Source: an optimization exercise on an open RTL-to-GDS flow (aim: small area). Production flows keep margins and buffers that such runs may drop. RTL that was checked went through simulation tests only; none was proved equivalent to the original. Some runs may be left out. An edit can pass the tests and still lose a function that they never use. The RTL of run 1 was laid out without a check of its function. Power is estimated from default activity; no workload was simulated.

## flow/design.v in outline (module list and top-level ports)
// module PROCESSOR: 3810 lines
// module c_a222oi: 3 lines
// module c_a22oi: 3 lines
// module c_fa: 4 lines
// module c_mux2: 3 lines
// module c_mux4: 3 lines
// module c_nand2: 3 lines
// module c_nand3: 3 lines
// module c_nand4: 3 lines
// module c_nor3: 3 lines
// module c_or2: 3 lines
// module c_xnor2: 3 lines
// module c_xor2: 3 lines
module PROCESSOR(input reset, clk, input [31:0] instr, output [31:0] pc,
                 output zero_flag, output [31:0] Write_data);
  // ...
==> flow/flow/run.sh <==
#!/bin/bash
# The standard layout flow with one change to synthesis: the design's c_<gate> leaf modules
# are mapped one-to-one onto the library cells of the same function (flow/map_cells.tcl, run as
# ORFS's SYNTH_CANONICALIZE_TCL hook) instead of being flattened and re-mapped by ABC.
set -euo pipefail
bash standard.sh SYNTH_CANONICALIZE_TCL="$PWD/flow/map_cells.tcl" finish > standard_flow.log 2>&1
==> flow/flow/map_cells.tcl <==
# Map the design's c_<gate> leaf modules one-to-one onto the sky130_fd_sc_hd cells of the same
# function and pin names, so that synthesis keeps them as they are.
foreach {c lib} {
  a222oi a222oi_1  a22oi a22oi_1  a21oi a21oi_1  o21ai o21ai_0
  nand2 nand2_1  nand3 nand3_1  nand4 nand4_1  nor2 nor2_1  nor3 nor3_1  nor4 nor4_1
  inv inv_1  xor2 xor2_1  xnor2 xnor2_1  mux2 mux2_1  mux2i mux2i_1  mux4 mux4_2
  fa fa_1  ha ha_1
} {
  yosys chtype -map c_$c sky130_fd_sc_hd__$lib
}
yosys hierarchy -top $::env(DESIGN_NAME)
==> flow/standard.sh <==
#!/bin/bash
# synth_recipe.tcl (not shown) runs the flow's synth.tcl, then flattens the netlist and writes it again
# the make line also repeats each setting of config.mk as NAME=value (left out here)
make -C /OpenROAD-flow-scripts/flow DESIGN_CONFIG=/design/flow/config.mk WORK_HOME=/design/flow/orfs CLKGATE_MAP_FILE= SYNTH_SCRIPT=/design/flow/synth_recipe.tcl "${@:-finish}"
==> flow/config.mk <==
export PLATFORM = sky130hd
export DESIGN_NAME = PROCESSOR
export DESIGN_NICKNAME = PROCESSOR
export VERILOG_FILES = /design/flow/design.v
export SDC_FILE = /design/flow/constraint.sdc
export NUM_CORES = 8
export LEC_CHECK = 0
export CAP_MARGIN = 20
export CORE_MARGIN = 2
export CORE_UTILIZATION = 50
export SETUP_SLACK_MARGIN = 0.2
export SLEW_MARGIN = 20
==> flow/constraint.sdc <==
create_clock -name core_clock -period 21.0 [get_ports {clk}]
set_input_delay 4.2000 -clock core_clock [delete_from_list [all_inputs] [get_ports {clk}]]
set_output_delay 4.2000 -clock core_clock [all_outputs]
set_load 0.01 [all_outputs]
==> run_1/pins.png <==
Scale bar: 100 um. Pins as bars across the die edge, other pins in gray.
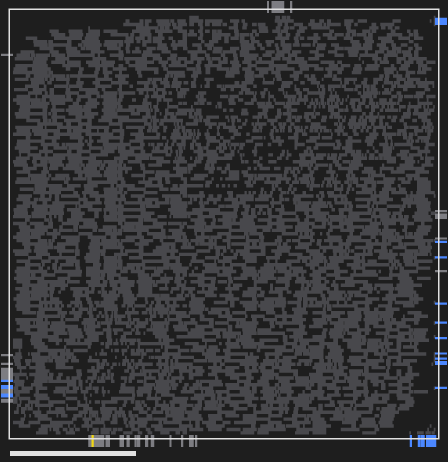
`pc`: drawn in blue, pins 32, direction output, edge 14 right, 13 bottom, 5 left. `reset`: drawn in yellow, pins 1, direction input, edge bottom.
All pins by edge: 47 bottom, 20 left, 20 right, 12 top.
die height: 339 um
total of buffers placed on input and output ports: 71

==> run_1/final_worst_path.png <==
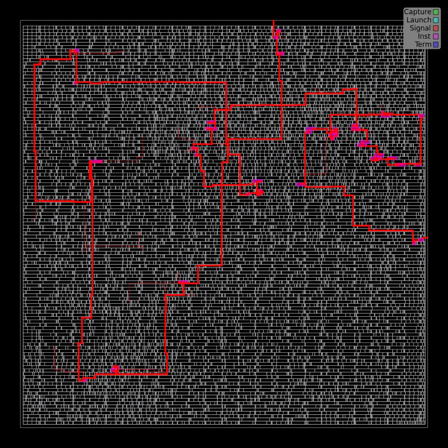
final cell utilization of the core: 59.6%
setup slack after layout: 0.318 ns
final standard cell count with taps included and fillers excluded: 5,863

==> run_1/metal_stack.png <==
Scale bar: 100 um.
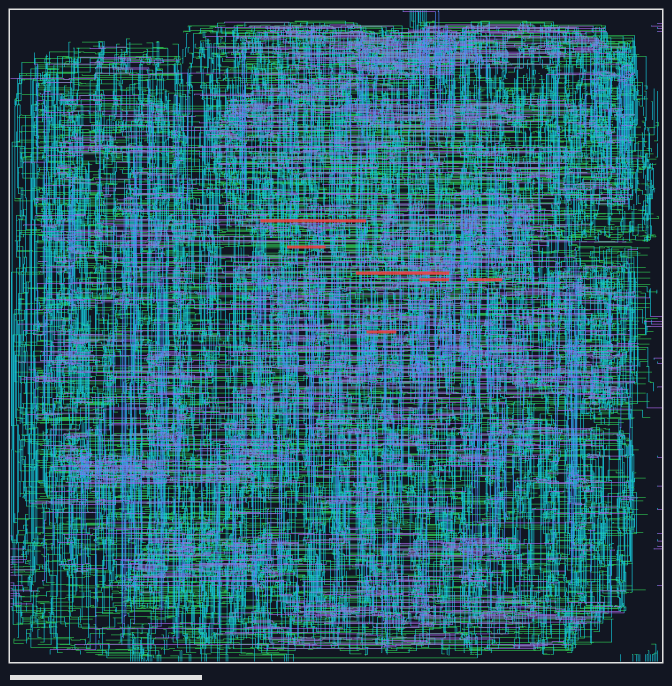
met3: drawn in purple, wire length 40.9 mm. met1: drawn in green, wire length 86.1 mm. met4: drawn in blue, wire length 14,200 um. met5: drawn in red, wire length 163 um. met2: drawn in cyan, wire length 103 mm.
global-route usage over all layers: 40.9%
vias post-DR: 47,547

==> PnR_summary.wiki, run 1 <==
{| class="wikitable"
! Metric !! Value
|-
| Die area || ~120,000 um^2
|-
| Slew at the pin closest to its max-slew limit || around 1.2 ns
|-
| Signal arrival time at the worst endpoint || 16.48 ns
|-
| Nonclk buf count || about 470
|-
| Post-detailed-routing wire length || approximately 240,000 um
|-
| Sink Count || about 1,100
|-
| Top-area cell type share of the netlist area || about 55%
|-
| Final GP Congestion || about 1.0
|-
| Pin count of the biggest net entering global routing || 55
|-
| HPWL after DPL || roughly 160,000 um
|-
| R2r setup slk || between 9 and 10 ns
|-
| Outcome || no timing/DRC/antenna violations
|-
| Share of final layout cell area taken by non-clock buffers || under 10%
|-
| Iteration-0 DRC count of the detailed router || around 14,000
|-
| Avg WL per Cell || between 40 and 50 um
|-
| Endpoint type of the worst setup path || output port
|-
| Hold Vio Cnt, Final || 0
|-
| Most frequent cells after synthesis || sky130_fd_sc_hd__edfxtp_1, sky130_fd_sc_hd__a222oi_1, sky130_fd_sc_hd__fa_1, sky130_fd_sc_hd__nand4_1, sky130_fd_sc_hd__inv_1
|-
| Avg Synthesized Cell Area || ~15 um^2
|-
| Final-layout fill cell count || roughly 8,800
|-
| Dominant cell type by area after synthesis || sky130_fd_sc_hd__edfxtp_1
|-
| Worst min-delay path category || reg -> reg
|-
| Most frequent CP cell || sky130_fd_sc_hd__fa_1
|-
| Biggest area consumer among cell classes || sequential cells
|-
| Core ar. || ~110,000 um^2
|-
| Final worst clock skew || ~0.024 ns
|-
| Die extent in x || approximately 340 um
|-
| Hold depth || 1
|-
| Unrepaired setup endpoints after global routing || false
|-
| Data required time of the worst path || 16.80 ns
|-
| Overall power of the completed layout || between 6 and 7 mW
|-
| Post-synth design cell area || roughly 56,000 um^2
|-
| FF+latch count, synth || roughly 1,100
|-
| Post-synthesis sequential area ratio || a little under three fifths
|-
| Highest-delay cell along the critical path || sky130_fd_sc_hd__or4b_4
|-
| Maximum capacitance violations || 0
|-
| Worst-path maximum fanout || 13
|-
| Startpoint-to-endpoint class of the critical path || in -> out
|-
| Number of cells upsized or downsized after cts || 15
|-
| Share of cells above drive strength 1 || 18.6%
|-
| Later-pin clock latency in the skew report || 0.72 ns
|-
| Initial standard-cell utilization of the core || between 50% and 60%
|-
| Clock network area share || just over 5%
|-
| Initial antenna violation count || 14
|-
| Io pins || between 90 and 100
|-
| Post-CTS repair timing setup buffer count || 3
|-
| Peak supply drop || 0.155 mV
|-
| Worst Reg-to-Reg Cells || 43
|-
| Multi-input combinational cell count || 2,466
|-
| Non-clock inverters || approximately 140
|-
| Clock edge transition at the registers on the reported setup and hold paths || roughly 0.06 ns
|-
| Wire length of the first global-routing pass || roughly 340,000 um
|-
| Combined area of the multi-input logic cells || around 24,000 um^2
|}
run 1: logic make-up (layout without fill, tap and decap cells):
family	Yosys count	in the layout	share of synthesized area (%)
buf+inv	228	809	1.76
fa+ha+maj	262	262	8.99
xor+xnor	132	132	2.06
mux	77	77	2.16
flops	1093	1093	57.5
other cells	2	39	0.0134
compound gates	1194	1194	20.1
simple gates	769	769	7.39
run 1: critical path: cells and delay by family:
family | cells | cell delay [ns]
and+or+nand+nor | 19 | 5.24
AOI/OAI and AO/OA | 8 | 1.62
adders and majority gates | 8 | 3.12
buffers and inverters | 9 | 2.23
run 1: stage by stage:
step                instance area [um^2]  std cells
floorplan                          56300       3787
global placement                   62200       5631
detailed placement                 62200       5631
CTS                                65600       5826
global route                       66300       5859
finish                             66300       5863
run 1: routing by layer:
metal  part of all wire, %  up-vias  GRT usage, %
met2                    42     4609          59.0
li1                      -    18399             -
met1                    35    23789          55.6
met3                    17      738          14.6
met5                 0.066        -             0
met4                   5.8       12          18.7
run 1: power breakdown:
part           internal [mW]  switching (mW)  total [mW]  leakage (nW)
registers               3.01          0.0683        3.08          9.88
logic                  0.478            1.56        2.03          9.48
clock network           1.03           0.840        1.87          1.65
==> run_1/drive_strength.png <==
Scale bar: 100 um.
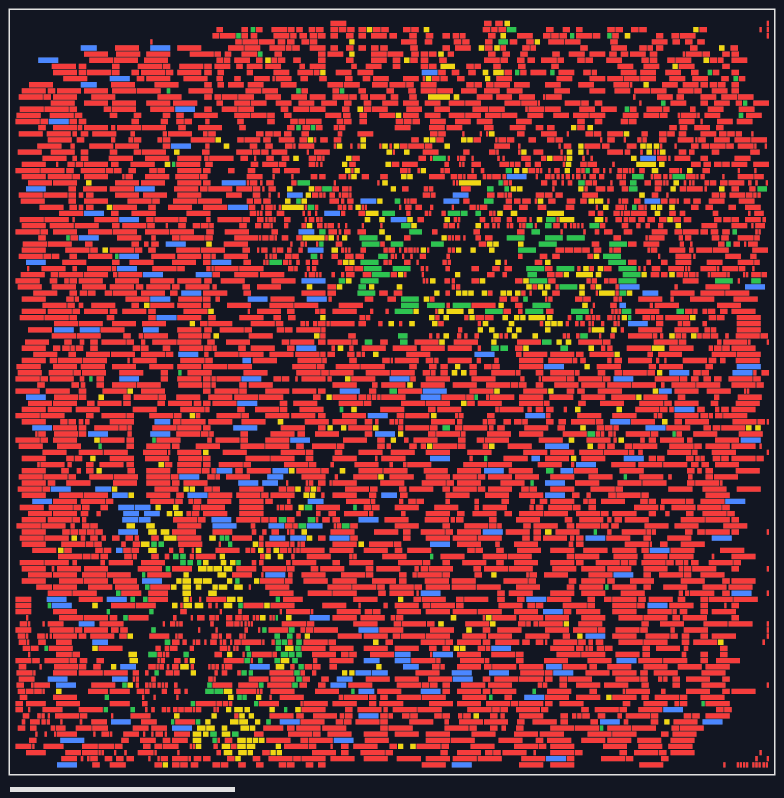

## Run 2: what changed since run 1
--- a/flow/design.v
+++ b/flow/design.v
@@ -6,6 +6,8 @@
     else if (pcq >= 5'd21) pcq <= 5'd0;
     else pcq <= pcq + 5'd1;
 assign pc = {25'b0, pcq, 2'b00};
+wire [31:0] A, B, Ap, P, L;
+wire [31:0] resn;
 wire [6:0] opcode = instr[6:0];
 wire [4:0] rd  = instr[11:7];
 wire [2:0] f3  = instr[14:12];
@@ -45,8 +47,9 @@
 wire opAddLike = ~(opMul | opShift | opLogic);
 wire yEn  = opAddLike & (isR | isI);
 wire yInv = opSub | opCmp;
-wire selP = ~(opShr | opLogic | opCmp);
-wire selR = opShr;
+wire shBig = |B[31:5];
+wire selP = ~(opShr | opLogic | opCmp | (opShl & shBig));
+wire selR = opShr & ~shBig;
 wire selL = opLogic;
 wire [3:0] lut = tXor  ? 4'b0110 :
                  tAnd  ? 4'b1000 :
@@ -57,10 +60,19 @@
 always @(posedge clk or posedge reset)
     if (reset) valid <= 32'd0;
     else valid <= valid | we;
-wire [31:0] decA = 32'd1 << rs1;
-wire [31:0] decB = 32'd1 << rs2;
-wire [31:0] selA = decA & valid;
-wire [31:0] selB = decB & valid & {32{isR}};
+wire [3:0] aLo = 4'd1 << rs1[1:0];
+wire [7:0] aHi = 8'd1 << rs1[4:2];
+wire [3:0] bLo = 4'd1 << rs2[1:0];
+wire [7:0] bHi = 8'd1 << rs2[4:2];
+wire [7:0] bHiR = bHi & {8{isR}};
+wire [31:0] decA, decB, selA, selB;
+genvar gr;
+generate for (gr = 0; gr < 32; gr = gr + 1) begin : dec
+    assign decA[gr] = aLo[gr % 4] & aHi[gr / 4];
+    assign decB[gr] = bLo[gr % 4] & bHi[gr / 4];
+    assign selA[gr] = aLo[gr % 4] & aHi[gr / 4] & valid[gr];
+    assign selB[gr] = bLo[gr % 4] & bHiR[gr / 4] & valid[gr];
+end endgenerate
 wire invA = |(decA & ~valid);
 wire invB = isR & (|(decB & ~valid));
 wire invAn = ~invA;
@@ -69,10 +81,7 @@
 wire [4:0] rs1n = ~rs1;
 wire [4:0] rs2n = ~rs2;
 wire [31:0] immn = ~imm;
-wire [31:0] A, B, Ap, P, L;
-wire [31:0] resn;
 wire [4:0] sh = B[4:0];
-wire shBig = |B[31:5];
 wire [15:0] one, two, m1, rg, rp;
 wire [16:0] rc;
 genvar gj;
@@ -167,7 +176,7 @@
     wire e1 = (v == 2'd1 & ~c) | (v == 2'd0 & c);
     wire e2 = (v == 2'd2 & ~c) | (v == 2'd1 & c);
     wire e3 = (v == 2'd3 & ~c) | (v == 2'd2 & c);
-    wire shRow = opShift & ~shBig & (sh[4:1] == gj);
+    wire shRow = opShift & (sh[4:1] == gj);
     assign one[gj] = (opMul & e1) | (shRow & ~sh[0]) | ((gj == 0) & opAddLike);
     assign two[gj] = (opMul & e2) | (shRow & sh[0]);
     assign m1[gj] = opMul & e3;
@@ -3806,7 +3815,8 @@
 reg [31:0] wdn;
 always @(posedge clk) wdn <= resn;
 assign Write_data = ~(wdn | {32{reset}});
-assign zero_flag = reset | (&resn);
+wire zeroL = ~|L;
+assign zero_flag = reset | ((selP | selR) & zeroP) | (selL & zeroL) | (opCmp & ~cmp) | (opShift & shBig);
 endmodule
 module c_a222oi(input A1, A2, B1, B2, C1, C2, output Y);
 assign Y = ~((A1&A2)|(B1&B2)|(C1&C2));
--- a/flow/config.mk
+++ b/flow/config.mk
@@ -7,6 +7,9 @@
 export LEC_CHECK = 0
 export CAP_MARGIN = 20
 export CORE_MARGIN = 2
-export CORE_UTILIZATION = 50
+export CORE_UTILIZATION = 45
+export CTS_BUF_LIST = sky130_fd_sc_hd__clkbuf_8 sky130_fd_sc_hd__clkbuf_16
+export CTS_CLUSTER_DIAMETER = 80
+export CTS_CLUSTER_SIZE = 25
 export SETUP_SLACK_MARGIN = 0.2
 export SLEW_MARGIN = 20
==> run_2/drive_strength.png <==
Scale bar: 100 um.
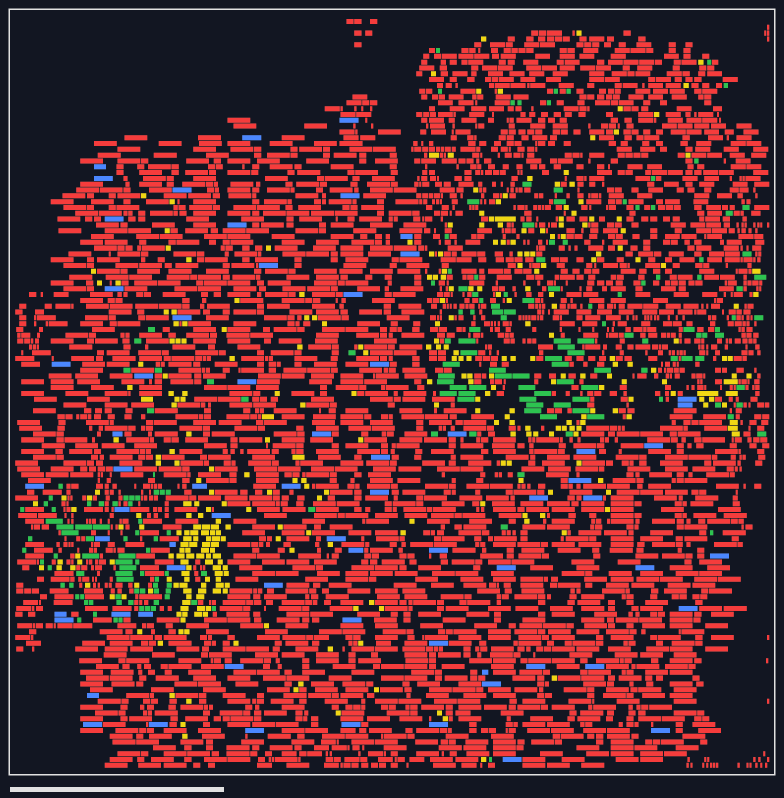
drive 1 or less: drawn in red, cells 3,546, share 86%, most used edfxtp_1. drive 2: drawn in green, cells 190, share 4.6%, most used or2_2. drive 6 and up: drawn in blue, cells 66, share 1.6%, most used clkbuf_16. drive 3 to 4: drawn in yellow, cells 337, share 8.1%, most used buf_4.
area growth from synthesis to layout: 12.1%
setup slack after layout: 0.507 ns
nonclk buf count: 367

==> run_2/zoom.png <==
Region (159, 87) to (199, 127) um. Cells in gray, sequential cells in the stronger gray; small squares are vias.
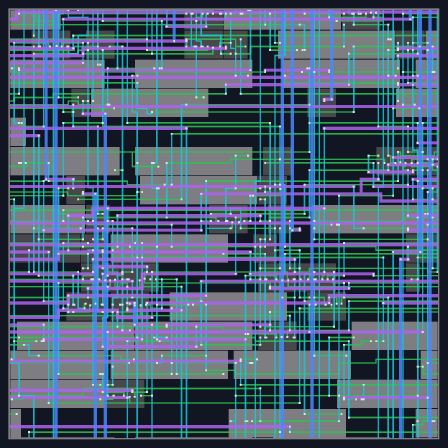
met3: drawn in purple. met4: drawn in blue. met1: drawn in green. met2: drawn in cyan.
Most frequent: edfxtp_1 (22), a222oi_1 (15), nand4_1 (6). 52 logic cells have their middle in the window. Sequential cells in the window: 22.

==> run 2 against run 1 <==
Against the previous run: still clean; combinational power down 48%; setup slack better by 0.19 ns; cell area down 4.9%; critical path depth down 7; non-clock buffer count down 106; clock skew up 0.021 ns; die area up 11%; fmax up 0.92%; synthesized cell count down 0.77%; critical path type unchanged; power down 30%; sequential power down 13%.
==> PnR_summary.wiki, run 2 <==
{| class="wikitable"
! Metric !! Value
|-
| Post-CTS repair timing setup buffer count || 0 (-3)
|-
| Post-synthesis sequential area ratio || 57.4% (-0.096 points)
|-
| Die height || 358 um (+5.4%)
|-
| Unrepaired setup endpoints after global routing || false
|-
| Die extent in x || 358 um (+5.4%)
|-
| Overall power of the completed layout || 4.92 mW (-30%)
|-
| Startpoint-to-endpoint class of the critical path || in -> out
|-
| Avg Synthesized Cell Area || 15.1 um^2 (+0.95%)
|-
| Global routing's busiest layer || met2
|-
| HPWL after DPL || 155,000 um (-4.6%)
|-
| Top-area cell type share of the netlist area || 54.6% (-0.091 points)
|-
| Pin count of the biggest net entering global routing || 65 (+18%)
|-
| Hold Vio Cnt, Final || 0 (unchanged)
|-
| Final GP Congestion || 0.999 (-3.5%)
|-
| Slew at the pin closest to its max-slew limit || 1.29 ns (+0.135 ns)
|-
| Initial standard-cell utilization of the core || 45.4% (-5.2 points)
|-
| Worst min-delay path category || reg -> reg
|-
| Combined area of the multi-input logic cells || 23,600 um^2 (-0.84%)
|-
| Maximum capacitance violations || 0 (unchanged)
|-
| Placed Instance Area || 61,400 um^2 (-1.1%)
|-
| Initial antenna violation count || 6 (-8)
|-
| Iteration-0 DRC count of the detailed router || 14,404 (+3.1%)
|-
| Post-synth design cell area || 56,300 um^2 (+0.17%)
|-
| Core ar. || 124,000 um^2 (+12%)
|-
| Die area || 128,000 um^2 (+11%)
|-
| Met1 Track Usage GR || 48.1% (-7.5 points)
|-
| Avg WL per Cell || 40.7 um (-2.5%)
|-
| Hold depth || 1 (unchanged)
|-
| Adder and majority cell fraction of the synthesized area || 8.94% (-0.051 points)
|-
| Share of cells above drive strength 1 || 14.3% (-4.2 points)
|-
| R2r setup slk || 9.50 ns (about the same)
|-
| Highest metal layer with signal wires || met5
|-
| Final worst clock skew || 0.0441 ns (+0.0205 ns)
|-
| Dominant cell type by area after synthesis || sky130_fd_sc_hd__edfxtp_1
|-
| Wire length of the first global-routing pass || 327,000 um (-3.0%)
|-
| Most frequent cells after synthesis || sky130_fd_sc_hd__edfxtp_1, sky130_fd_sc_hd__a222oi_1, sky130_fd_sc_hd__fa_1, sky130_fd_sc_hd__nand4_1
|-
| Sink Count || 1,093 (unchanged)
|-
| Data required time of the worst path || 16.80 ns (about the same)
|-
| Final standard cell count with taps included and fillers excluded || 5,776 (-1.5%)
|-
| Outcome || no timing/DRC/antenna violations
|-
| Met2 GRT Util || 51.2% (-7.8 points)
|-
| Peak supply drop || 0.0741 mV (-52%)
|-
| Post-placement cell count || 5,683 (+0.92%)
|}
[run 2: changes by cell type after synthesis, sizes merged, moves of 7 or more]
cell,delta
buf,+11
clkbuf,-16
mux4,+11
o21ai,-13
o31ai,-7
or3,-10
xnor2,+21
xor2,-28
[run 2: where the power goes]
part | total (mW) | internal (mW) | switching [mW]
Sequential | 2.68 | 2.64 | 0.0465
Combinational | 1.06 | 0.271 | 0.790
Clock | 1.18 | 0.469 | 0.708
[run 2: worst max-delay path, delay by kind of cell]
kind,cells,cell delay (ns)
fa+ha+maj,6,2.81
buf+inv,6,1.70
compound gates,11,3.57
simple gates,12,3.51
xor+xnor,2,0.45
[run 2: cell type report]
cell class	instances	area share, %
Multi-Input combinational cell	2446	37.4
Clock inverter	40	0.409
Clock buffer	53	2.09
Tap cell	1637	3.25
Timing Repair Buffer	367	4.74
Inverter	140	0.833
Sequential cell	1093	51.2
[run 2: logic make-up after synthesis]
family / count (synthesis)
xor gates and xnor gates: 125
muxes: 87
AOI/OAI and AO/OA: 1176
DFF: 1093
other: 2
buffers and inverters: 219
adders and majority gates: 261
and+or+nand+nor: 765
[run 2: what timing repair did]
action,CTS,global route
hold buffers,0,0
setup endpoints to repair,0,1
resized for setup,0,7
==> run_2/metal_stack.png <==
Scale bar: 100 um.
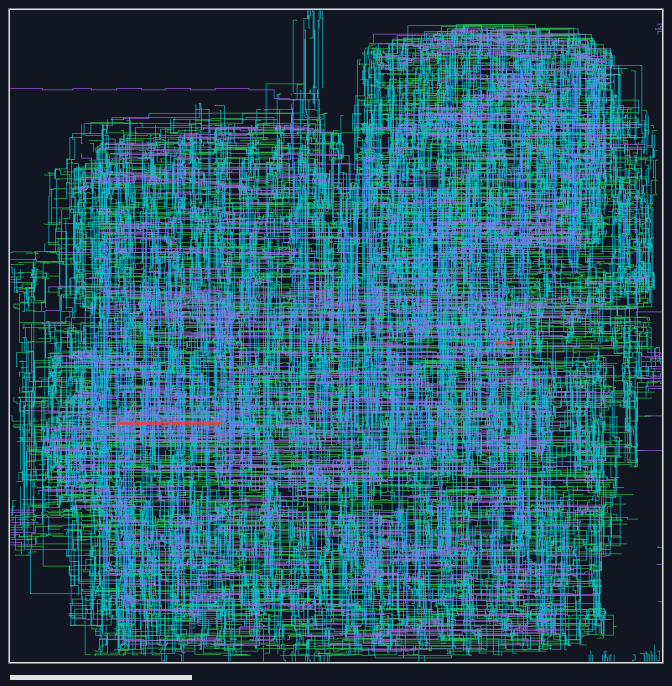

## Run 3: what changed since run 2
--- a/flow/design.v
+++ b/flow/design.v
@@ -3745,38 +3745,38 @@
 assign P[29] = pg[29] ^ G5_22;
 assign P[30] = pg[30] ^ G5_23;
 assign P[31] = pg[31] ^ G5_24;
-c_mux4 u3325 (.A0(lut[0]), .A1(lut[1]), .A2(lut[2]), .A3(lut[3]), .S0(A[0]), .S1(B[0]), .X(L[0]));
-c_mux4 u3326 (.A0(lut[0]), .A1(lut[1]), .A2(lut[2]), .A3(lut[3]), .S0(A[1]), .S1(B[1]), .X(L[1]));
-c_mux4 u3327 (.A0(lut[0]), .A1(lut[1]), .A2(lut[2]), .A3(lut[3]), .S0(A[2]), .S1(B[2]), .X(L[2]));
-c_mux4 u3328 (.A0(lut[0]), .A1(lut[1]), .A2(lut[2]), .A3(lut[3]), .S0(A[3]), .S1(B[3]), .X(L[3]));
-c_mux4 u3329 (.A0(lut[0]), .A1(lut[1]), .A2(lut[2]), .A3(lut[3]), .S0(A[4]), .S1(B[4]), .X(L[4]));
-c_mux4 u3330 (.A0(lut[0]), .A1(lut[1]), .A2(lut[2]), .A3(lut[3]), .S0(A[5]), .S1(B[5]), .X(L[5]));
-c_mux4 u3331 (.A0(lut[0]), .A1(lut[1]), .A2(lut[2]), .A3(lut[3]), .S0(A[6]), .S1(B[6]), .X(L[6]));
-c_mux4 u3332 (.A0(lut[0]), .A1(lut[1]), .A2(lut[2]), .A3(lut[3]), .S0(A[7]), .S1(B[7]), .X(L[7]));
-c_mux4 u3333 (.A0(lut[0]), .A1(lut[1]), .A2(lut[2]), .A3(lut[3]), .S0(A[8]), .S1(B[8]), .X(L[8]));
-c_mux4 u3334 (.A0(lut[0]), .A1(lut[1]), .A2(lut[2]), .A3(lut[3]), .S0(A[9]), .S1(B[9]), .X(L[9]));
-c_mux4 u3335 (.A0(lut[0]), .A1(lut[1]), .A2(lut[2]), .A3(lut[3]), .S0(A[10]), .S1(B[10]), .X(L[10]));
-c_mux4 u3336 (.A0(lut[0]), .A1(lut[1]), .A2(lut[2]), .A3(lut[3]), .S0(A[11]), .S1(B[11]), .X(L[11]));
-c_mux4 u3337 (.A0(lut[0]), .A1(lut[1]), .A2(lut[2]), .A3(lut[3]), .S0(A[12]), .S1(B[12]), .X(L[12]));
-c_mux4 u3338 (.A0(lut[0]), .A1(lut[1]), .A2(lut[2]), .A3(lut[3]), .S0(A[13]), .S1(B[13]), .X(L[13]));
-c_mux4 u3339 (.A0(lut[0]), .A1(lut[1]), .A2(lut[2]), .A3(lut[3]), .S0(A[14]), .S1(B[14]), .X(L[14]));
-c_mux4 u3340 (.A0(lut[0]), .A1(lut[1]), .A2(lut[2]), .A3(lut[3]), .S0(A[15]), .S1(B[15]), .X(L[15]));
-c_mux4 u3341 (.A0(lut[0]), .A1(lut[1]), .A2(lut[2]), .A3(lut[3]), .S0(A[16]), .S1(B[16]), .X(L[16]));
-c_mux4 u3342 (.A0(lut[0]), .A1(lut[1]), .A2(lut[2]), .A3(lut[3]), .S0(A[17]), .S1(B[17]), .X(L[17]));
-c_mux4 u3343 (.A0(lut[0]), .A1(lut[1]), .A2(lut[2]), .A3(lut[3]), .S0(A[18]), .S1(B[18]), .X(L[18]));
-c_mux4 u3344 (.A0(lut[0]), .A1(lut[1]), .A2(lut[2]), .A3(lut[3]), .S0(A[19]), .S1(B[19]), .X(L[19]));
-c_mux4 u3345 (.A0(lut[0]), .A1(lut[1]), .A2(lut[2]), .A3(lut[3]), .S0(A[20]), .S1(B[20]), .X(L[20]));
-c_mux4 u3346 (.A0(lut[0]), .A1(lut[1]), .A2(lut[2]), .A3(lut[3]), .S0(A[21]), .S1(B[21]), .X(L[21]));
-c_mux4 u3347 (.A0(lut[0]), .A1(lut[1]), .A2(lut[2]), .A3(lut[3]), .S0(A[22]), .S1(B[22]), .X(L[22]));
-c_mux4 u3348 (.A0(lut[0]), .A1(lut[1]), .A2(lut[2]), .A3(lut[3]), .S0(A[23]), .S1(B[23]), .X(L[23]));
-c_mux4 u3349 (.A0(lut[0]), .A1(lut[1]), .A2(lut[2]), .A3(lut[3]), .S0(A[24]), .S1(B[24]), .X(L[24]));
-c_mux4 u3350 (.A0(lut[0]), .A1(lut[1]), .A2(lut[2]), .A3(lut[3]), .S0(A[25]), .S1(B[25]), .X(L[25]));
-c_mux4 u3351 (.A0(lut[0]), .A1(lut[1]), .A2(lut[2]), .A3(lut[3]), .S0(A[26]), .S1(B[26]), .X(L[26]));
-c_mux4 u3352 (.A0(lut[0]), .A1(lut[1]), .A2(lut[2]), .A3(lut[3]), .S0(A[27]), .S1(B[27]), .X(L[27]));
-c_mux4 u3353 (.A0(lut[0]), .A1(lut[1]), .A2(lut[2]), .A3(lut[3]), .S0(A[28]), .S1(B[28]), .X(L[28]));
-c_mux4 u3354 (.A0(lut[0]), .A1(lut[1]), .A2(lut[2]), .A3(lut[3]), .S0(A[29]), .S1(B[29]), .X(L[29]));
-c_mux4 u3355 (.A0(lut[0]), .A1(lut[1]), .A2(lut[2]), .A3(lut[3]), .S0(A[30]), .S1(B[30]), .X(L[30]));
-c_mux4 u3356 (.A0(lut[0]), .A1(lut[1]), .A2(lut[2]), .A3(lut[3]), .S0(A[31]), .S1(B[31]), .X(L[31]));
+c_mux4 u3325 (.A0(lut[0]), .A1(lut[1]), .A2(lut[2]), .A3(lut[3]), .S0(Ap[0]), .S1(B[0]), .X(L[0]));
+c_mux4 u3326 (.A0(lut[0]), .A1(lut[1]), .A2(lut[2]), .A3(lut[3]), .S0(Ap[1]), .S1(B[1]), .X(L[1]));
+c_mux4 u3327 (.A0(lut[0]), .A1(lut[1]), .A2(lut[2]), .A3(lut[3]), .S0(Ap[2]), .S1(B[2]), .X(L[2]));
+c_mux4 u3328 (.A0(lut[0]), .A1(lut[1]), .A2(lut[2]), .A3(lut[3]), .S0(Ap[3]), .S1(B[3]), .X(L[3]));
+c_mux4 u3329 (.A0(lut[0]), .A1(lut[1]), .A2(lut[2]), .A3(lut[3]), .S0(Ap[4]), .S1(B[4]), .X(L[4]));
+c_mux4 u3330 (.A0(lut[0]), .A1(lut[1]), .A2(lut[2]), .A3(lut[3]), .S0(Ap[5]), .S1(B[5]), .X(L[5]));
+c_mux4 u3331 (.A0(lut[0]), .A1(lut[1]), .A2(lut[2]), .A3(lut[3]), .S0(Ap[6]), .S1(B[6]), .X(L[6]));
+c_mux4 u3332 (.A0(lut[0]), .A1(lut[1]), .A2(lut[2]), .A3(lut[3]), .S0(Ap[7]), .S1(B[7]), .X(L[7]));
+c_mux4 u3333 (.A0(lut[0]), .A1(lut[1]), .A2(lut[2]), .A3(lut[3]), .S0(Ap[8]), .S1(B[8]), .X(L[8]));
+c_mux4 u3334 (.A0(lut[0]), .A1(lut[1]), .A2(lut[2]), .A3(lut[3]), .S0(Ap[9]), .S1(B[9]), .X(L[9]));
+c_mux4 u3335 (.A0(lut[0]), .A1(lut[1]), .A2(lut[2]), .A3(lut[3]), .S0(Ap[10]), .S1(B[10]), .X(L[10]));
+c_mux4 u3336 (.A0(lut[0]), .A1(lut[1]), .A2(lut[2]), .A3(lut[3]), .S0(Ap[11]), .S1(B[11]), .X(L[11]));
+c_mux4 u3337 (.A0(lut[0]), .A1(lut[1]), .A2(lut[2]), .A3(lut[3]), .S0(Ap[12]), .S1(B[12]), .X(L[12]));
+c_mux4 u3338 (.A0(lut[0]), .A1(lut[1]), .A2(lut[2]), .A3(lut[3]), .S0(Ap[13]), .S1(B[13]), .X(L[13]));
+c_mux4 u3339 (.A0(lut[0]), .A1(lut[1]), .A2(lut[2]), .A3(lut[3]), .S0(Ap[14]), .S1(B[14]), .X(L[14]));
+c_mux4 u3340 (.A0(lut[0]), .A1(lut[1]), .A2(lut[2]), .A3(lut[3]), .S0(Ap[15]), .S1(B[15]), .X(L[15]));
+c_mux4 u3341 (.A0(lut[0]), .A1(lut[1]), .A2(lut[2]), .A3(lut[3]), .S0(Ap[16]), .S1(B[16]), .X(L[16]));
+c_mux4 u3342 (.A0(lut[0]), .A1(lut[1]), .A2(lut[2]), .A3(lut[3]), .S0(Ap[17]), .S1(B[17]), .X(L[17]));
+c_mux4 u3343 (.A0(lut[0]), .A1(lut[1]), .A2(lut[2]), .A3(lut[3]), .S0(Ap[18]), .S1(B[18]), .X(L[18]));
+c_mux4 u3344 (.A0(lut[0]), .A1(lut[1]), .A2(lut[2]), .A3(lut[3]), .S0(Ap[19]), .S1(B[19]), .X(L[19]));
+c_mux4 u3345 (.A0(lut[0]), .A1(lut[1]), .A2(lut[2]), .A3(lut[3]), .S0(Ap[20]), .S1(B[20]), .X(L[20]));
+c_mux4 u3346 (.A0(lut[0]), .A1(lut[1]), .A2(lut[2]), .A3(lut[3]), .S0(Ap[21]), .S1(B[21]), .X(L[21]));
+c_mux4 u3347 (.A0(lut[0]), .A1(lut[1]), .A2(lut[2]), .A3(lut[3]), .S0(Ap[22]), .S1(B[22]), .X(L[22]));
+c_mux4 u3348 (.A0(lut[0]), .A1(lut[1]), .A2(lut[2]), .A3(lut[3]), .S0(Ap[23]), .S1(B[23]), .X(L[23]));
+c_mux4 u3349 (.A0(lut[0]), .A1(lut[1]), .A2(lut[2]), .A3(lut[3]), .S0(Ap[24]), .S1(B[24]), .X(L[24]));
+c_mux4 u3350 (.A0(lut[0]), .A1(lut[1]), .A2(lut[2]), .A3(lut[3]), .S0(Ap[25]), .S1(B[25]), .X(L[25]));
+c_mux4 u3351 (.A0(lut[0]), .A1(lut[1]), .A2(lut[2]), .A3(lut[3]), .S0(Ap[26]), .S1(B[26]), .X(L[26]));
+c_mux4 u3352 (.A0(lut[0]), .A1(lut[1]), .A2(lut[2]), .A3(lut[3]), .S0(Ap[27]), .S1(B[27]), .X(L[27]));
+c_mux4 u3353 (.A0(lut[0]), .A1(lut[1]), .A2(lut[2]), .A3(lut[3]), .S0(Ap[28]), .S1(B[28]), .X(L[28]));
+c_mux4 u3354 (.A0(lut[0]), .A1(lut[1]), .A2(lut[2]), .A3(lut[3]), .S0(Ap[29]), .S1(B[29]), .X(L[29]));
+c_mux4 u3355 (.A0(lut[0]), .A1(lut[1]), .A2(lut[2]), .A3(lut[3]), .S0(Ap[30]), .S1(B[30]), .X(L[30]));
+c_mux4 u3356 (.A0(lut[0]), .A1(lut[1]), .A2(lut[2]), .A3(lut[3]), .S0(Ap[31]), .S1(B[31]), .X(L[31]));
 c_a222oi u3357 (.A1(selP), .A2(P[1]), .B1(selR), .B2(P[30]), .C1(selL), .C2(L[1]), .Y(resn[1]));
 c_a222oi u3358 (.A1(selP), .A2(P[2]), .B1(selR), .B2(P[29]), .C1(selL), .C2(L[2]), .Y(resn[2]));
 c_a222oi u3359 (.A1(selP), .A2(P[3]), .B1(selR), .B2(P[28]), .C1(selL), .C2(L[3]), .Y(resn[3]));
@@ -3808,7 +3808,7 @@
 c_a222oi u3385 (.A1(selP), .A2(P[29]), .B1(selR), .B2(P[2]), .C1(selL), .C2(L[29]), .Y(resn[29]));
 c_a222oi u3386 (.A1(selP), .A2(P[30]), .B1(selR), .B2(P[1]), .C1(selL), .C2(L[30]), .Y(resn[30]));
 c_a222oi u3387 (.A1(selP), .A2(P[31]), .B1(selR), .B2(P[0]), .C1(selL), .C2(L[31]), .Y(resn[31]));
-wire borrow = (~A[31] & B[31]) | (~(A[31] ^ B[31]) & P[31]);
+wire borrow = (~Ap[31] & B[31]) | (~(Ap[31] ^ B[31]) & P[31]);
 wire zeroP = ~|P;
 wire cmp = opSlt ? borrow : (~borrow & ~zeroP);
 assign resn[0] = ~((selP & P[0]) | (selR & P[31]) | (selL & L[0]) | (opCmp & cmp));
==> flow/flow/run.sh (replaced) <==
#!/bin/bash
# The standard layout flow with two changes:
# - synthesis: the design's c_<gate> leaf modules are mapped one-to-one onto the library cells
#   of the same function (flow/map_cells.tcl, run as ORFS's SYNTH_CANONICALIZE_TCL hook)
#   instead of being flattened and re-mapped by ABC;
# - placement: the buffer put on every input and output port is buf_1 instead of the
#   buffer_ports default.
set -euo pipefail
bash standard.sh SYNTH_CANONICALIZE_TCL="$PWD/flow/map_cells.tcl" \
  BUFFER_PORTS_ARGS="-buffer_cell sky130_fd_sc_hd__buf_1" finish > standard_flow.log 2>&1
--- a/flow/flow/map_cells.tcl
+++ b/flow/flow/map_cells.tcl
@@ -2,7 +2,7 @@
 # function and pin names, so that synthesis keeps them as they are.
 foreach {c lib} {
   a222oi a222oi_1  a22oi a22oi_1  a21oi a21oi_1  o21ai o21ai_0
-  nand2 nand2_1  nand3 nand3_1  nand4 nand4_1  nor2 nor2_1  nor3 nor3_1  nor4 nor4_1
+  or2 or2_0  nand2 nand2_1  nand3 nand3_1  nand4 nand4_1  nor2 nor2_1  nor3 nor3_1  nor4 nor4_1
   inv inv_1  xor2 xor2_1  xnor2 xnor2_1  mux2 mux2_1  mux2i mux2i_1  mux4 mux4_2
   fa fa_1  ha ha_1
 } {
==> run_3/metal_stack.png <==
Scale bar: 100 um.
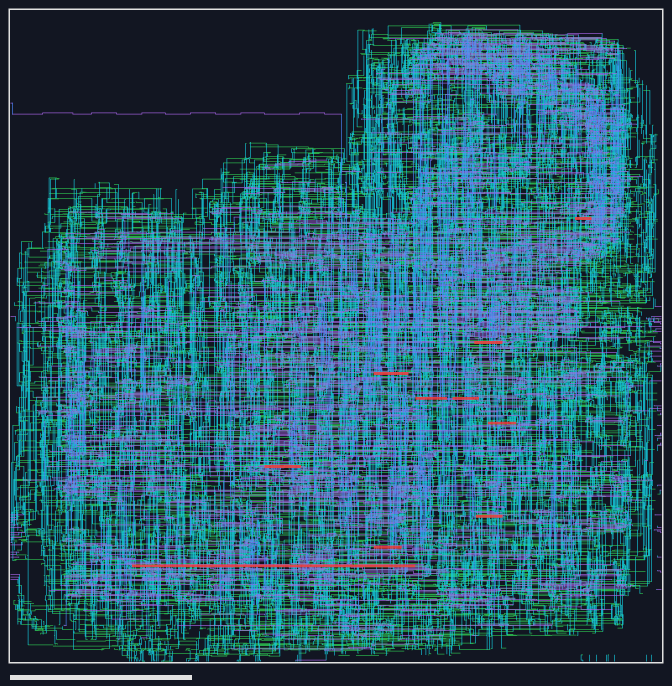
met2: drawn in cyan, wire length 101 mm. met4: drawn in blue, wire length 13,100 um. met3: drawn in purple, wire length 42.2 mm. met1: drawn in green, wire length 81.2 mm. met5: drawn in red, wire length 280 um.

==> run_3/final_ir_drop.png <==
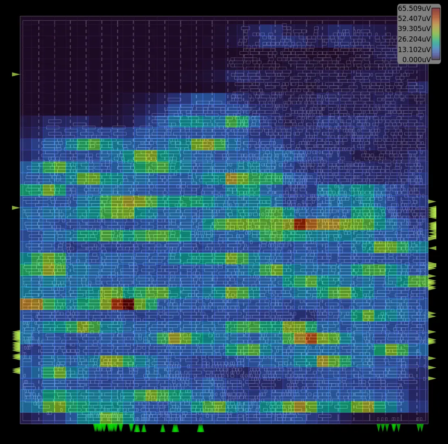
P per Cell Area: 74.4 nW/um^2
Int Power: 3.21 mW
overall power of the completed layout: 4.61 mW
NetSw: 1.40 mW

==> run 3 against run 2 <==
Against the previous run: still clean; utilization decreased by 0.75 points; sequential cell count unchanged; setup slack improved by 0.45 ns; clock skew increased by 0.030 ns; sequential power decreased by 4%; worst hold slack got worse by 0.011 ns; first-iteration DRC count increased by 3.4%; critical path type unchanged; largest cell class unchanged.
==> PnR_summary.wiki, run 3 <==
{| class="wikitable"
! Metric !! Value
|-
| Slew at the pin closest to its max-slew limit || 1.26 ns (-0.0243 ns)
|-
| Maximum capacitance violations || 0 (unchanged)
|-
| Post-CTS repair timing setup buffer count || 0 (unchanged)
|-
| Pin count of the biggest net entering global routing || 65 (unchanged)
|-
| Avg WL per Cell || 41.8 um (+2.7%)
|-
| Wire length of the first global-routing pass || 330,000 um (+0.86%)
|-
| Avg Synthesized Cell Area || 15.1 um^2 (about the same)
|-
| Number of cells upsized or downsized after cts || 0 (unchanged)
|-
| Hold Vio Cnt, Final || 0 (unchanged)
|-
| Met1 Track Usage GR || 47.3% (-0.84 points)
|-
| Unrepaired setup endpoints after global routing || false
|-
| Core ar. || 124,000 um^2 (-0.13%)
|-
| Peak supply drop || 0.100 mV (+35%)
|-
| Sink Count || 1,093 (unchanged)
|-
| Met2 GRT Util || 53.5% (+2.3 points)
|-
| Most frequent cells after synthesis || sky130_fd_sc_hd__edfxtp_1, sky130_fd_sc_hd__a222oi_1, sky130_fd_sc_hd__fa_1, sky130_fd_sc_hd__nand4_1, sky130_fd_sc_hd__inv_1
|-
| Startpoint-to-endpoint class of the critical path || in -> out
|-
| R2r setup slk || 8.92 ns (-0.58 ns)
|-
| Iteration-0 DRC count of the detailed router || 14,897 (+3.4%)
|-
| Outcome || no timing/DRC/antenna violations
|-
| Setup slack after layout || 0.956 ns (+0.449 ns)
|-
| Global routing's busiest layer || met2
|-
| Post-placement cell count || 5,617 (-1.2%)
|-
| Hold depth || 1 (unchanged)
|-
| Area growth from synthesis to layout || 10.5%
|-
| Count of cell instances traversed by the critical path || 37 (unchanged)
|-
| Crit path buffers/inverters || 6 (unchanged)
|-
| Final worst clock skew || 0.0746 ns (+0.0305 ns)
|-
| Post-synth design cell area || 56,200 um^2 (-0.16%)
|-
| Initial standard-cell utilization of the core || 45.4% (about the same)
|}
-- run 3: changes by cell type in the layout (fill, tap and decap cells not counted), sizes merged, moves of 5 or more --
cell           change
or2                +9
inv               -19
clkdlybuf4s50     -70
xnor2             -29
o21ai             +12
a21oi             -11
buf               +18
diode              +6
conb               -5
xor2              +35
nand2              +6
and2               -8
-- run 3: cells by family after synthesis --
kind of cell / Yosys count / share of synthesized area, %
fa+ha+maj: 261 / 8.95
compound gates: 1173 / 20.0
simple gates: 756 / 7.26
buf+inv: 224 / 1.74
other cells: 1 / 0.00667
flops: 1093 / 57.5
mux: 83 / 2.51
xor+xnor: 131 / 2.06
-- run 3: layout make-up --
cell class	instances	area (um^2)
Clock inverter	24	234
Multi-Input combinational cell	2431	23500
Clock buffer	53	1330
Sequential cell	1093	32300
Inverter	141	529
Fill cell	10450	61700
Tap cell	1637	2050
Antenna cell	6	15.0
Timing Repair Buffer	316	2120
-- run 3: where the power goes --
part	switching (mW)	internal, mW
sequential	0.0405	2.53
combinational	0.666	0.191
clock	0.697	0.491
total	1.40	3.21
-- run 3: layer usage --
metal	up-vias	wire length (um)
li1	17734	-
met1	23089	81200
met2	4798	101000
met3	951	42200
met4	20	13100
met5	-	279
==> run_3/drive_strength.png <==
Scale bar: 100 um.
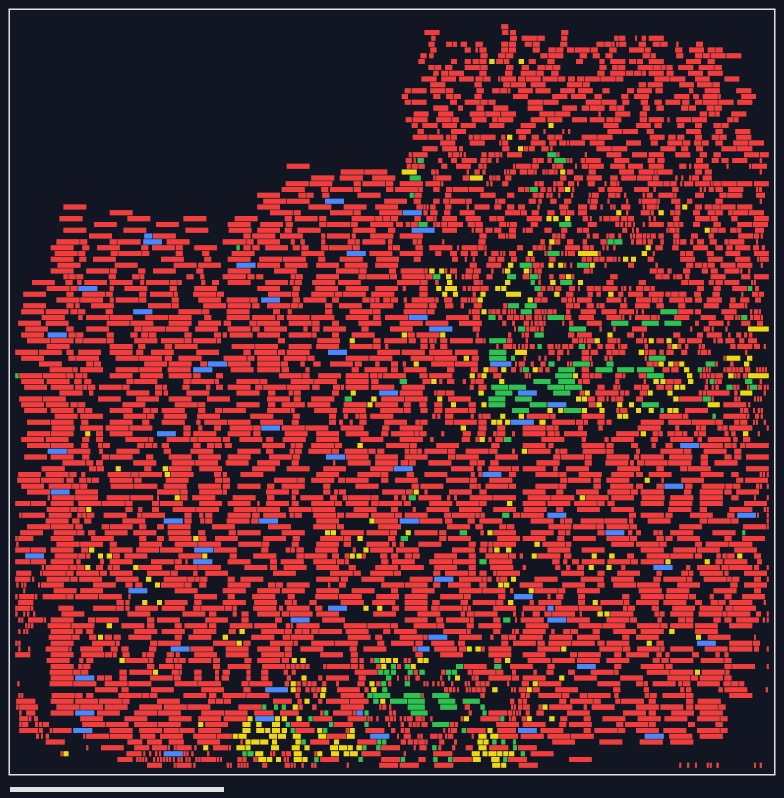

--- run 4: outline of the changes from run 3 ---
flow/design.v: 3857 -> 3970 lines; modules unchanged: 11
  PROCESSOR: edited, 3820 -> 3918 lines
  c_and2: new, 3 lines
  c_and2s: new, 3 lines
  c_and3s: new, 3 lines
  c_inv2: new, 3 lines
  c_mux2s: new, 3 lines
  c_nor3s: new, 3 lines
  removed: c_mux2
==> module c_inv2 as of run 4 <==
module c_inv2(input A, output Y);
assign Y = ~A;
endmodule
==> module c_nor3s as of run 4 <==
module c_nor3s(input A, B, C, output Y);
assign Y = ~(A|B|C);
endmodule
==> module c_and2s as of run 4 <==
module c_and2s(input A, B, output X);
assign X = A&B;
endmodule
==> module c_and3s as of run 4 <==
module c_and3s(input A, B, C, output X);
assign X = A&B&C;
endmodule
==> module c_mux2s as of run 4 <==
module c_mux2s(input A0, A1, S, output X);
assign X = S ? A1 : A0;
endmodule
==> module c_and2 as of run 4 <==
module c_and2(input A, B, output X);
assign X = A&B;
endmodule
==> flow/flow/run.sh (replaced) <==
#!/bin/bash
# The standard layout flow with these changes:
# - synthesis: the design's c_<gate> leaf modules are mapped one-to-one onto the library cells
#   of the same function (flow/map_cells.tcl, run as ORFS's SYNTH_CANONICALIZE_TCL hook)
#   instead of being flattened and re-mapped by ABC;
# - placement: the buffer put on every input and output port is buf_1 instead of the
#   buffer_ports default;
# - clock tree: larger sink clusters driven by clkbuf_8/clkbuf_16, and no dummy loads.
set -euo pipefail
bash standard.sh SYNTH_CANONICALIZE_TCL="$PWD/flow/map_cells.tcl" \
  BUFFER_PORTS_ARGS="-buffer_cell sky130_fd_sc_hd__buf_1" \
  CTS_ARGS="-sink_clustering_enable -repair_clock_nets -buf_list {sky130_fd_sc_hd__clkbuf_8 sky130_fd_sc_hd__clkbuf_16} -sink_clustering_size 28 -sink_clustering_max_diameter 100 -dont_use_dummy_load" \
  finish > standard_flow.log 2>&1
--- a/flow/flow/map_cells.tcl
+++ b/flow/flow/map_cells.tcl
@@ -3,5 +3,5 @@
 foreach {c lib} {
   a222oi a222oi_1  a22oi a22oi_1  a21oi a21oi_1  o21ai o21ai_0
-  or2 or2_0  nand2 nand2_1  nand3 nand3_1  nand4 nand4_1  nor2 nor2_1  nor3 nor3_1  nor4 nor4_1
+  or2 or2_0  and2 and2_1  and3 and3_1  and2s and2_4  and3s and3_4  nor3s nor3_2  mux2s mux2_4  inv2 inv_2  nand2 nand2_1  nand3 nand3_1  nand4 nand4_1  nor2 nor2_1  nor3 nor3_1  nor4 nor4_1
   inv inv_1  xor2 xor2_1  xnor2 xnor2_1  mux2 mux2_1  mux2i mux2i_1  mux4 mux4_2
   fa fa_1  ha ha_1
--- a/flow/config.mk
+++ b/flow/config.mk
@@ -9,7 +9,4 @@
 export CORE_MARGIN = 2
 export CORE_UTILIZATION = 45
-export CTS_BUF_LIST = sky130_fd_sc_hd__clkbuf_8 sky130_fd_sc_hd__clkbuf_16
-export CTS_CLUSTER_DIAMETER = 80
-export CTS_CLUSTER_SIZE = 25
 export SETUP_SLACK_MARGIN = 0.2
 export SLEW_MARGIN = 20
==> run_4/drive_strength.png <==
Scale bar: 100 um.
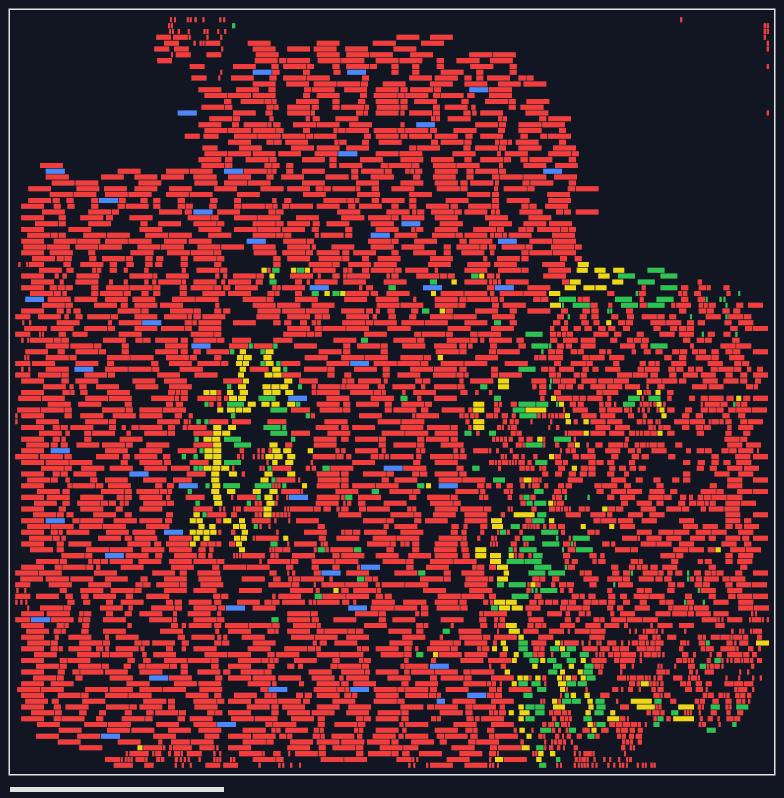
drive 3 to 4: drawn in yellow, cells 229, share 6.0%, most used buf_4. drive 2: drawn in green, cells 212, share 5.6%, most used mux4_2. drive 1 or less: drawn in red, cells 3,310, share 87%, most used edfxtp_1. drive 6 and up: drawn in blue, cells 46, share 1.2%, most used clkbuf_16.

==> run 4 against run 3 <==
Against the previous run: still clean; synthesized cell count shrank 2.7%; clock-buffer cell count shrank 8; global-route usage shrank 1.9 points; cell area shrank 2.9%; utilization shrank 1.4 points; cell count shrank 4.6%; wire length shrank 5.3%; fmax grew 1.0%; power grew 2.9%; sequential share of layout area grew 1.6 points; critical endpoint unchanged; largest cell class unchanged; largest power group unchanged.
==> PnR_summary.wiki, run 4 <==
{| class="wikitable"
! Metric !! Value
|-
| Multiplexer share of the synthesized area || 2.71% (+0.20 points)
|-
| Final worst clock skew || 0.0892 ns (+0.0147 ns)
|-
| Sink Count || 1,093 (unchanged)
|-
| Outcome || no timing/DRC/antenna violations
|-
| Wire length of the first global-routing pass || 312,000 um (-5.5%)
|-
| Met2 GRT Util || 52.5% (-0.98 points)
|-
| Iteration-0 DRC count of the detailed router || 12,459 (-16%)
|-
| Maximum capacitance violations || 0 (unchanged)
|-
| Wire length on met3 || 30,700 um (-27%)
|-
| Final standard cell count with taps included and fillers excluded || roughly 5,400
|-
| Share of cell area taken by flip-flops and latches || 53.7% (+1.6 points)
|-
| Main combinational cell family by area after synthesis || compound AO/OA/AOI/OAI gates
|-
| Avg Synthesized Cell Area || 15.5 um^2 (+2.4%)
|-
| Post-synthesis share of cell area spent on xor and xnor gates || 1.47% (-0.59 points)
|-
| Adder and majority cell fraction of the synthesized area || 7.98% (-0.98 points)
|-
| Avg WL per Cell || 41.4 um (-0.77%)
|-
| Final-layout fill cell count || 10,653 (+1.9%)
|-
| Int Power || 3.24 mW (+1.0%)
|-
| Post-CTS repair timing setup buffer count || 0 (unchanged)
|-
| Slew at the pin closest to its max-slew limit || 1.23 ns (-0.0364 ns)
|-
| Combined area of the multi-input logic cells || 23,300 um^2 (-0.75%)
|-
| Global routing's busiest layer || met2
|-
| Hold depth || 1 (unchanged)
|-
| Share of power burned in combinational logic || 22.6% (+4.0 points)
|-
| Most frequent cells after synthesis || sky130_fd_sc_hd__edfxtp_1, sky130_fd_sc_hd__a222oi_1, sky130_fd_sc_hd__fa_1, sky130_fd_sc_hd__nand4_1, sky130_fd_sc_hd__inv_1
|-
| Multi-input combinational cell count || 2,363 (-2.8%)
|-
| Number of tap cells added at floorplan || 1,637 (unchanged)
|-
| Peak supply drop || 0.0939 mV (-6.2%)
|-
| Final sequential cell count || 1,093 (unchanged)
|-
| R2r setup slk || 9.74 ns (+0.82 ns)
|-
| Count of cell instances traversed by the critical path || 34 (-8.1%)
|-
| P per Cell Area || 78.8 nW/um^2 (+6.0%)
|-
| NetSw || 1.51 mW (+7.3%)
|-
| Part of the total power dissipated in the clock network || 21.6% (-4.2 points)
|-
| Final GP Congestion || 0.984
|-
| Area growth from synthesis to layout || 7.51%
|-
| Met1 Track Usage GR || 43.8% (-3.5 points)
|-
| Wire length the detailed router placed on met1 || 77,000 um (-5.1%)
|-
| Pin count of the biggest net entering global routing || 44 (-32%)
|-
| Post-synthesis share of cell area spent on and, or, nand and nor gates || 8.88% (+1.6 points)
|-
| Highest metal layer with signal wires || met5
|-
| Post-synth design cell area || 56,000 um^2 (-0.28%)
|-
| Number of clock buffers in the layout || 45 (-15%)
|-
| Unrepaired setup endpoints after global routing || false
|-
| Register cell area after layout || 32,300 um^2 (unchanged)
|-
| Share of final layout cell area taken by non-clock buffers || 1.54% (-1.9 points)
|-
| Core ar. || 124,000 um^2 (-0.13%)
|-
| Number of cells upsized or downsized after cts || 0 (unchanged)
|-
| Nonclk buf count || 158 (-50%)
|-
| Non-clock inverters || 138 (-2.1%)
|-
| Post-placement cell count || 5,388 (-4.1%)
|-
| Area fraction in compound gates after synthesis || 19.8% (-0.18 points)
|-
| Routed length on met2 || 99,700 um (-1.6%)
|}
==> run_4/final_worst_path.png <==
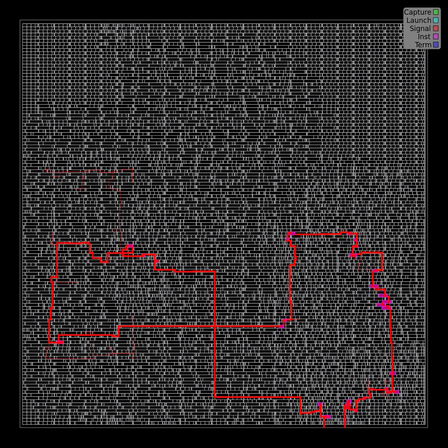
setup slack after layout: 1.16 ns
Post-Route Setup TNS: 0 ns
final cell utilization of the core: 48.7%
min cycle time layout: 19.84 ns

## run 4: cell count changes after synthesis, moves of 32 or more
| cell | delta |
|---|---|
| sky130_fd_sc_hd__and2_4 | +32 |
| sky130_fd_sc_hd__inv_1 | -37 |
| sky130_fd_sc_hd__and3_4 | +64 |
| sky130_fd_sc_hd__and2_1 | +34 |
| sky130_fd_sc_hd__a222oi_1 | -32 |
| sky130_fd_sc_hd__inv_2 | +34 |
| sky130_fd_sc_hd__nor3_2 | +33 |
| sky130_fd_sc_hd__nand2_1 | -50 |
| sky130_fd_sc_hd__mux2_4 | +32 |
| sky130_fd_sc_hd__nor3_1 | -37 |
| sky130_fd_sc_hd__nor2_1 | -36 |
| sky130_fd_sc_hd__and3_1 | -60 |
## run 4: power by group through the flow
stage	clock (mW)	sequential (mW)	combinational (mW)
finish	1.02	2.65	1.07
global route	1.10	2.66	1.10
CTS	1.03	2.65	1.03
detailed placement	0	2.70	1.03
global placement	0	2.70	1.02
floorplan	0	2.70	0.523
==> run_4/pins.png <==
Scale bar: 100 um. Pins as bars across the die edge, other pins in gray.
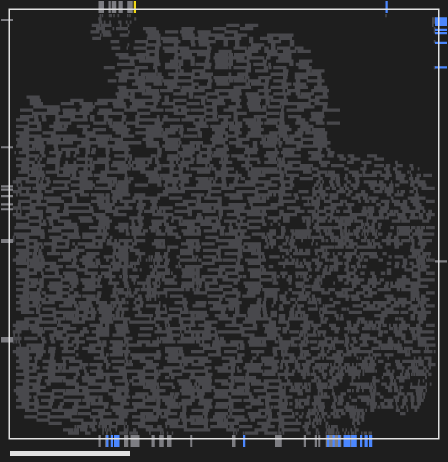

## Run 5: what changed since run 4
--- a/flow/config.mk
+++ b/flow/config.mk
@@ -7,6 +7,6 @@
 export LEC_CHECK = 0
 export CAP_MARGIN = 20
 export CORE_MARGIN = 2
-export CORE_UTILIZATION = 45
+export CORE_UTILIZATION = 40
 export SETUP_SLACK_MARGIN = 0.2
 export SLEW_MARGIN = 20
==> run_5/pins.png <==
Scale bar: 100 um. Pins as bars across the die edge, other pins in gray.
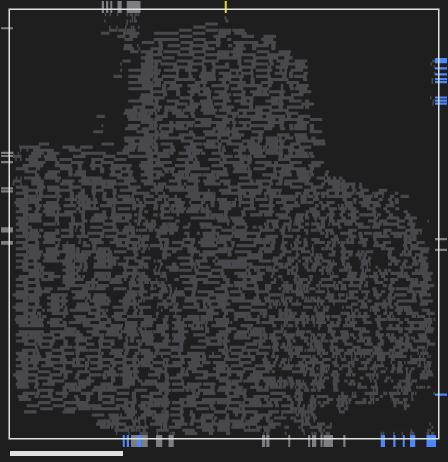
`pc`: drawn in blue, pins 32, direction output, edge 21 bottom, 11 right. `reset`: drawn in yellow, pins 1, direction input, edge top.
All pins by edge: 59 bottom, 16 top, 13 right, 11 left.
die height: 378 um
die extent in x: 378 um

==> run_5/metal_stack.png <==
Scale bar: 100 um.
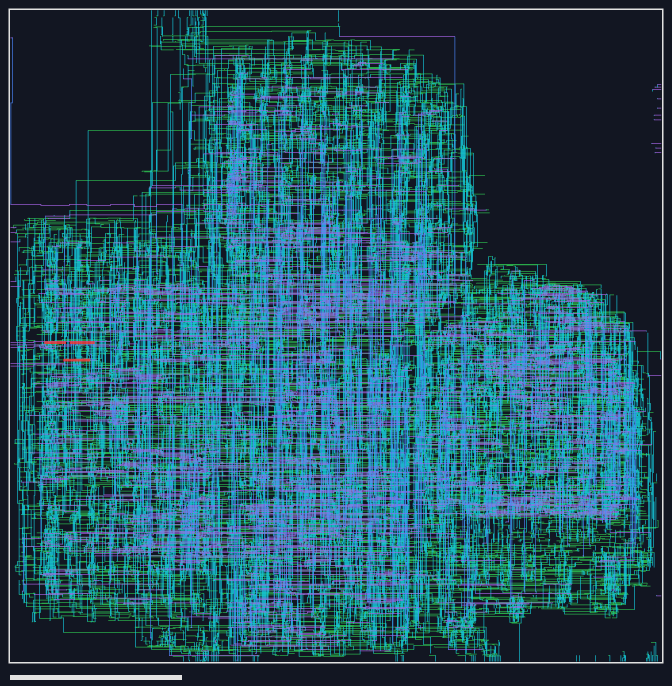
met2: drawn in cyan, wire length 97.1 mm. met3: drawn in purple, wire length 31.6 mm. met4: drawn in blue, wire length 18,300 um. met5: drawn in red, wire length 37.7 um. met1: drawn in green, wire length 78.0 mm.
global-route usage over all layers: 30.5%
vias post-DR: 43,937
Avg WL per Cell: 39.7 um
post-detailed-routing wire length: 225,000 um

==> run 5 against run 4 <==
Against the previous run: still clean; worst hold slack gained 0.0091 ns; die area grew 12%; global-route usage shrank 3.8 points; combinational power is essentially flat; power grew 0.27%; critical path depth is the same; sequential cell count is the same; cell area grew 0.43%; clock-buffer cell count grew 1; sequential share of layout area shrank 0.23 points; clock skew grew 0.0012 ns; critical path type unchanged; critical endpoint unchanged; largest power group unchanged.
==> PnR_summary.wiki, run 5 <==
{| class="wikitable"
! Metric !! Value
|-
| Int Power || 3.25 mW (+0.12%)
|-
| Iteration-0 DRC count of the detailed router || 12,502 (+0.35%)
|-
| Final worst clock skew || 0.0905 ns (+0.00125 ns)
|-
| NetSw || 1.51 mW (+0.58%)
|-
| Share of final layout cell area taken by non-clock buffers || 1.42% (-0.11 points)
|-
| P per Cell Area || 78.7 nW/um^2 (-0.17%)
|-
| Wire length the detailed router placed on met1 || 78,000 um (+1.3%)
|-
| Outcome || no timing/DRC/antenna violations
|-
| Post-Route Setup TNS || 0 ns (unchanged)
|-
| Wire length of the first global-routing pass || 312,000 um (about the same)
|-
| Number of clock buffers in the layout || 46 (+2.2%)
|-
| Pin count of the biggest net entering global routing || 44 (unchanged)
|-
| Area growth from synthesis to layout || 7.98%
|-
| Avg Synthesized Cell Area || 15.5 um^2 (unchanged)
|-
| Non-clock inverters || 138 (unchanged)
|-
| Most frequent cells after synthesis || sky130_fd_sc_hd__edfxtp_1, sky130_fd_sc_hd__a222oi_1, sky130_fd_sc_hd__fa_1, sky130_fd_sc_hd__nand4_1, sky130_fd_sc_hd__inv_1
|-
| Peak supply drop || 0.0935 mV (-0.47%)
|-
| Maximum capacitance violations || 0 (unchanged)
|-
| R2r setup slk || 9.62 ns (-0.12 ns)
|-
| Routed length on met2 || 97,100 um (-2.5%)
|-
| Min cycle time layout || 19.72 ns (-0.116 ns)
|-
| Combined area of the multi-input logic cells || 23,300 um^2 (about the same)
|-
| Wire length on met3 || 31,600 um (+2.9%)
|-
| Multi-input combinational cell count || 2,363 (unchanged)
|-
| Core ar. || 139,000 um^2 (+13%)
|}
run 5: cell count changes in the layout (fill, tap and decap cells not counted), moves of 2 or more:
| cell | previous run | this run |
|---|---|---|
| sky130_fd_sc_hd__o32ai_2 | 8 | 6 |
| sky130_fd_sc_hd__o22ai_1 | 14 | 12 |
| sky130_fd_sc_hd__buf_4 | 85 | 79 |
| sky130_fd_sc_hd__o22ai_2 | 4 | 6 |
run 5: cell families (layout without fill, tap and decap cells):
kind of cell             Yosys count  in the layout  share of synthesized area (%)
AO/OA/AOI/OAI                   1164           1164                           19.8
flip-flops                      1093           1093                           57.7
AND/OR/NAND/NOR                  762            762                           8.88
adder cells (fa/ha/maj)          233            233                           7.98
buffers and inverters            193            334                           1.50
XOR/XNOR                          94             94                           1.47
multiplexers                      83             83                           2.71
other                              1             31                        0.00669
run 5: metrics by stage:
stage               power, mW  hold WS, ns  util [%]  cell area [um^2]
floorplan                3.22        0.481         -             56100
global placement         3.73        0.492      42.6             59300
detailed placement       3.73        0.495      42.6             59300
CTS                      4.73        0.511      43.4             60500
global route             4.88        0.538      43.5             60500
finish                   4.76        0.516      43.5             60500
==> run_5/final_ir_drop.png <==
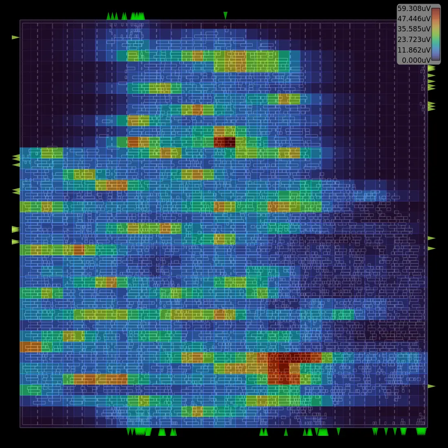

--- run 6: outline of the changes from run 5 ---
flow/design.v: 3970 -> 3976 lines; modules unchanged: 16
  PROCESSOR: edited, 3918 -> 3921 lines
  c_a22os: new, 3 lines
  c_inv4: new, 3 lines
  removed: c_inv2
==> module c_a22os as of run 6 <==
module c_a22os(input A1, A2, B1, B2, output X);
assign X = (A1&A2)|(B1&B2);
endmodule
==> module c_inv4 as of run 6 <==
module c_inv4(input A, output Y);
assign Y = ~A;
endmodule
==> flow/flow/map_cells.tcl (replaced) <==
# Map the design's c_<gate> leaf modules one-to-one onto the sky130_fd_sc_hd cells of the same
# function and pin names, so that synthesis keeps them as they are.
foreach {c lib} {
  a222oi a222oi_1  a22oi a22oi_1  a21oi a21oi_1  o21ai o21ai_0
  or2 or2_0  and2 and2_1  and3 and3_1  and2s and2_4  and3s and3_4  nor3s nor3_2  mux2s mux2_4  inv2 inv_2  inv4 inv_4  a22os a22o_2  nand2 nand2_1  nand3 nand3_1  nand4 nand4_1  nor2 nor2_1  nor3 nor3_1  nor4 nor4_1
  inv inv_1  xor2 xor2_1  xnor2 xnor2_1  mux2 mux2_1  mux2i mux2i_1  mux4 mux4_2
  fa fa_1  ha ha_1
} {
  yosys chtype -map c_$c sky130_fd_sc_hd__$lib
}
yosys hierarchy -top $::env(DESIGN_NAME)
--- a/flow/config.mk
+++ b/flow/config.mk
@@ -8,5 +8,5 @@
 export CAP_MARGIN = 20
 export CORE_MARGIN = 2
-export CORE_UTILIZATION = 40
+export CORE_UTILIZATION = 45
 export SETUP_SLACK_MARGIN = 0.2
 export SLEW_MARGIN = 20
==> run_6/final_ir_drop.png <==
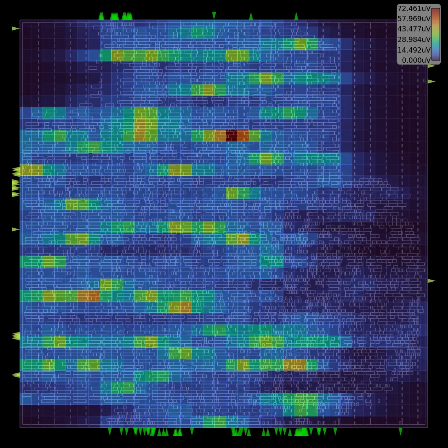
P per Cell Area: 74.1 nW/um^2
Int Power: 3.11 mW
overall power of the completed layout: 4.41 mW

==> run 6 against run 5 <==
Against the previous run: first-iteration DRC count decreased by 1.5%; global-route usage rose by 4.2 points; largest cell class unchanged; wire length is 0.66% higher; critical path type unchanged; cell area decreased by 1.7%; sequential share of layout area increased by 0.93 points; die area shrank 11%; highest routed layer unchanged; sequential cell count did not move; synthesized area down 0.49%; power decreased by 7.5%; still clean on timing, DRC and antenna.
==> PnR_summary.wiki, run 6 <==
{| class="wikitable"
! Metric !! Value
|-
| Post-Route Setup TNS || 0 ns (unchanged)
|-
| Worst Reg-to-Reg Cells || 35
|-
| CP max stage delay || about 0.8 ns
|-
| Iteration-0 DRC count of the detailed router || 12,311 (-1.5%)
|-
| Min cycle time layout || 20.23 ns (+0.506 ns)
|-
| Post-synth design cell area || around 56,000 um^2
|-
| Most frequent cells in the layout || sky130_fd_sc_hd__edfxtp_1, sky130_fd_sc_hd__a222oi_1, sky130_fd_sc_hd__fa_1, sky130_fd_sc_hd__nand4_1, sky130_fd_sc_hd__inv_1
|-
| Adder and majority cell fraction of the synthesized area || 8.02% (+0.040 points)
|-
| Number of buffers created by CTS || 45
|-
| Dominant cells by area after synthesis || sky130_fd_sc_hd__edfxtp_1, sky130_fd_sc_hd__a222oi_1, sky130_fd_sc_hd__fa_1, sky130_fd_sc_hd__mux4_2, sky130_fd_sc_hd__dfrtp_1
|-
| Pin count of the biggest net entering global routing || 36 (-18%)
|-
| Routed length on met2 || 99,200 um (+2.1%)
|-
| Maximum capacitance violations || 0 (unchanged)
|-
| Die extent in x || 356 um (-5.9%)
|-
| Static Leak || 17.7 nW
|-
| Primary flip-flop cell chosen by synthesis mapping || sky130_fd_sc_hd__edfxtp_1
|-
| Highest-delay cell along the critical path || sky130_fd_sc_hd__a211oi_1
|-
| R2r setup slk || 9.35 ns (-0.27 ns)
|-
| Multiplexer share of the synthesized area || 2.63% (-0.076 points)
|-
| Core ar. || 123,000 um^2 (-11%)
|-
| Initial antenna violation count || 18
|-
| FF+latch count, synth || 1,093
|-
| Area growth from synthesis to layout || 6.66%
|-
| Top-area cell type share of the netlist area || about 55%
|-
| Post-synthesis share of cell area spent on and, or, nand and nor gates || 8.55% (-0.33 points)
|-
| Maximum buffer depth of the clock tree || 3
|-
| Later-pin clock latency in the skew report || just under 0.7 ns
|-
| Outcome || no timing/DRC/antenna violations
|-
| Area fraction in compound gates after synthesis || 19.7% (-0.086 points)
|-
| Final worst clock skew || 0.127 ns (+0.0367 ns)
|-
| Number of core rows || approximately 130
|-
| Die height || 356 um (-5.9%)
|-
| Synth unique cells || 88
|-
| Main combinational cell family by area after synthesis || compound AO/OA/AOI/OAI gates
|-
| Wire length on met3 || 32,900 um (+4.2%)
|-
| Unrepaired setup endpoints after global routing || false
|-
| Setup slack after layout || about 0.77 ns
|-
| Avg Synthesized Cell Area || 15.6 um^2 (+0.67%)
|-
| Peak supply drop || 0.0870 mV (-6.9%)
|-
| NetSw || 1.30 mW (-14%)
|-
| Avg WL per Cell || 42.3 um (+6.6%)
|-
| Share of power burned in combinational logic || 17.8%
|-
| Wire length the detailed router placed on met1 || 77,200 um (-1.0%)
|-
| Most frequent cells after synthesis || sky130_fd_sc_hd__edfxtp_1, sky130_fd_sc_hd__a222oi_1, sky130_fd_sc_hd__fa_1, sky130_fd_sc_hd__nand4_1, sky130_fd_sc_hd__inv_1
|-
| Count of cell instances traversed by the critical path || 36
|-
| Endpoint type of the worst setup path || output port
|-
| Post-placement cell count || roughly 5,300
|-
| Wire length of the first global-routing pass || 314,000 um (+0.68%)
|-
| HPWL after DPL || 138,000 um
|-
| Post-synthesis share of cell area spent on xor and xnor gates || 1.52% (+0.054 points)
|-
| Count of nets after finishing || about 4,000
|}
==> run_6/metal_stack.png <==
Scale bar: 100 um.
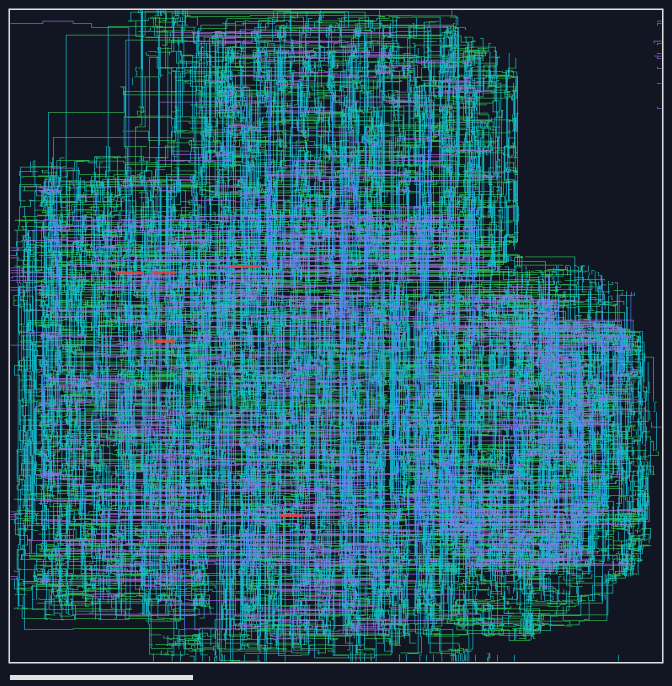
met5: drawn in red, wire length 62.6 um. met1: drawn in green, wire length 77.2 mm. met3: drawn in purple, wire length 32.9 mm. met2: drawn in cyan, wire length 99.2 mm. met4: drawn in blue, wire length 17,200 um.
vias post-DR: 43,566
global-route usage over all layers: 34.6%
post-detailed-routing wire length: 227,000 um

run 6: cell types whose count changed in the layout (fill, tap and decap cells not counted), sizes merged, moves of 7 or more:
cell and change:
a22o +31, a22oi -24, buf -33, nand2 +11, nand3 +67, nand4 -49
nor2 -56, nor2b +29, nor4 -7, o22ai +7, o32ai -13
run 6: power by group through the flow:
stage               sequential [mW]  combinational (mW)  clock (mW)
floorplan                      2.62               0.401           0
global placement               2.64               0.741           0
detailed placement             2.64               0.743           0
CTS                            2.59               0.744        1.03
global route                   2.60               0.799        1.10
finish                         2.60               0.786        1.02
run 6: metrics by stage:
step / hold slack (ns) / util (%) / cell area (um^2)
finish: 0.511 / 48.2 / 59500
global route: 0.553 / 48.2 / 59500
CTS: 0.514 / 48.2 / 59400
detailed placement: 0.498 / 47.3 / 58300
global placement: 0.487 / 47.3 / 58300
floorplan: 0.481 / - / 55800
run 6: cell type report:
class	count	area (um^2)
flip-flops and latches	1093	32300
repair buffers	117	613
fillers	10669	63900
clock buffers	45	1130
inverters	137	594
well taps	1637	2050
multi-input cells	2323	22800
diodes	4	10.0
==> run_6/final_worst_path.png <==
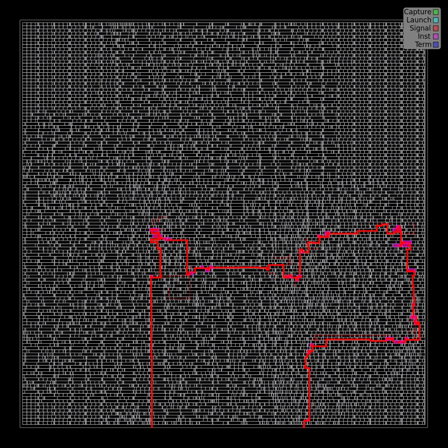

## Run 7: what changed since run 6
--- a/flow/config.mk
+++ b/flow/config.mk
@@ -7,6 +7,6 @@
 export LEC_CHECK = 0
 export CAP_MARGIN = 20
 export CORE_MARGIN = 2
-export CORE_UTILIZATION = 45
+export CORE_UTILIZATION = 40
 export SETUP_SLACK_MARGIN = 0.2
 export SLEW_MARGIN = 20
==> run_7/final_worst_path.png <==
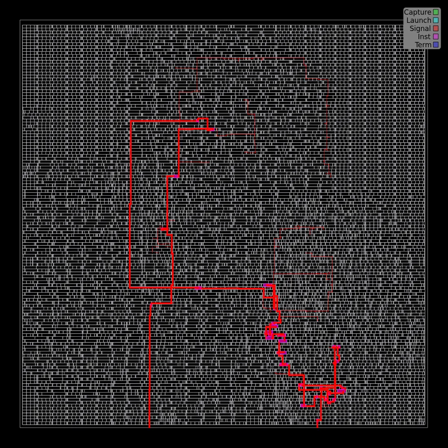
setup slack after layout: 0.824 ns
min cycle time layout: 20.18 ns
final cell utilization of the core: 43.5%
final standard cell count with taps included and fillers excluded: 5,541

==> run_7/metal_stack.png <==
Scale bar: 100 um.
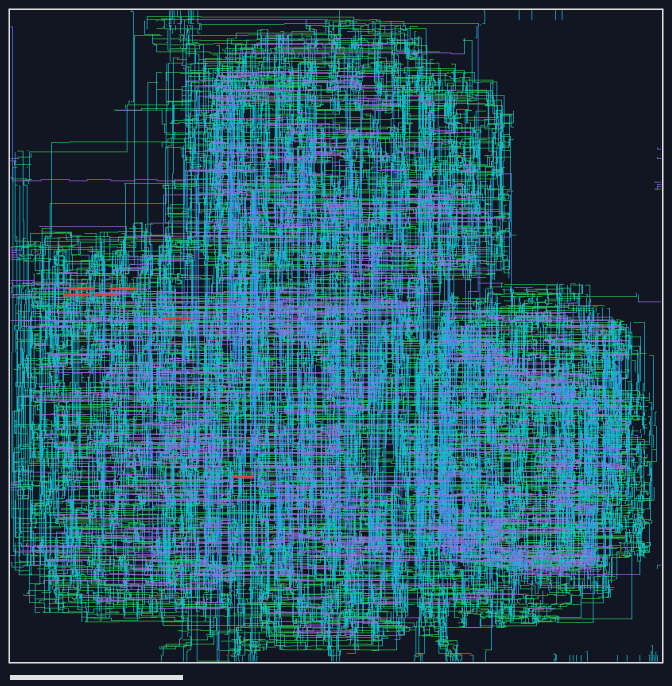
met1: drawn in green, wire length 79.3 mm. met4: drawn in blue, wire length 17,400 um. met2: drawn in cyan, wire length 98.9 mm. met5: drawn in red, wire length 79.1 um. met3: drawn in purple, wire length 32.8 mm.

==> run 7 against run 6 <==
Against the previous run: utilization down 4.7 points; setup slack better by 0.054 ns; clock-buffer cell count up 1.
==> PnR_summary.wiki, run 7 <==
{| class="wikitable"
! Metric !! Value
|-
| Total sequential power || 2.60 mW (about the same)
|-
| Int Power || 3.12 mW (+0.33%)
|-
| Count of nets after finishing || 4,009 (+0.63%)
|-
| Worst Reg-to-Reg Cells || 35 (unchanged)
|-
| Wire length of the first global-routing pass || 316,000 um (+0.64%)
|-
| Met1 Track Usage GR || about two fifths
|-
| Number of core rows || 136 (+5.4%)
|-
| Pin count of the biggest net entering global routing || 36 (unchanged)
|-
| Global-route usage over all layers || 31.0% (-3.6 points)
|-
| NetSw || 1.31 mW (+1.1%)
|-
| Avg WL per Cell || 41.2 um (-2.5%)
|-
| Unrepaired setup endpoints after global routing || false
|-
| Die height || 377 um (+6.0%)
|-
| Total of warnings raised by yosys || 1
|-
| Static Leak || 17.8 nW (+0.87%)
|-
| Most common cell after layout, fill and taps aside || sky130_fd_sc_hd__edfxtp_1
|-
| Avg Synthesized Cell Area || 15.6 um^2 (unchanged)
|-
| R2r setup slk || 8.95 ns (-0.40 ns)
|-
| Most frequent cells in the layout || sky130_fd_sc_hd__edfxtp_1, sky130_fd_sc_hd__a222oi_1, sky130_fd_sc_hd__fa_1, sky130_fd_sc_hd__nand4_1, sky130_fd_sc_hd__inv_1
|-
| Power of the clock network || 1.04 mW (about the same)
|-
| CP max stage delay || 1.04 ns (+0.24 ns)
|-
| Primary flip-flop cell chosen by synthesis mapping || sky130_fd_sc_hd__edfxtp_1
|-
| Highest-delay cell along the critical path || sky130_fd_sc_hd__o31ai_4
|-
| Dominant cells by area after synthesis || sky130_fd_sc_hd__edfxtp_1, sky130_fd_sc_hd__a222oi_1, sky130_fd_sc_hd__fa_1, sky130_fd_sc_hd__mux4_2, sky130_fd_sc_hd__dfrtp_1
|-
| Post-Route Setup TNS || 0 ns (unchanged)
|-
| HPWL after DPL || 142,000 um (+2.6%)
|-
| Drc violations || 0
|-
| Overall power of the completed layout || 4.43 mW (+0.56%)
|-
| FF+latch count, synth || 1,093 (unchanged)
|-
| Post-placement cell count || 5,487 (+3.4%)
|-
| Die extent in x || 377 um (+6.0%)
|-
| Initial antenna violation count || 14 (-4)
|-
| Detailed-routing iteration count for the pre-antenna-repair pass || 22
|-
| Later-pin clock latency in the skew report || 0.68 ns (about the same)
|-
| Area growth from synthesis to layout || 7.48%
|-
| Final worst clock skew || 0.106 ns (-0.0211 ns)
|-
| Outcome || no timing/DRC/antenna violations
|-
| Maximum buffer depth of the clock tree || 3 (unchanged)
|-
| Wire length on met3 || 32,800 um (-0.46%)
|-
| Synth unique cells || 88 (unchanged)
|-
| Power drawn by the combinational cells || 791 uW (+0.6%)
|-
| Post-detailed-routing wire length || 228,000 um (+0.85%)
|-
| Endpoint type of the worst setup path || output port
|-
| Number of buffers created by CTS || 46 (+2.2%)
|-
| Top power group || sequential cells
|-
| Share of power burned in combinational logic || 17.8% (about the same)
|-
| Iteration-0 DRC count of the detailed router || 11,938 (-3.0%)
|-
| Maximum capacitance violations || 0 (unchanged)
|-
| Placed Instance Area || 58,700 um^2 (+0.68%)
|-
| Vias post-DR || 43,381 (-0.42%)
|-
| WHS || 0.504 ns (-0.00711 ns)
|-
| Core ar. || 138,000 um^2 (+12%)
|-
| Wire length the detailed router placed on met1 || 79,300 um (+2.7%)
|-
| Area of all placed cells without fillers || 59,900 um^2 (+0.77%)
|}
## run 7: area by class of cell
type / instances / area [um^2]
tap: 1794 / 2240
fill: 12360 / 77900
sequential: 1093 / 32300
multi-input combinational: 2323 / 22800
timing repair buffer: 141 / 813
clock buffer: 46 / 1150
inverter: 137 / 594
antenna: 7 / 17.5
## run 7: worst max-delay path: cells and delay by family
family	cells	cell delay (ns)
AO/OA/AOI/OAI	8	2.63
XOR/XNOR	1	0.22
adder cells (fa/ha/maj)	8	3.00
buffers and inverters	4	1.02
AND/OR/NAND/NOR	13	4.87
## run 7: cells by family (layout without fill, tap and decap cells)
| kind of cell | Yosys count | count (layout) | synth area share (%) |
|---|---|---|---|
| and+or+nand+nor | 738 | 738 | 8.55 |
| AOI/OAI and AO/OA | 1150 | 1150 | 19.7 |
| DFF | 1093 | 1093 | 58.0 |
| buffers and inverters | 191 | 324 | 1.61 |
| other | 1 | 34 | 0.00673 |
| adders and majority gates | 233 | 233 | 8.02 |
| xor gates and xnor gates | 97 | 97 | 1.52 |
| muxes | 78 | 78 | 2.63 |
## run 7: what timing repair did
item                                    4_1_cts  5_1_grt
endpoints found under the setup margin        0        1
hold buffers                                  0        0
resized for setup                             0        2
setup buffers                                 0        0
==> run_7/pins.png <==
Scale bar: 100 um. Pins as bars across the die edge, other pins in gray.
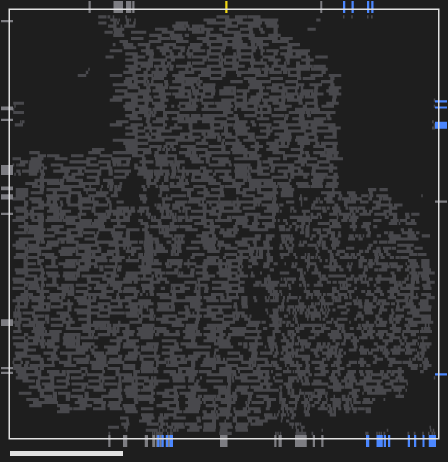

## Run 8: what changed since run 7
==> flow/flow/run.sh (replaced) <==
#!/bin/bash
# The standard layout flow with these changes:
# - synthesis: the design's c_<gate> leaf modules are mapped one-to-one onto the library cells
#   of the same function (flow/map_cells.tcl, run as ORFS's SYNTH_CANONICALIZE_TCL hook)
#   instead of being flattened and re-mapped by ABC;
# - floorplan: the constant outputs share one tie cell (SKIP_REPAIR_TIE_FANOUT);
# - placement: the buffer put on every input and output port is buf_1 instead of the
#   buffer_ports default;
# - clock tree: larger sink clusters driven by clkbuf_8/clkbuf_16, and no dummy loads.
set -euo pipefail
bash standard.sh SYNTH_CANONICALIZE_TCL="$PWD/flow/map_cells.tcl" \
  SKIP_REPAIR_TIE_FANOUT=1 \
  BUFFER_PORTS_ARGS="-buffer_cell sky130_fd_sc_hd__buf_1" \
  CTS_ARGS="-sink_clustering_enable -repair_clock_nets -buf_list {sky130_fd_sc_hd__clkbuf_8 sky130_fd_sc_hd__clkbuf_16} -sink_clustering_size 28 -sink_clustering_max_diameter 100 -dont_use_dummy_load" \
  finish > standard_flow.log 2>&1
--- a/flow/config.mk
+++ b/flow/config.mk
@@ -7,6 +7,6 @@
 export LEC_CHECK = 0
 export CAP_MARGIN = 20
 export CORE_MARGIN = 2
-export CORE_UTILIZATION = 40
+export CORE_UTILIZATION = 45
 export SETUP_SLACK_MARGIN = 0.2
 export SLEW_MARGIN = 20
==> run_8/pins.png <==
Scale bar: 100 um. Pins as bars across the die edge, other pins in gray.
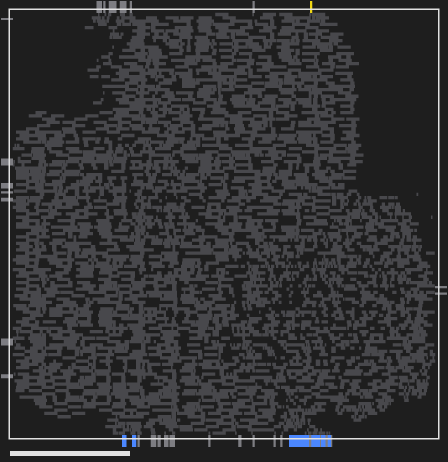
`pc`: drawn in blue, pins 32, direction output, edge bottom. `reset`: drawn in yellow, pins 1, direction input, edge top.
All pins by edge: 62 bottom, 18 top, 17 left, 2 right.
die height: 356 um
die extent in x: 356 um

==> run_8/metal_stack.png <==
Scale bar: 100 um.
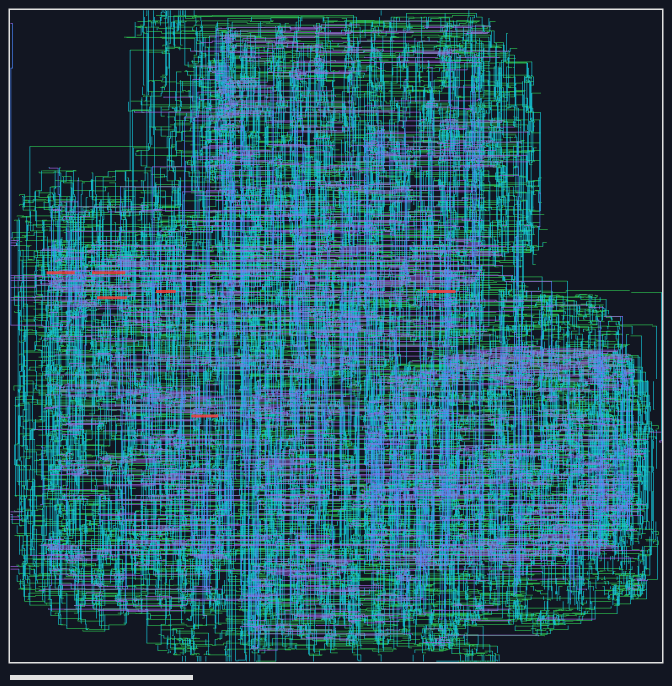
met1: drawn in green, wire length 77.9 mm. met2: drawn in cyan, wire length 95.3 mm. met5: drawn in red, wire length 81.0 um. met4: drawn in blue, wire length 16,600 um. met3: drawn in purple, wire length 34.7 mm.

==> run 8 against run 7 <==
Against the previous run: wire length down 1.7%; cell area shrank 0.73%; worst hold slack improved by 0.0065 ns; combinational power shrank 2%; synthesized cell count is the same; clock skew is 0.015 ns higher; largest power group unchanged; clock-buffer cell count up 1; still clean; sequential cell count unchanged; register-to-register slack better by 0.48 ns.
==> PnR_summary.wiki, run 8 <==
{| class="wikitable"
! Metric !! Value
|-
| Count of cell instances traversed by the critical path || 37 (+8.8%)
|-
| Avg WL per Cell || 42.0 um (+1.9%)
|-
| Most common cell after layout, fill and taps aside || sky130_fd_sc_hd__edfxtp_1
|-
| Share of power burned in combinational logic || 17.5% (-0.3 points)
|-
| Core ar. || 123,000 um^2 (-11%)
|-
| Detailed-routing iteration count for the pre-antenna-repair pass || 20 (-9.1%)
|-
| Vias post-DR || 43,530 (+0.34%)
|-
| Post-placement cell count || 5,290 (-3.6%)
|-
| Post-detailed-routing wire length || 225,000 um (-1.7%)
|-
| Crit path buffers/inverters || 5 (+1)
|-
| Maximum buffer depth of the clock tree || 3 (unchanged)
|-
| Largest delay contributor family on the critical path || simple AND/OR/NAND/NOR gates
|-
| Primary flip-flop cell chosen by synthesis mapping || sky130_fd_sc_hd__edfxtp_1
|-
| WHS || 0.510 ns (+0.00651 ns)
|-
| HPWL after DPL || 136,000 um (-4.3%)
|-
| Power drawn by the combinational cells || 774 uW (-2%)
|-
| Top power group || sequential cells
|-
| Outcome || no timing/DRC/antenna violations
|-
| Endpoint type of the worst setup path || output port
|-
| Global-route usage over all layers || 34.3% (+3.3 points)
|-
| Startpoint-to-endpoint class of the critical path || in -> out
|-
| Synth async-reset ratio || ~3.4%
|-
| Initial standard-cell utilization of the core || ~45%
|-
| Area of all placed cells without fillers || 59,500 um^2 (-0.73%)
|-
| Number of buffers created by CTS || 47 (+2.2%)
|-
| Max Freq || around 50 MHz
|-
| Unrepaired setup endpoints after global routing || false
|-
| Post-CTS repair timing setup buffer count || 0 (unchanged)
|-
| CP max stage delay || 0.92 ns (-0.12 ns)
|-
| NetSw || 1.29 mW (-1.8%)
|-
| Overall power of the completed layout || 4.41 mW (-0.41%)
|-
| Final cell utilization of the core || 48.2% (+4.8 points)
|-
| Peak supply drop || around 0.068 mV
|-
| Initial antenna violation count || 12 (-2)
|-
| Area growth from synthesis to layout || 6.69%
|-
| Static Leak || 17.6 nW (-0.95%)
|-
| Final worst clock skew || 0.121 ns (+0.0145 ns)
|-
| Later-pin clock latency in the skew report || 0.67 ns (about the same)
|-
| Wire length of the first global-routing pass || 311,000 um (-1.8%)
|-
| Power of the clock network || 1.04 mW (about the same)
|-
| Post-Route Setup TNS || 0 ns (unchanged)
|-
| Drc violations || 0 (unchanged)
|-
| Number of cells upsized or downsized after cts || 0 (unchanged)
|-
| Min cycle time layout || 19.97 ns (-0.206 ns)
|-
| Dominant cells by area after synthesis || sky130_fd_sc_hd__edfxtp_1, sky130_fd_sc_hd__a222oi_1, sky130_fd_sc_hd__fa_1, sky130_fd_sc_hd__mux4_2, sky130_fd_sc_hd__dfrtp_1
|-
| Share of cells above drive strength 1 || 11.8%
|-
| Number of core rows || 129 (-5.1%)
|-
| FF+latch count, synth || 1,093 (unchanged)
|-
| Final standard cell count with taps included and fillers excluded || 5,345 (-3.5%)
|-
| Avg Synthesized Cell Area || 15.6 um^2 (unchanged)
|-
| Final-layout fill cell count || 10,583 (-14%)
|-
| Placed Instance Area || 58,300 um^2 (-0.71%)
|-
| Count of hold buffers inserted by post-cts repair || 0 (unchanged)
|-
| Count of nets after finishing || 3,969 (-1.0%)
|-
| Synth unique cells || 88 (unchanged)
|-
| Relative contribution of sequential cells to total power || 58.8%
|-
| Iteration-0 DRC count of the detailed router || 12,051 (+0.95%)
|-
| Int Power || 3.12 mW (+0.18%)
|-
| Most frequent cells in the layout || sky130_fd_sc_hd__edfxtp_1, sky130_fd_sc_hd__a222oi_1, sky130_fd_sc_hd__fa_1, sky130_fd_sc_hd__nand4_1, sky130_fd_sc_hd__inv_1
|-
| Highest-delay cell along the critical path || sky130_fd_sc_hd__nor3_2
|}
-- run 8: changes by cell type in the layout (fill, tap and decap cells not counted), sizes merged --
cell    previous run  this run
buf              140       125
diode              7         8
clkbuf            47        48
conb              27         1
-- run 8: final cells by class --
type | instances | area, um^2 | share of cell area (%)
Sequential cell | 1093 | 32300 | 54.3
Antenna cell | 8 | 20.0 | 0.0337
Inverter | 137 | 594 | 0.999
Timing Repair Buffer | 126 | 678 | 1.14
Clock buffer | 47 | 1180 | 1.98
Tap cell | 1637 | 2050 | 3.44
Multi-Input combinational cell | 2297 | 22600 | 38.1
-- run 8: kinds of logic after synthesis --
logic type               after synthesis  share of synthesized area (%)
AO/OA/AOI/OAI                       1150                           19.7
XOR/XNOR                              97                           1.52
adder cells (fa/ha/maj)              233                           8.02
buffers and inverters                191                           1.61
flip-flops                          1093                           58.0
multiplexers                          78                           2.63
other                                  1                        0.00673
AND/OR/NAND/NOR                      738                           8.55
-- run 8: per-layer routing --
layer | routed length [um] | global-route usage, % | part of all wire (%)
met1 | 77900 | 45.1 | 35
met5 | 80 | 0 | 0.036
met4 | 16600 | 20.6 | 7.4
met2 | 95300 | 49.7 | 42
met3 | 34700 | 10.7 | 15

==> notes/layouts.md <==
Pictures saved along the way, in no particular order.

IR drop over the die.
panel A
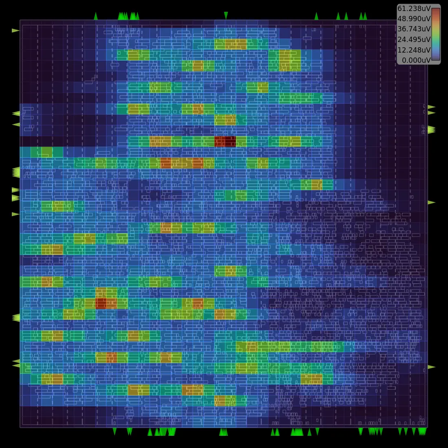
panel B
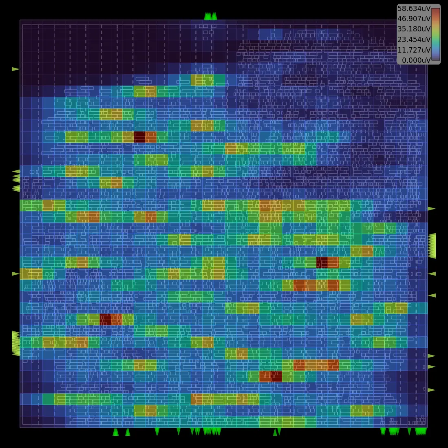
panel C
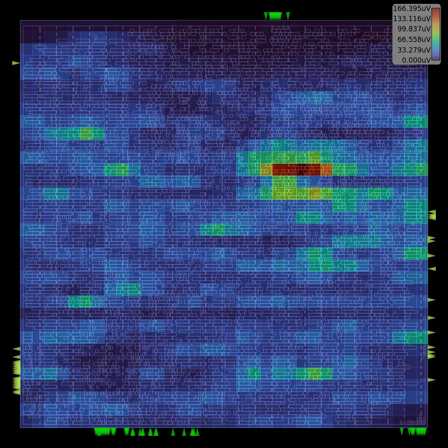
panel D
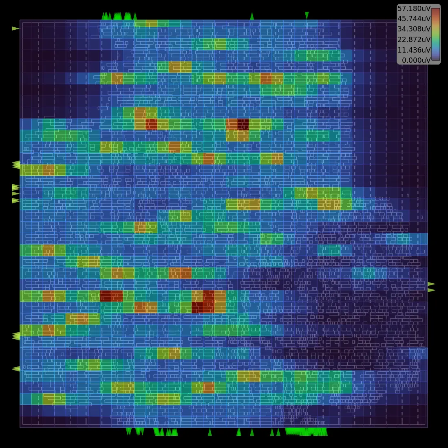
- panel C = run 1
- panel A = run 7
- panel B = run 2
- panel D = run 8


==> screenshots <==
Path with the least slack.
image #1
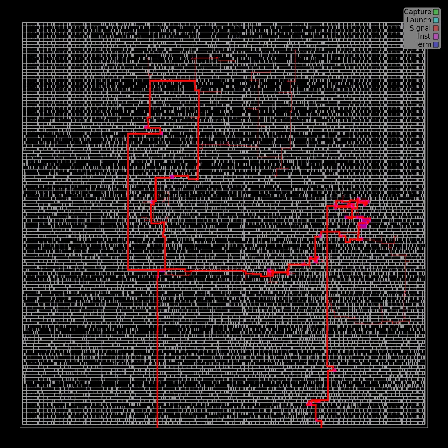
image #2
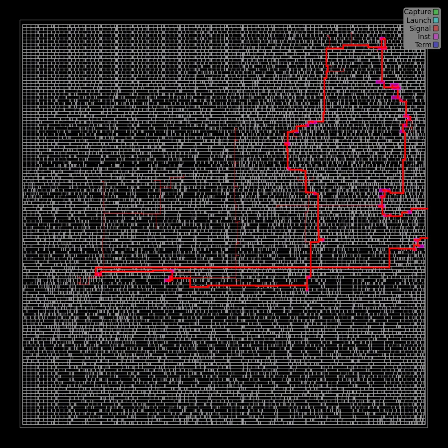
| from | picture |
|---|---|
| run 2 | image #2 |
| run 8 | image #1 |

what the ideal ports hide:
In the flow no input, the clock included, has a driving cell. The finished layouts below were timed again as built, in two steps. Step 1 (the two cells are an assumption about what drives the block):
set clk [get_ports {clk}]
set_driving_cell -lib_cell sky130_fd_sc_hd__clkbuf_16 $clk
set_driving_cell -lib_cell sky130_fd_sc_hd__buf_2 [delete_from_list [all_inputs] $clk]
Step 2 adds t to the input delays and takes it off the output delays; t is the mean of the earliest and latest rising clock arrival at the registers after step 1. Input paths then give back, and output paths get back, about the clock's delay inside the block. Three values: ideal, step 1, step 2; two values: the first two.
run | t (ns) | setup slack, ns | worst setup path after step 2
run 1 | 0.792 | 0.318 / 0.288 / 0.288 | input to output
run 2 | 0.780 | 0.507 / 0.480 / 0.480 | input to output
run 3 | 0.749 | 0.956 / 0.932 / 0.932 | input to output
run 4 | 0.684 | 1.161 / 1.136 / 1.136 | input to output
run 5 | 0.703 | 1.276 / 1.238 / 1.238 | input to output
run 6 | 0.696 | 0.770 / 0.654 / 0.654 | input to output
run 7 | 0.693 | 0.824 / 0.704 / 0.704 | input to output
run 8 | 0.679 | 1.031 / 0.911 / 0.911 | input to output
After both steps setup and hold are still met in every run listed.
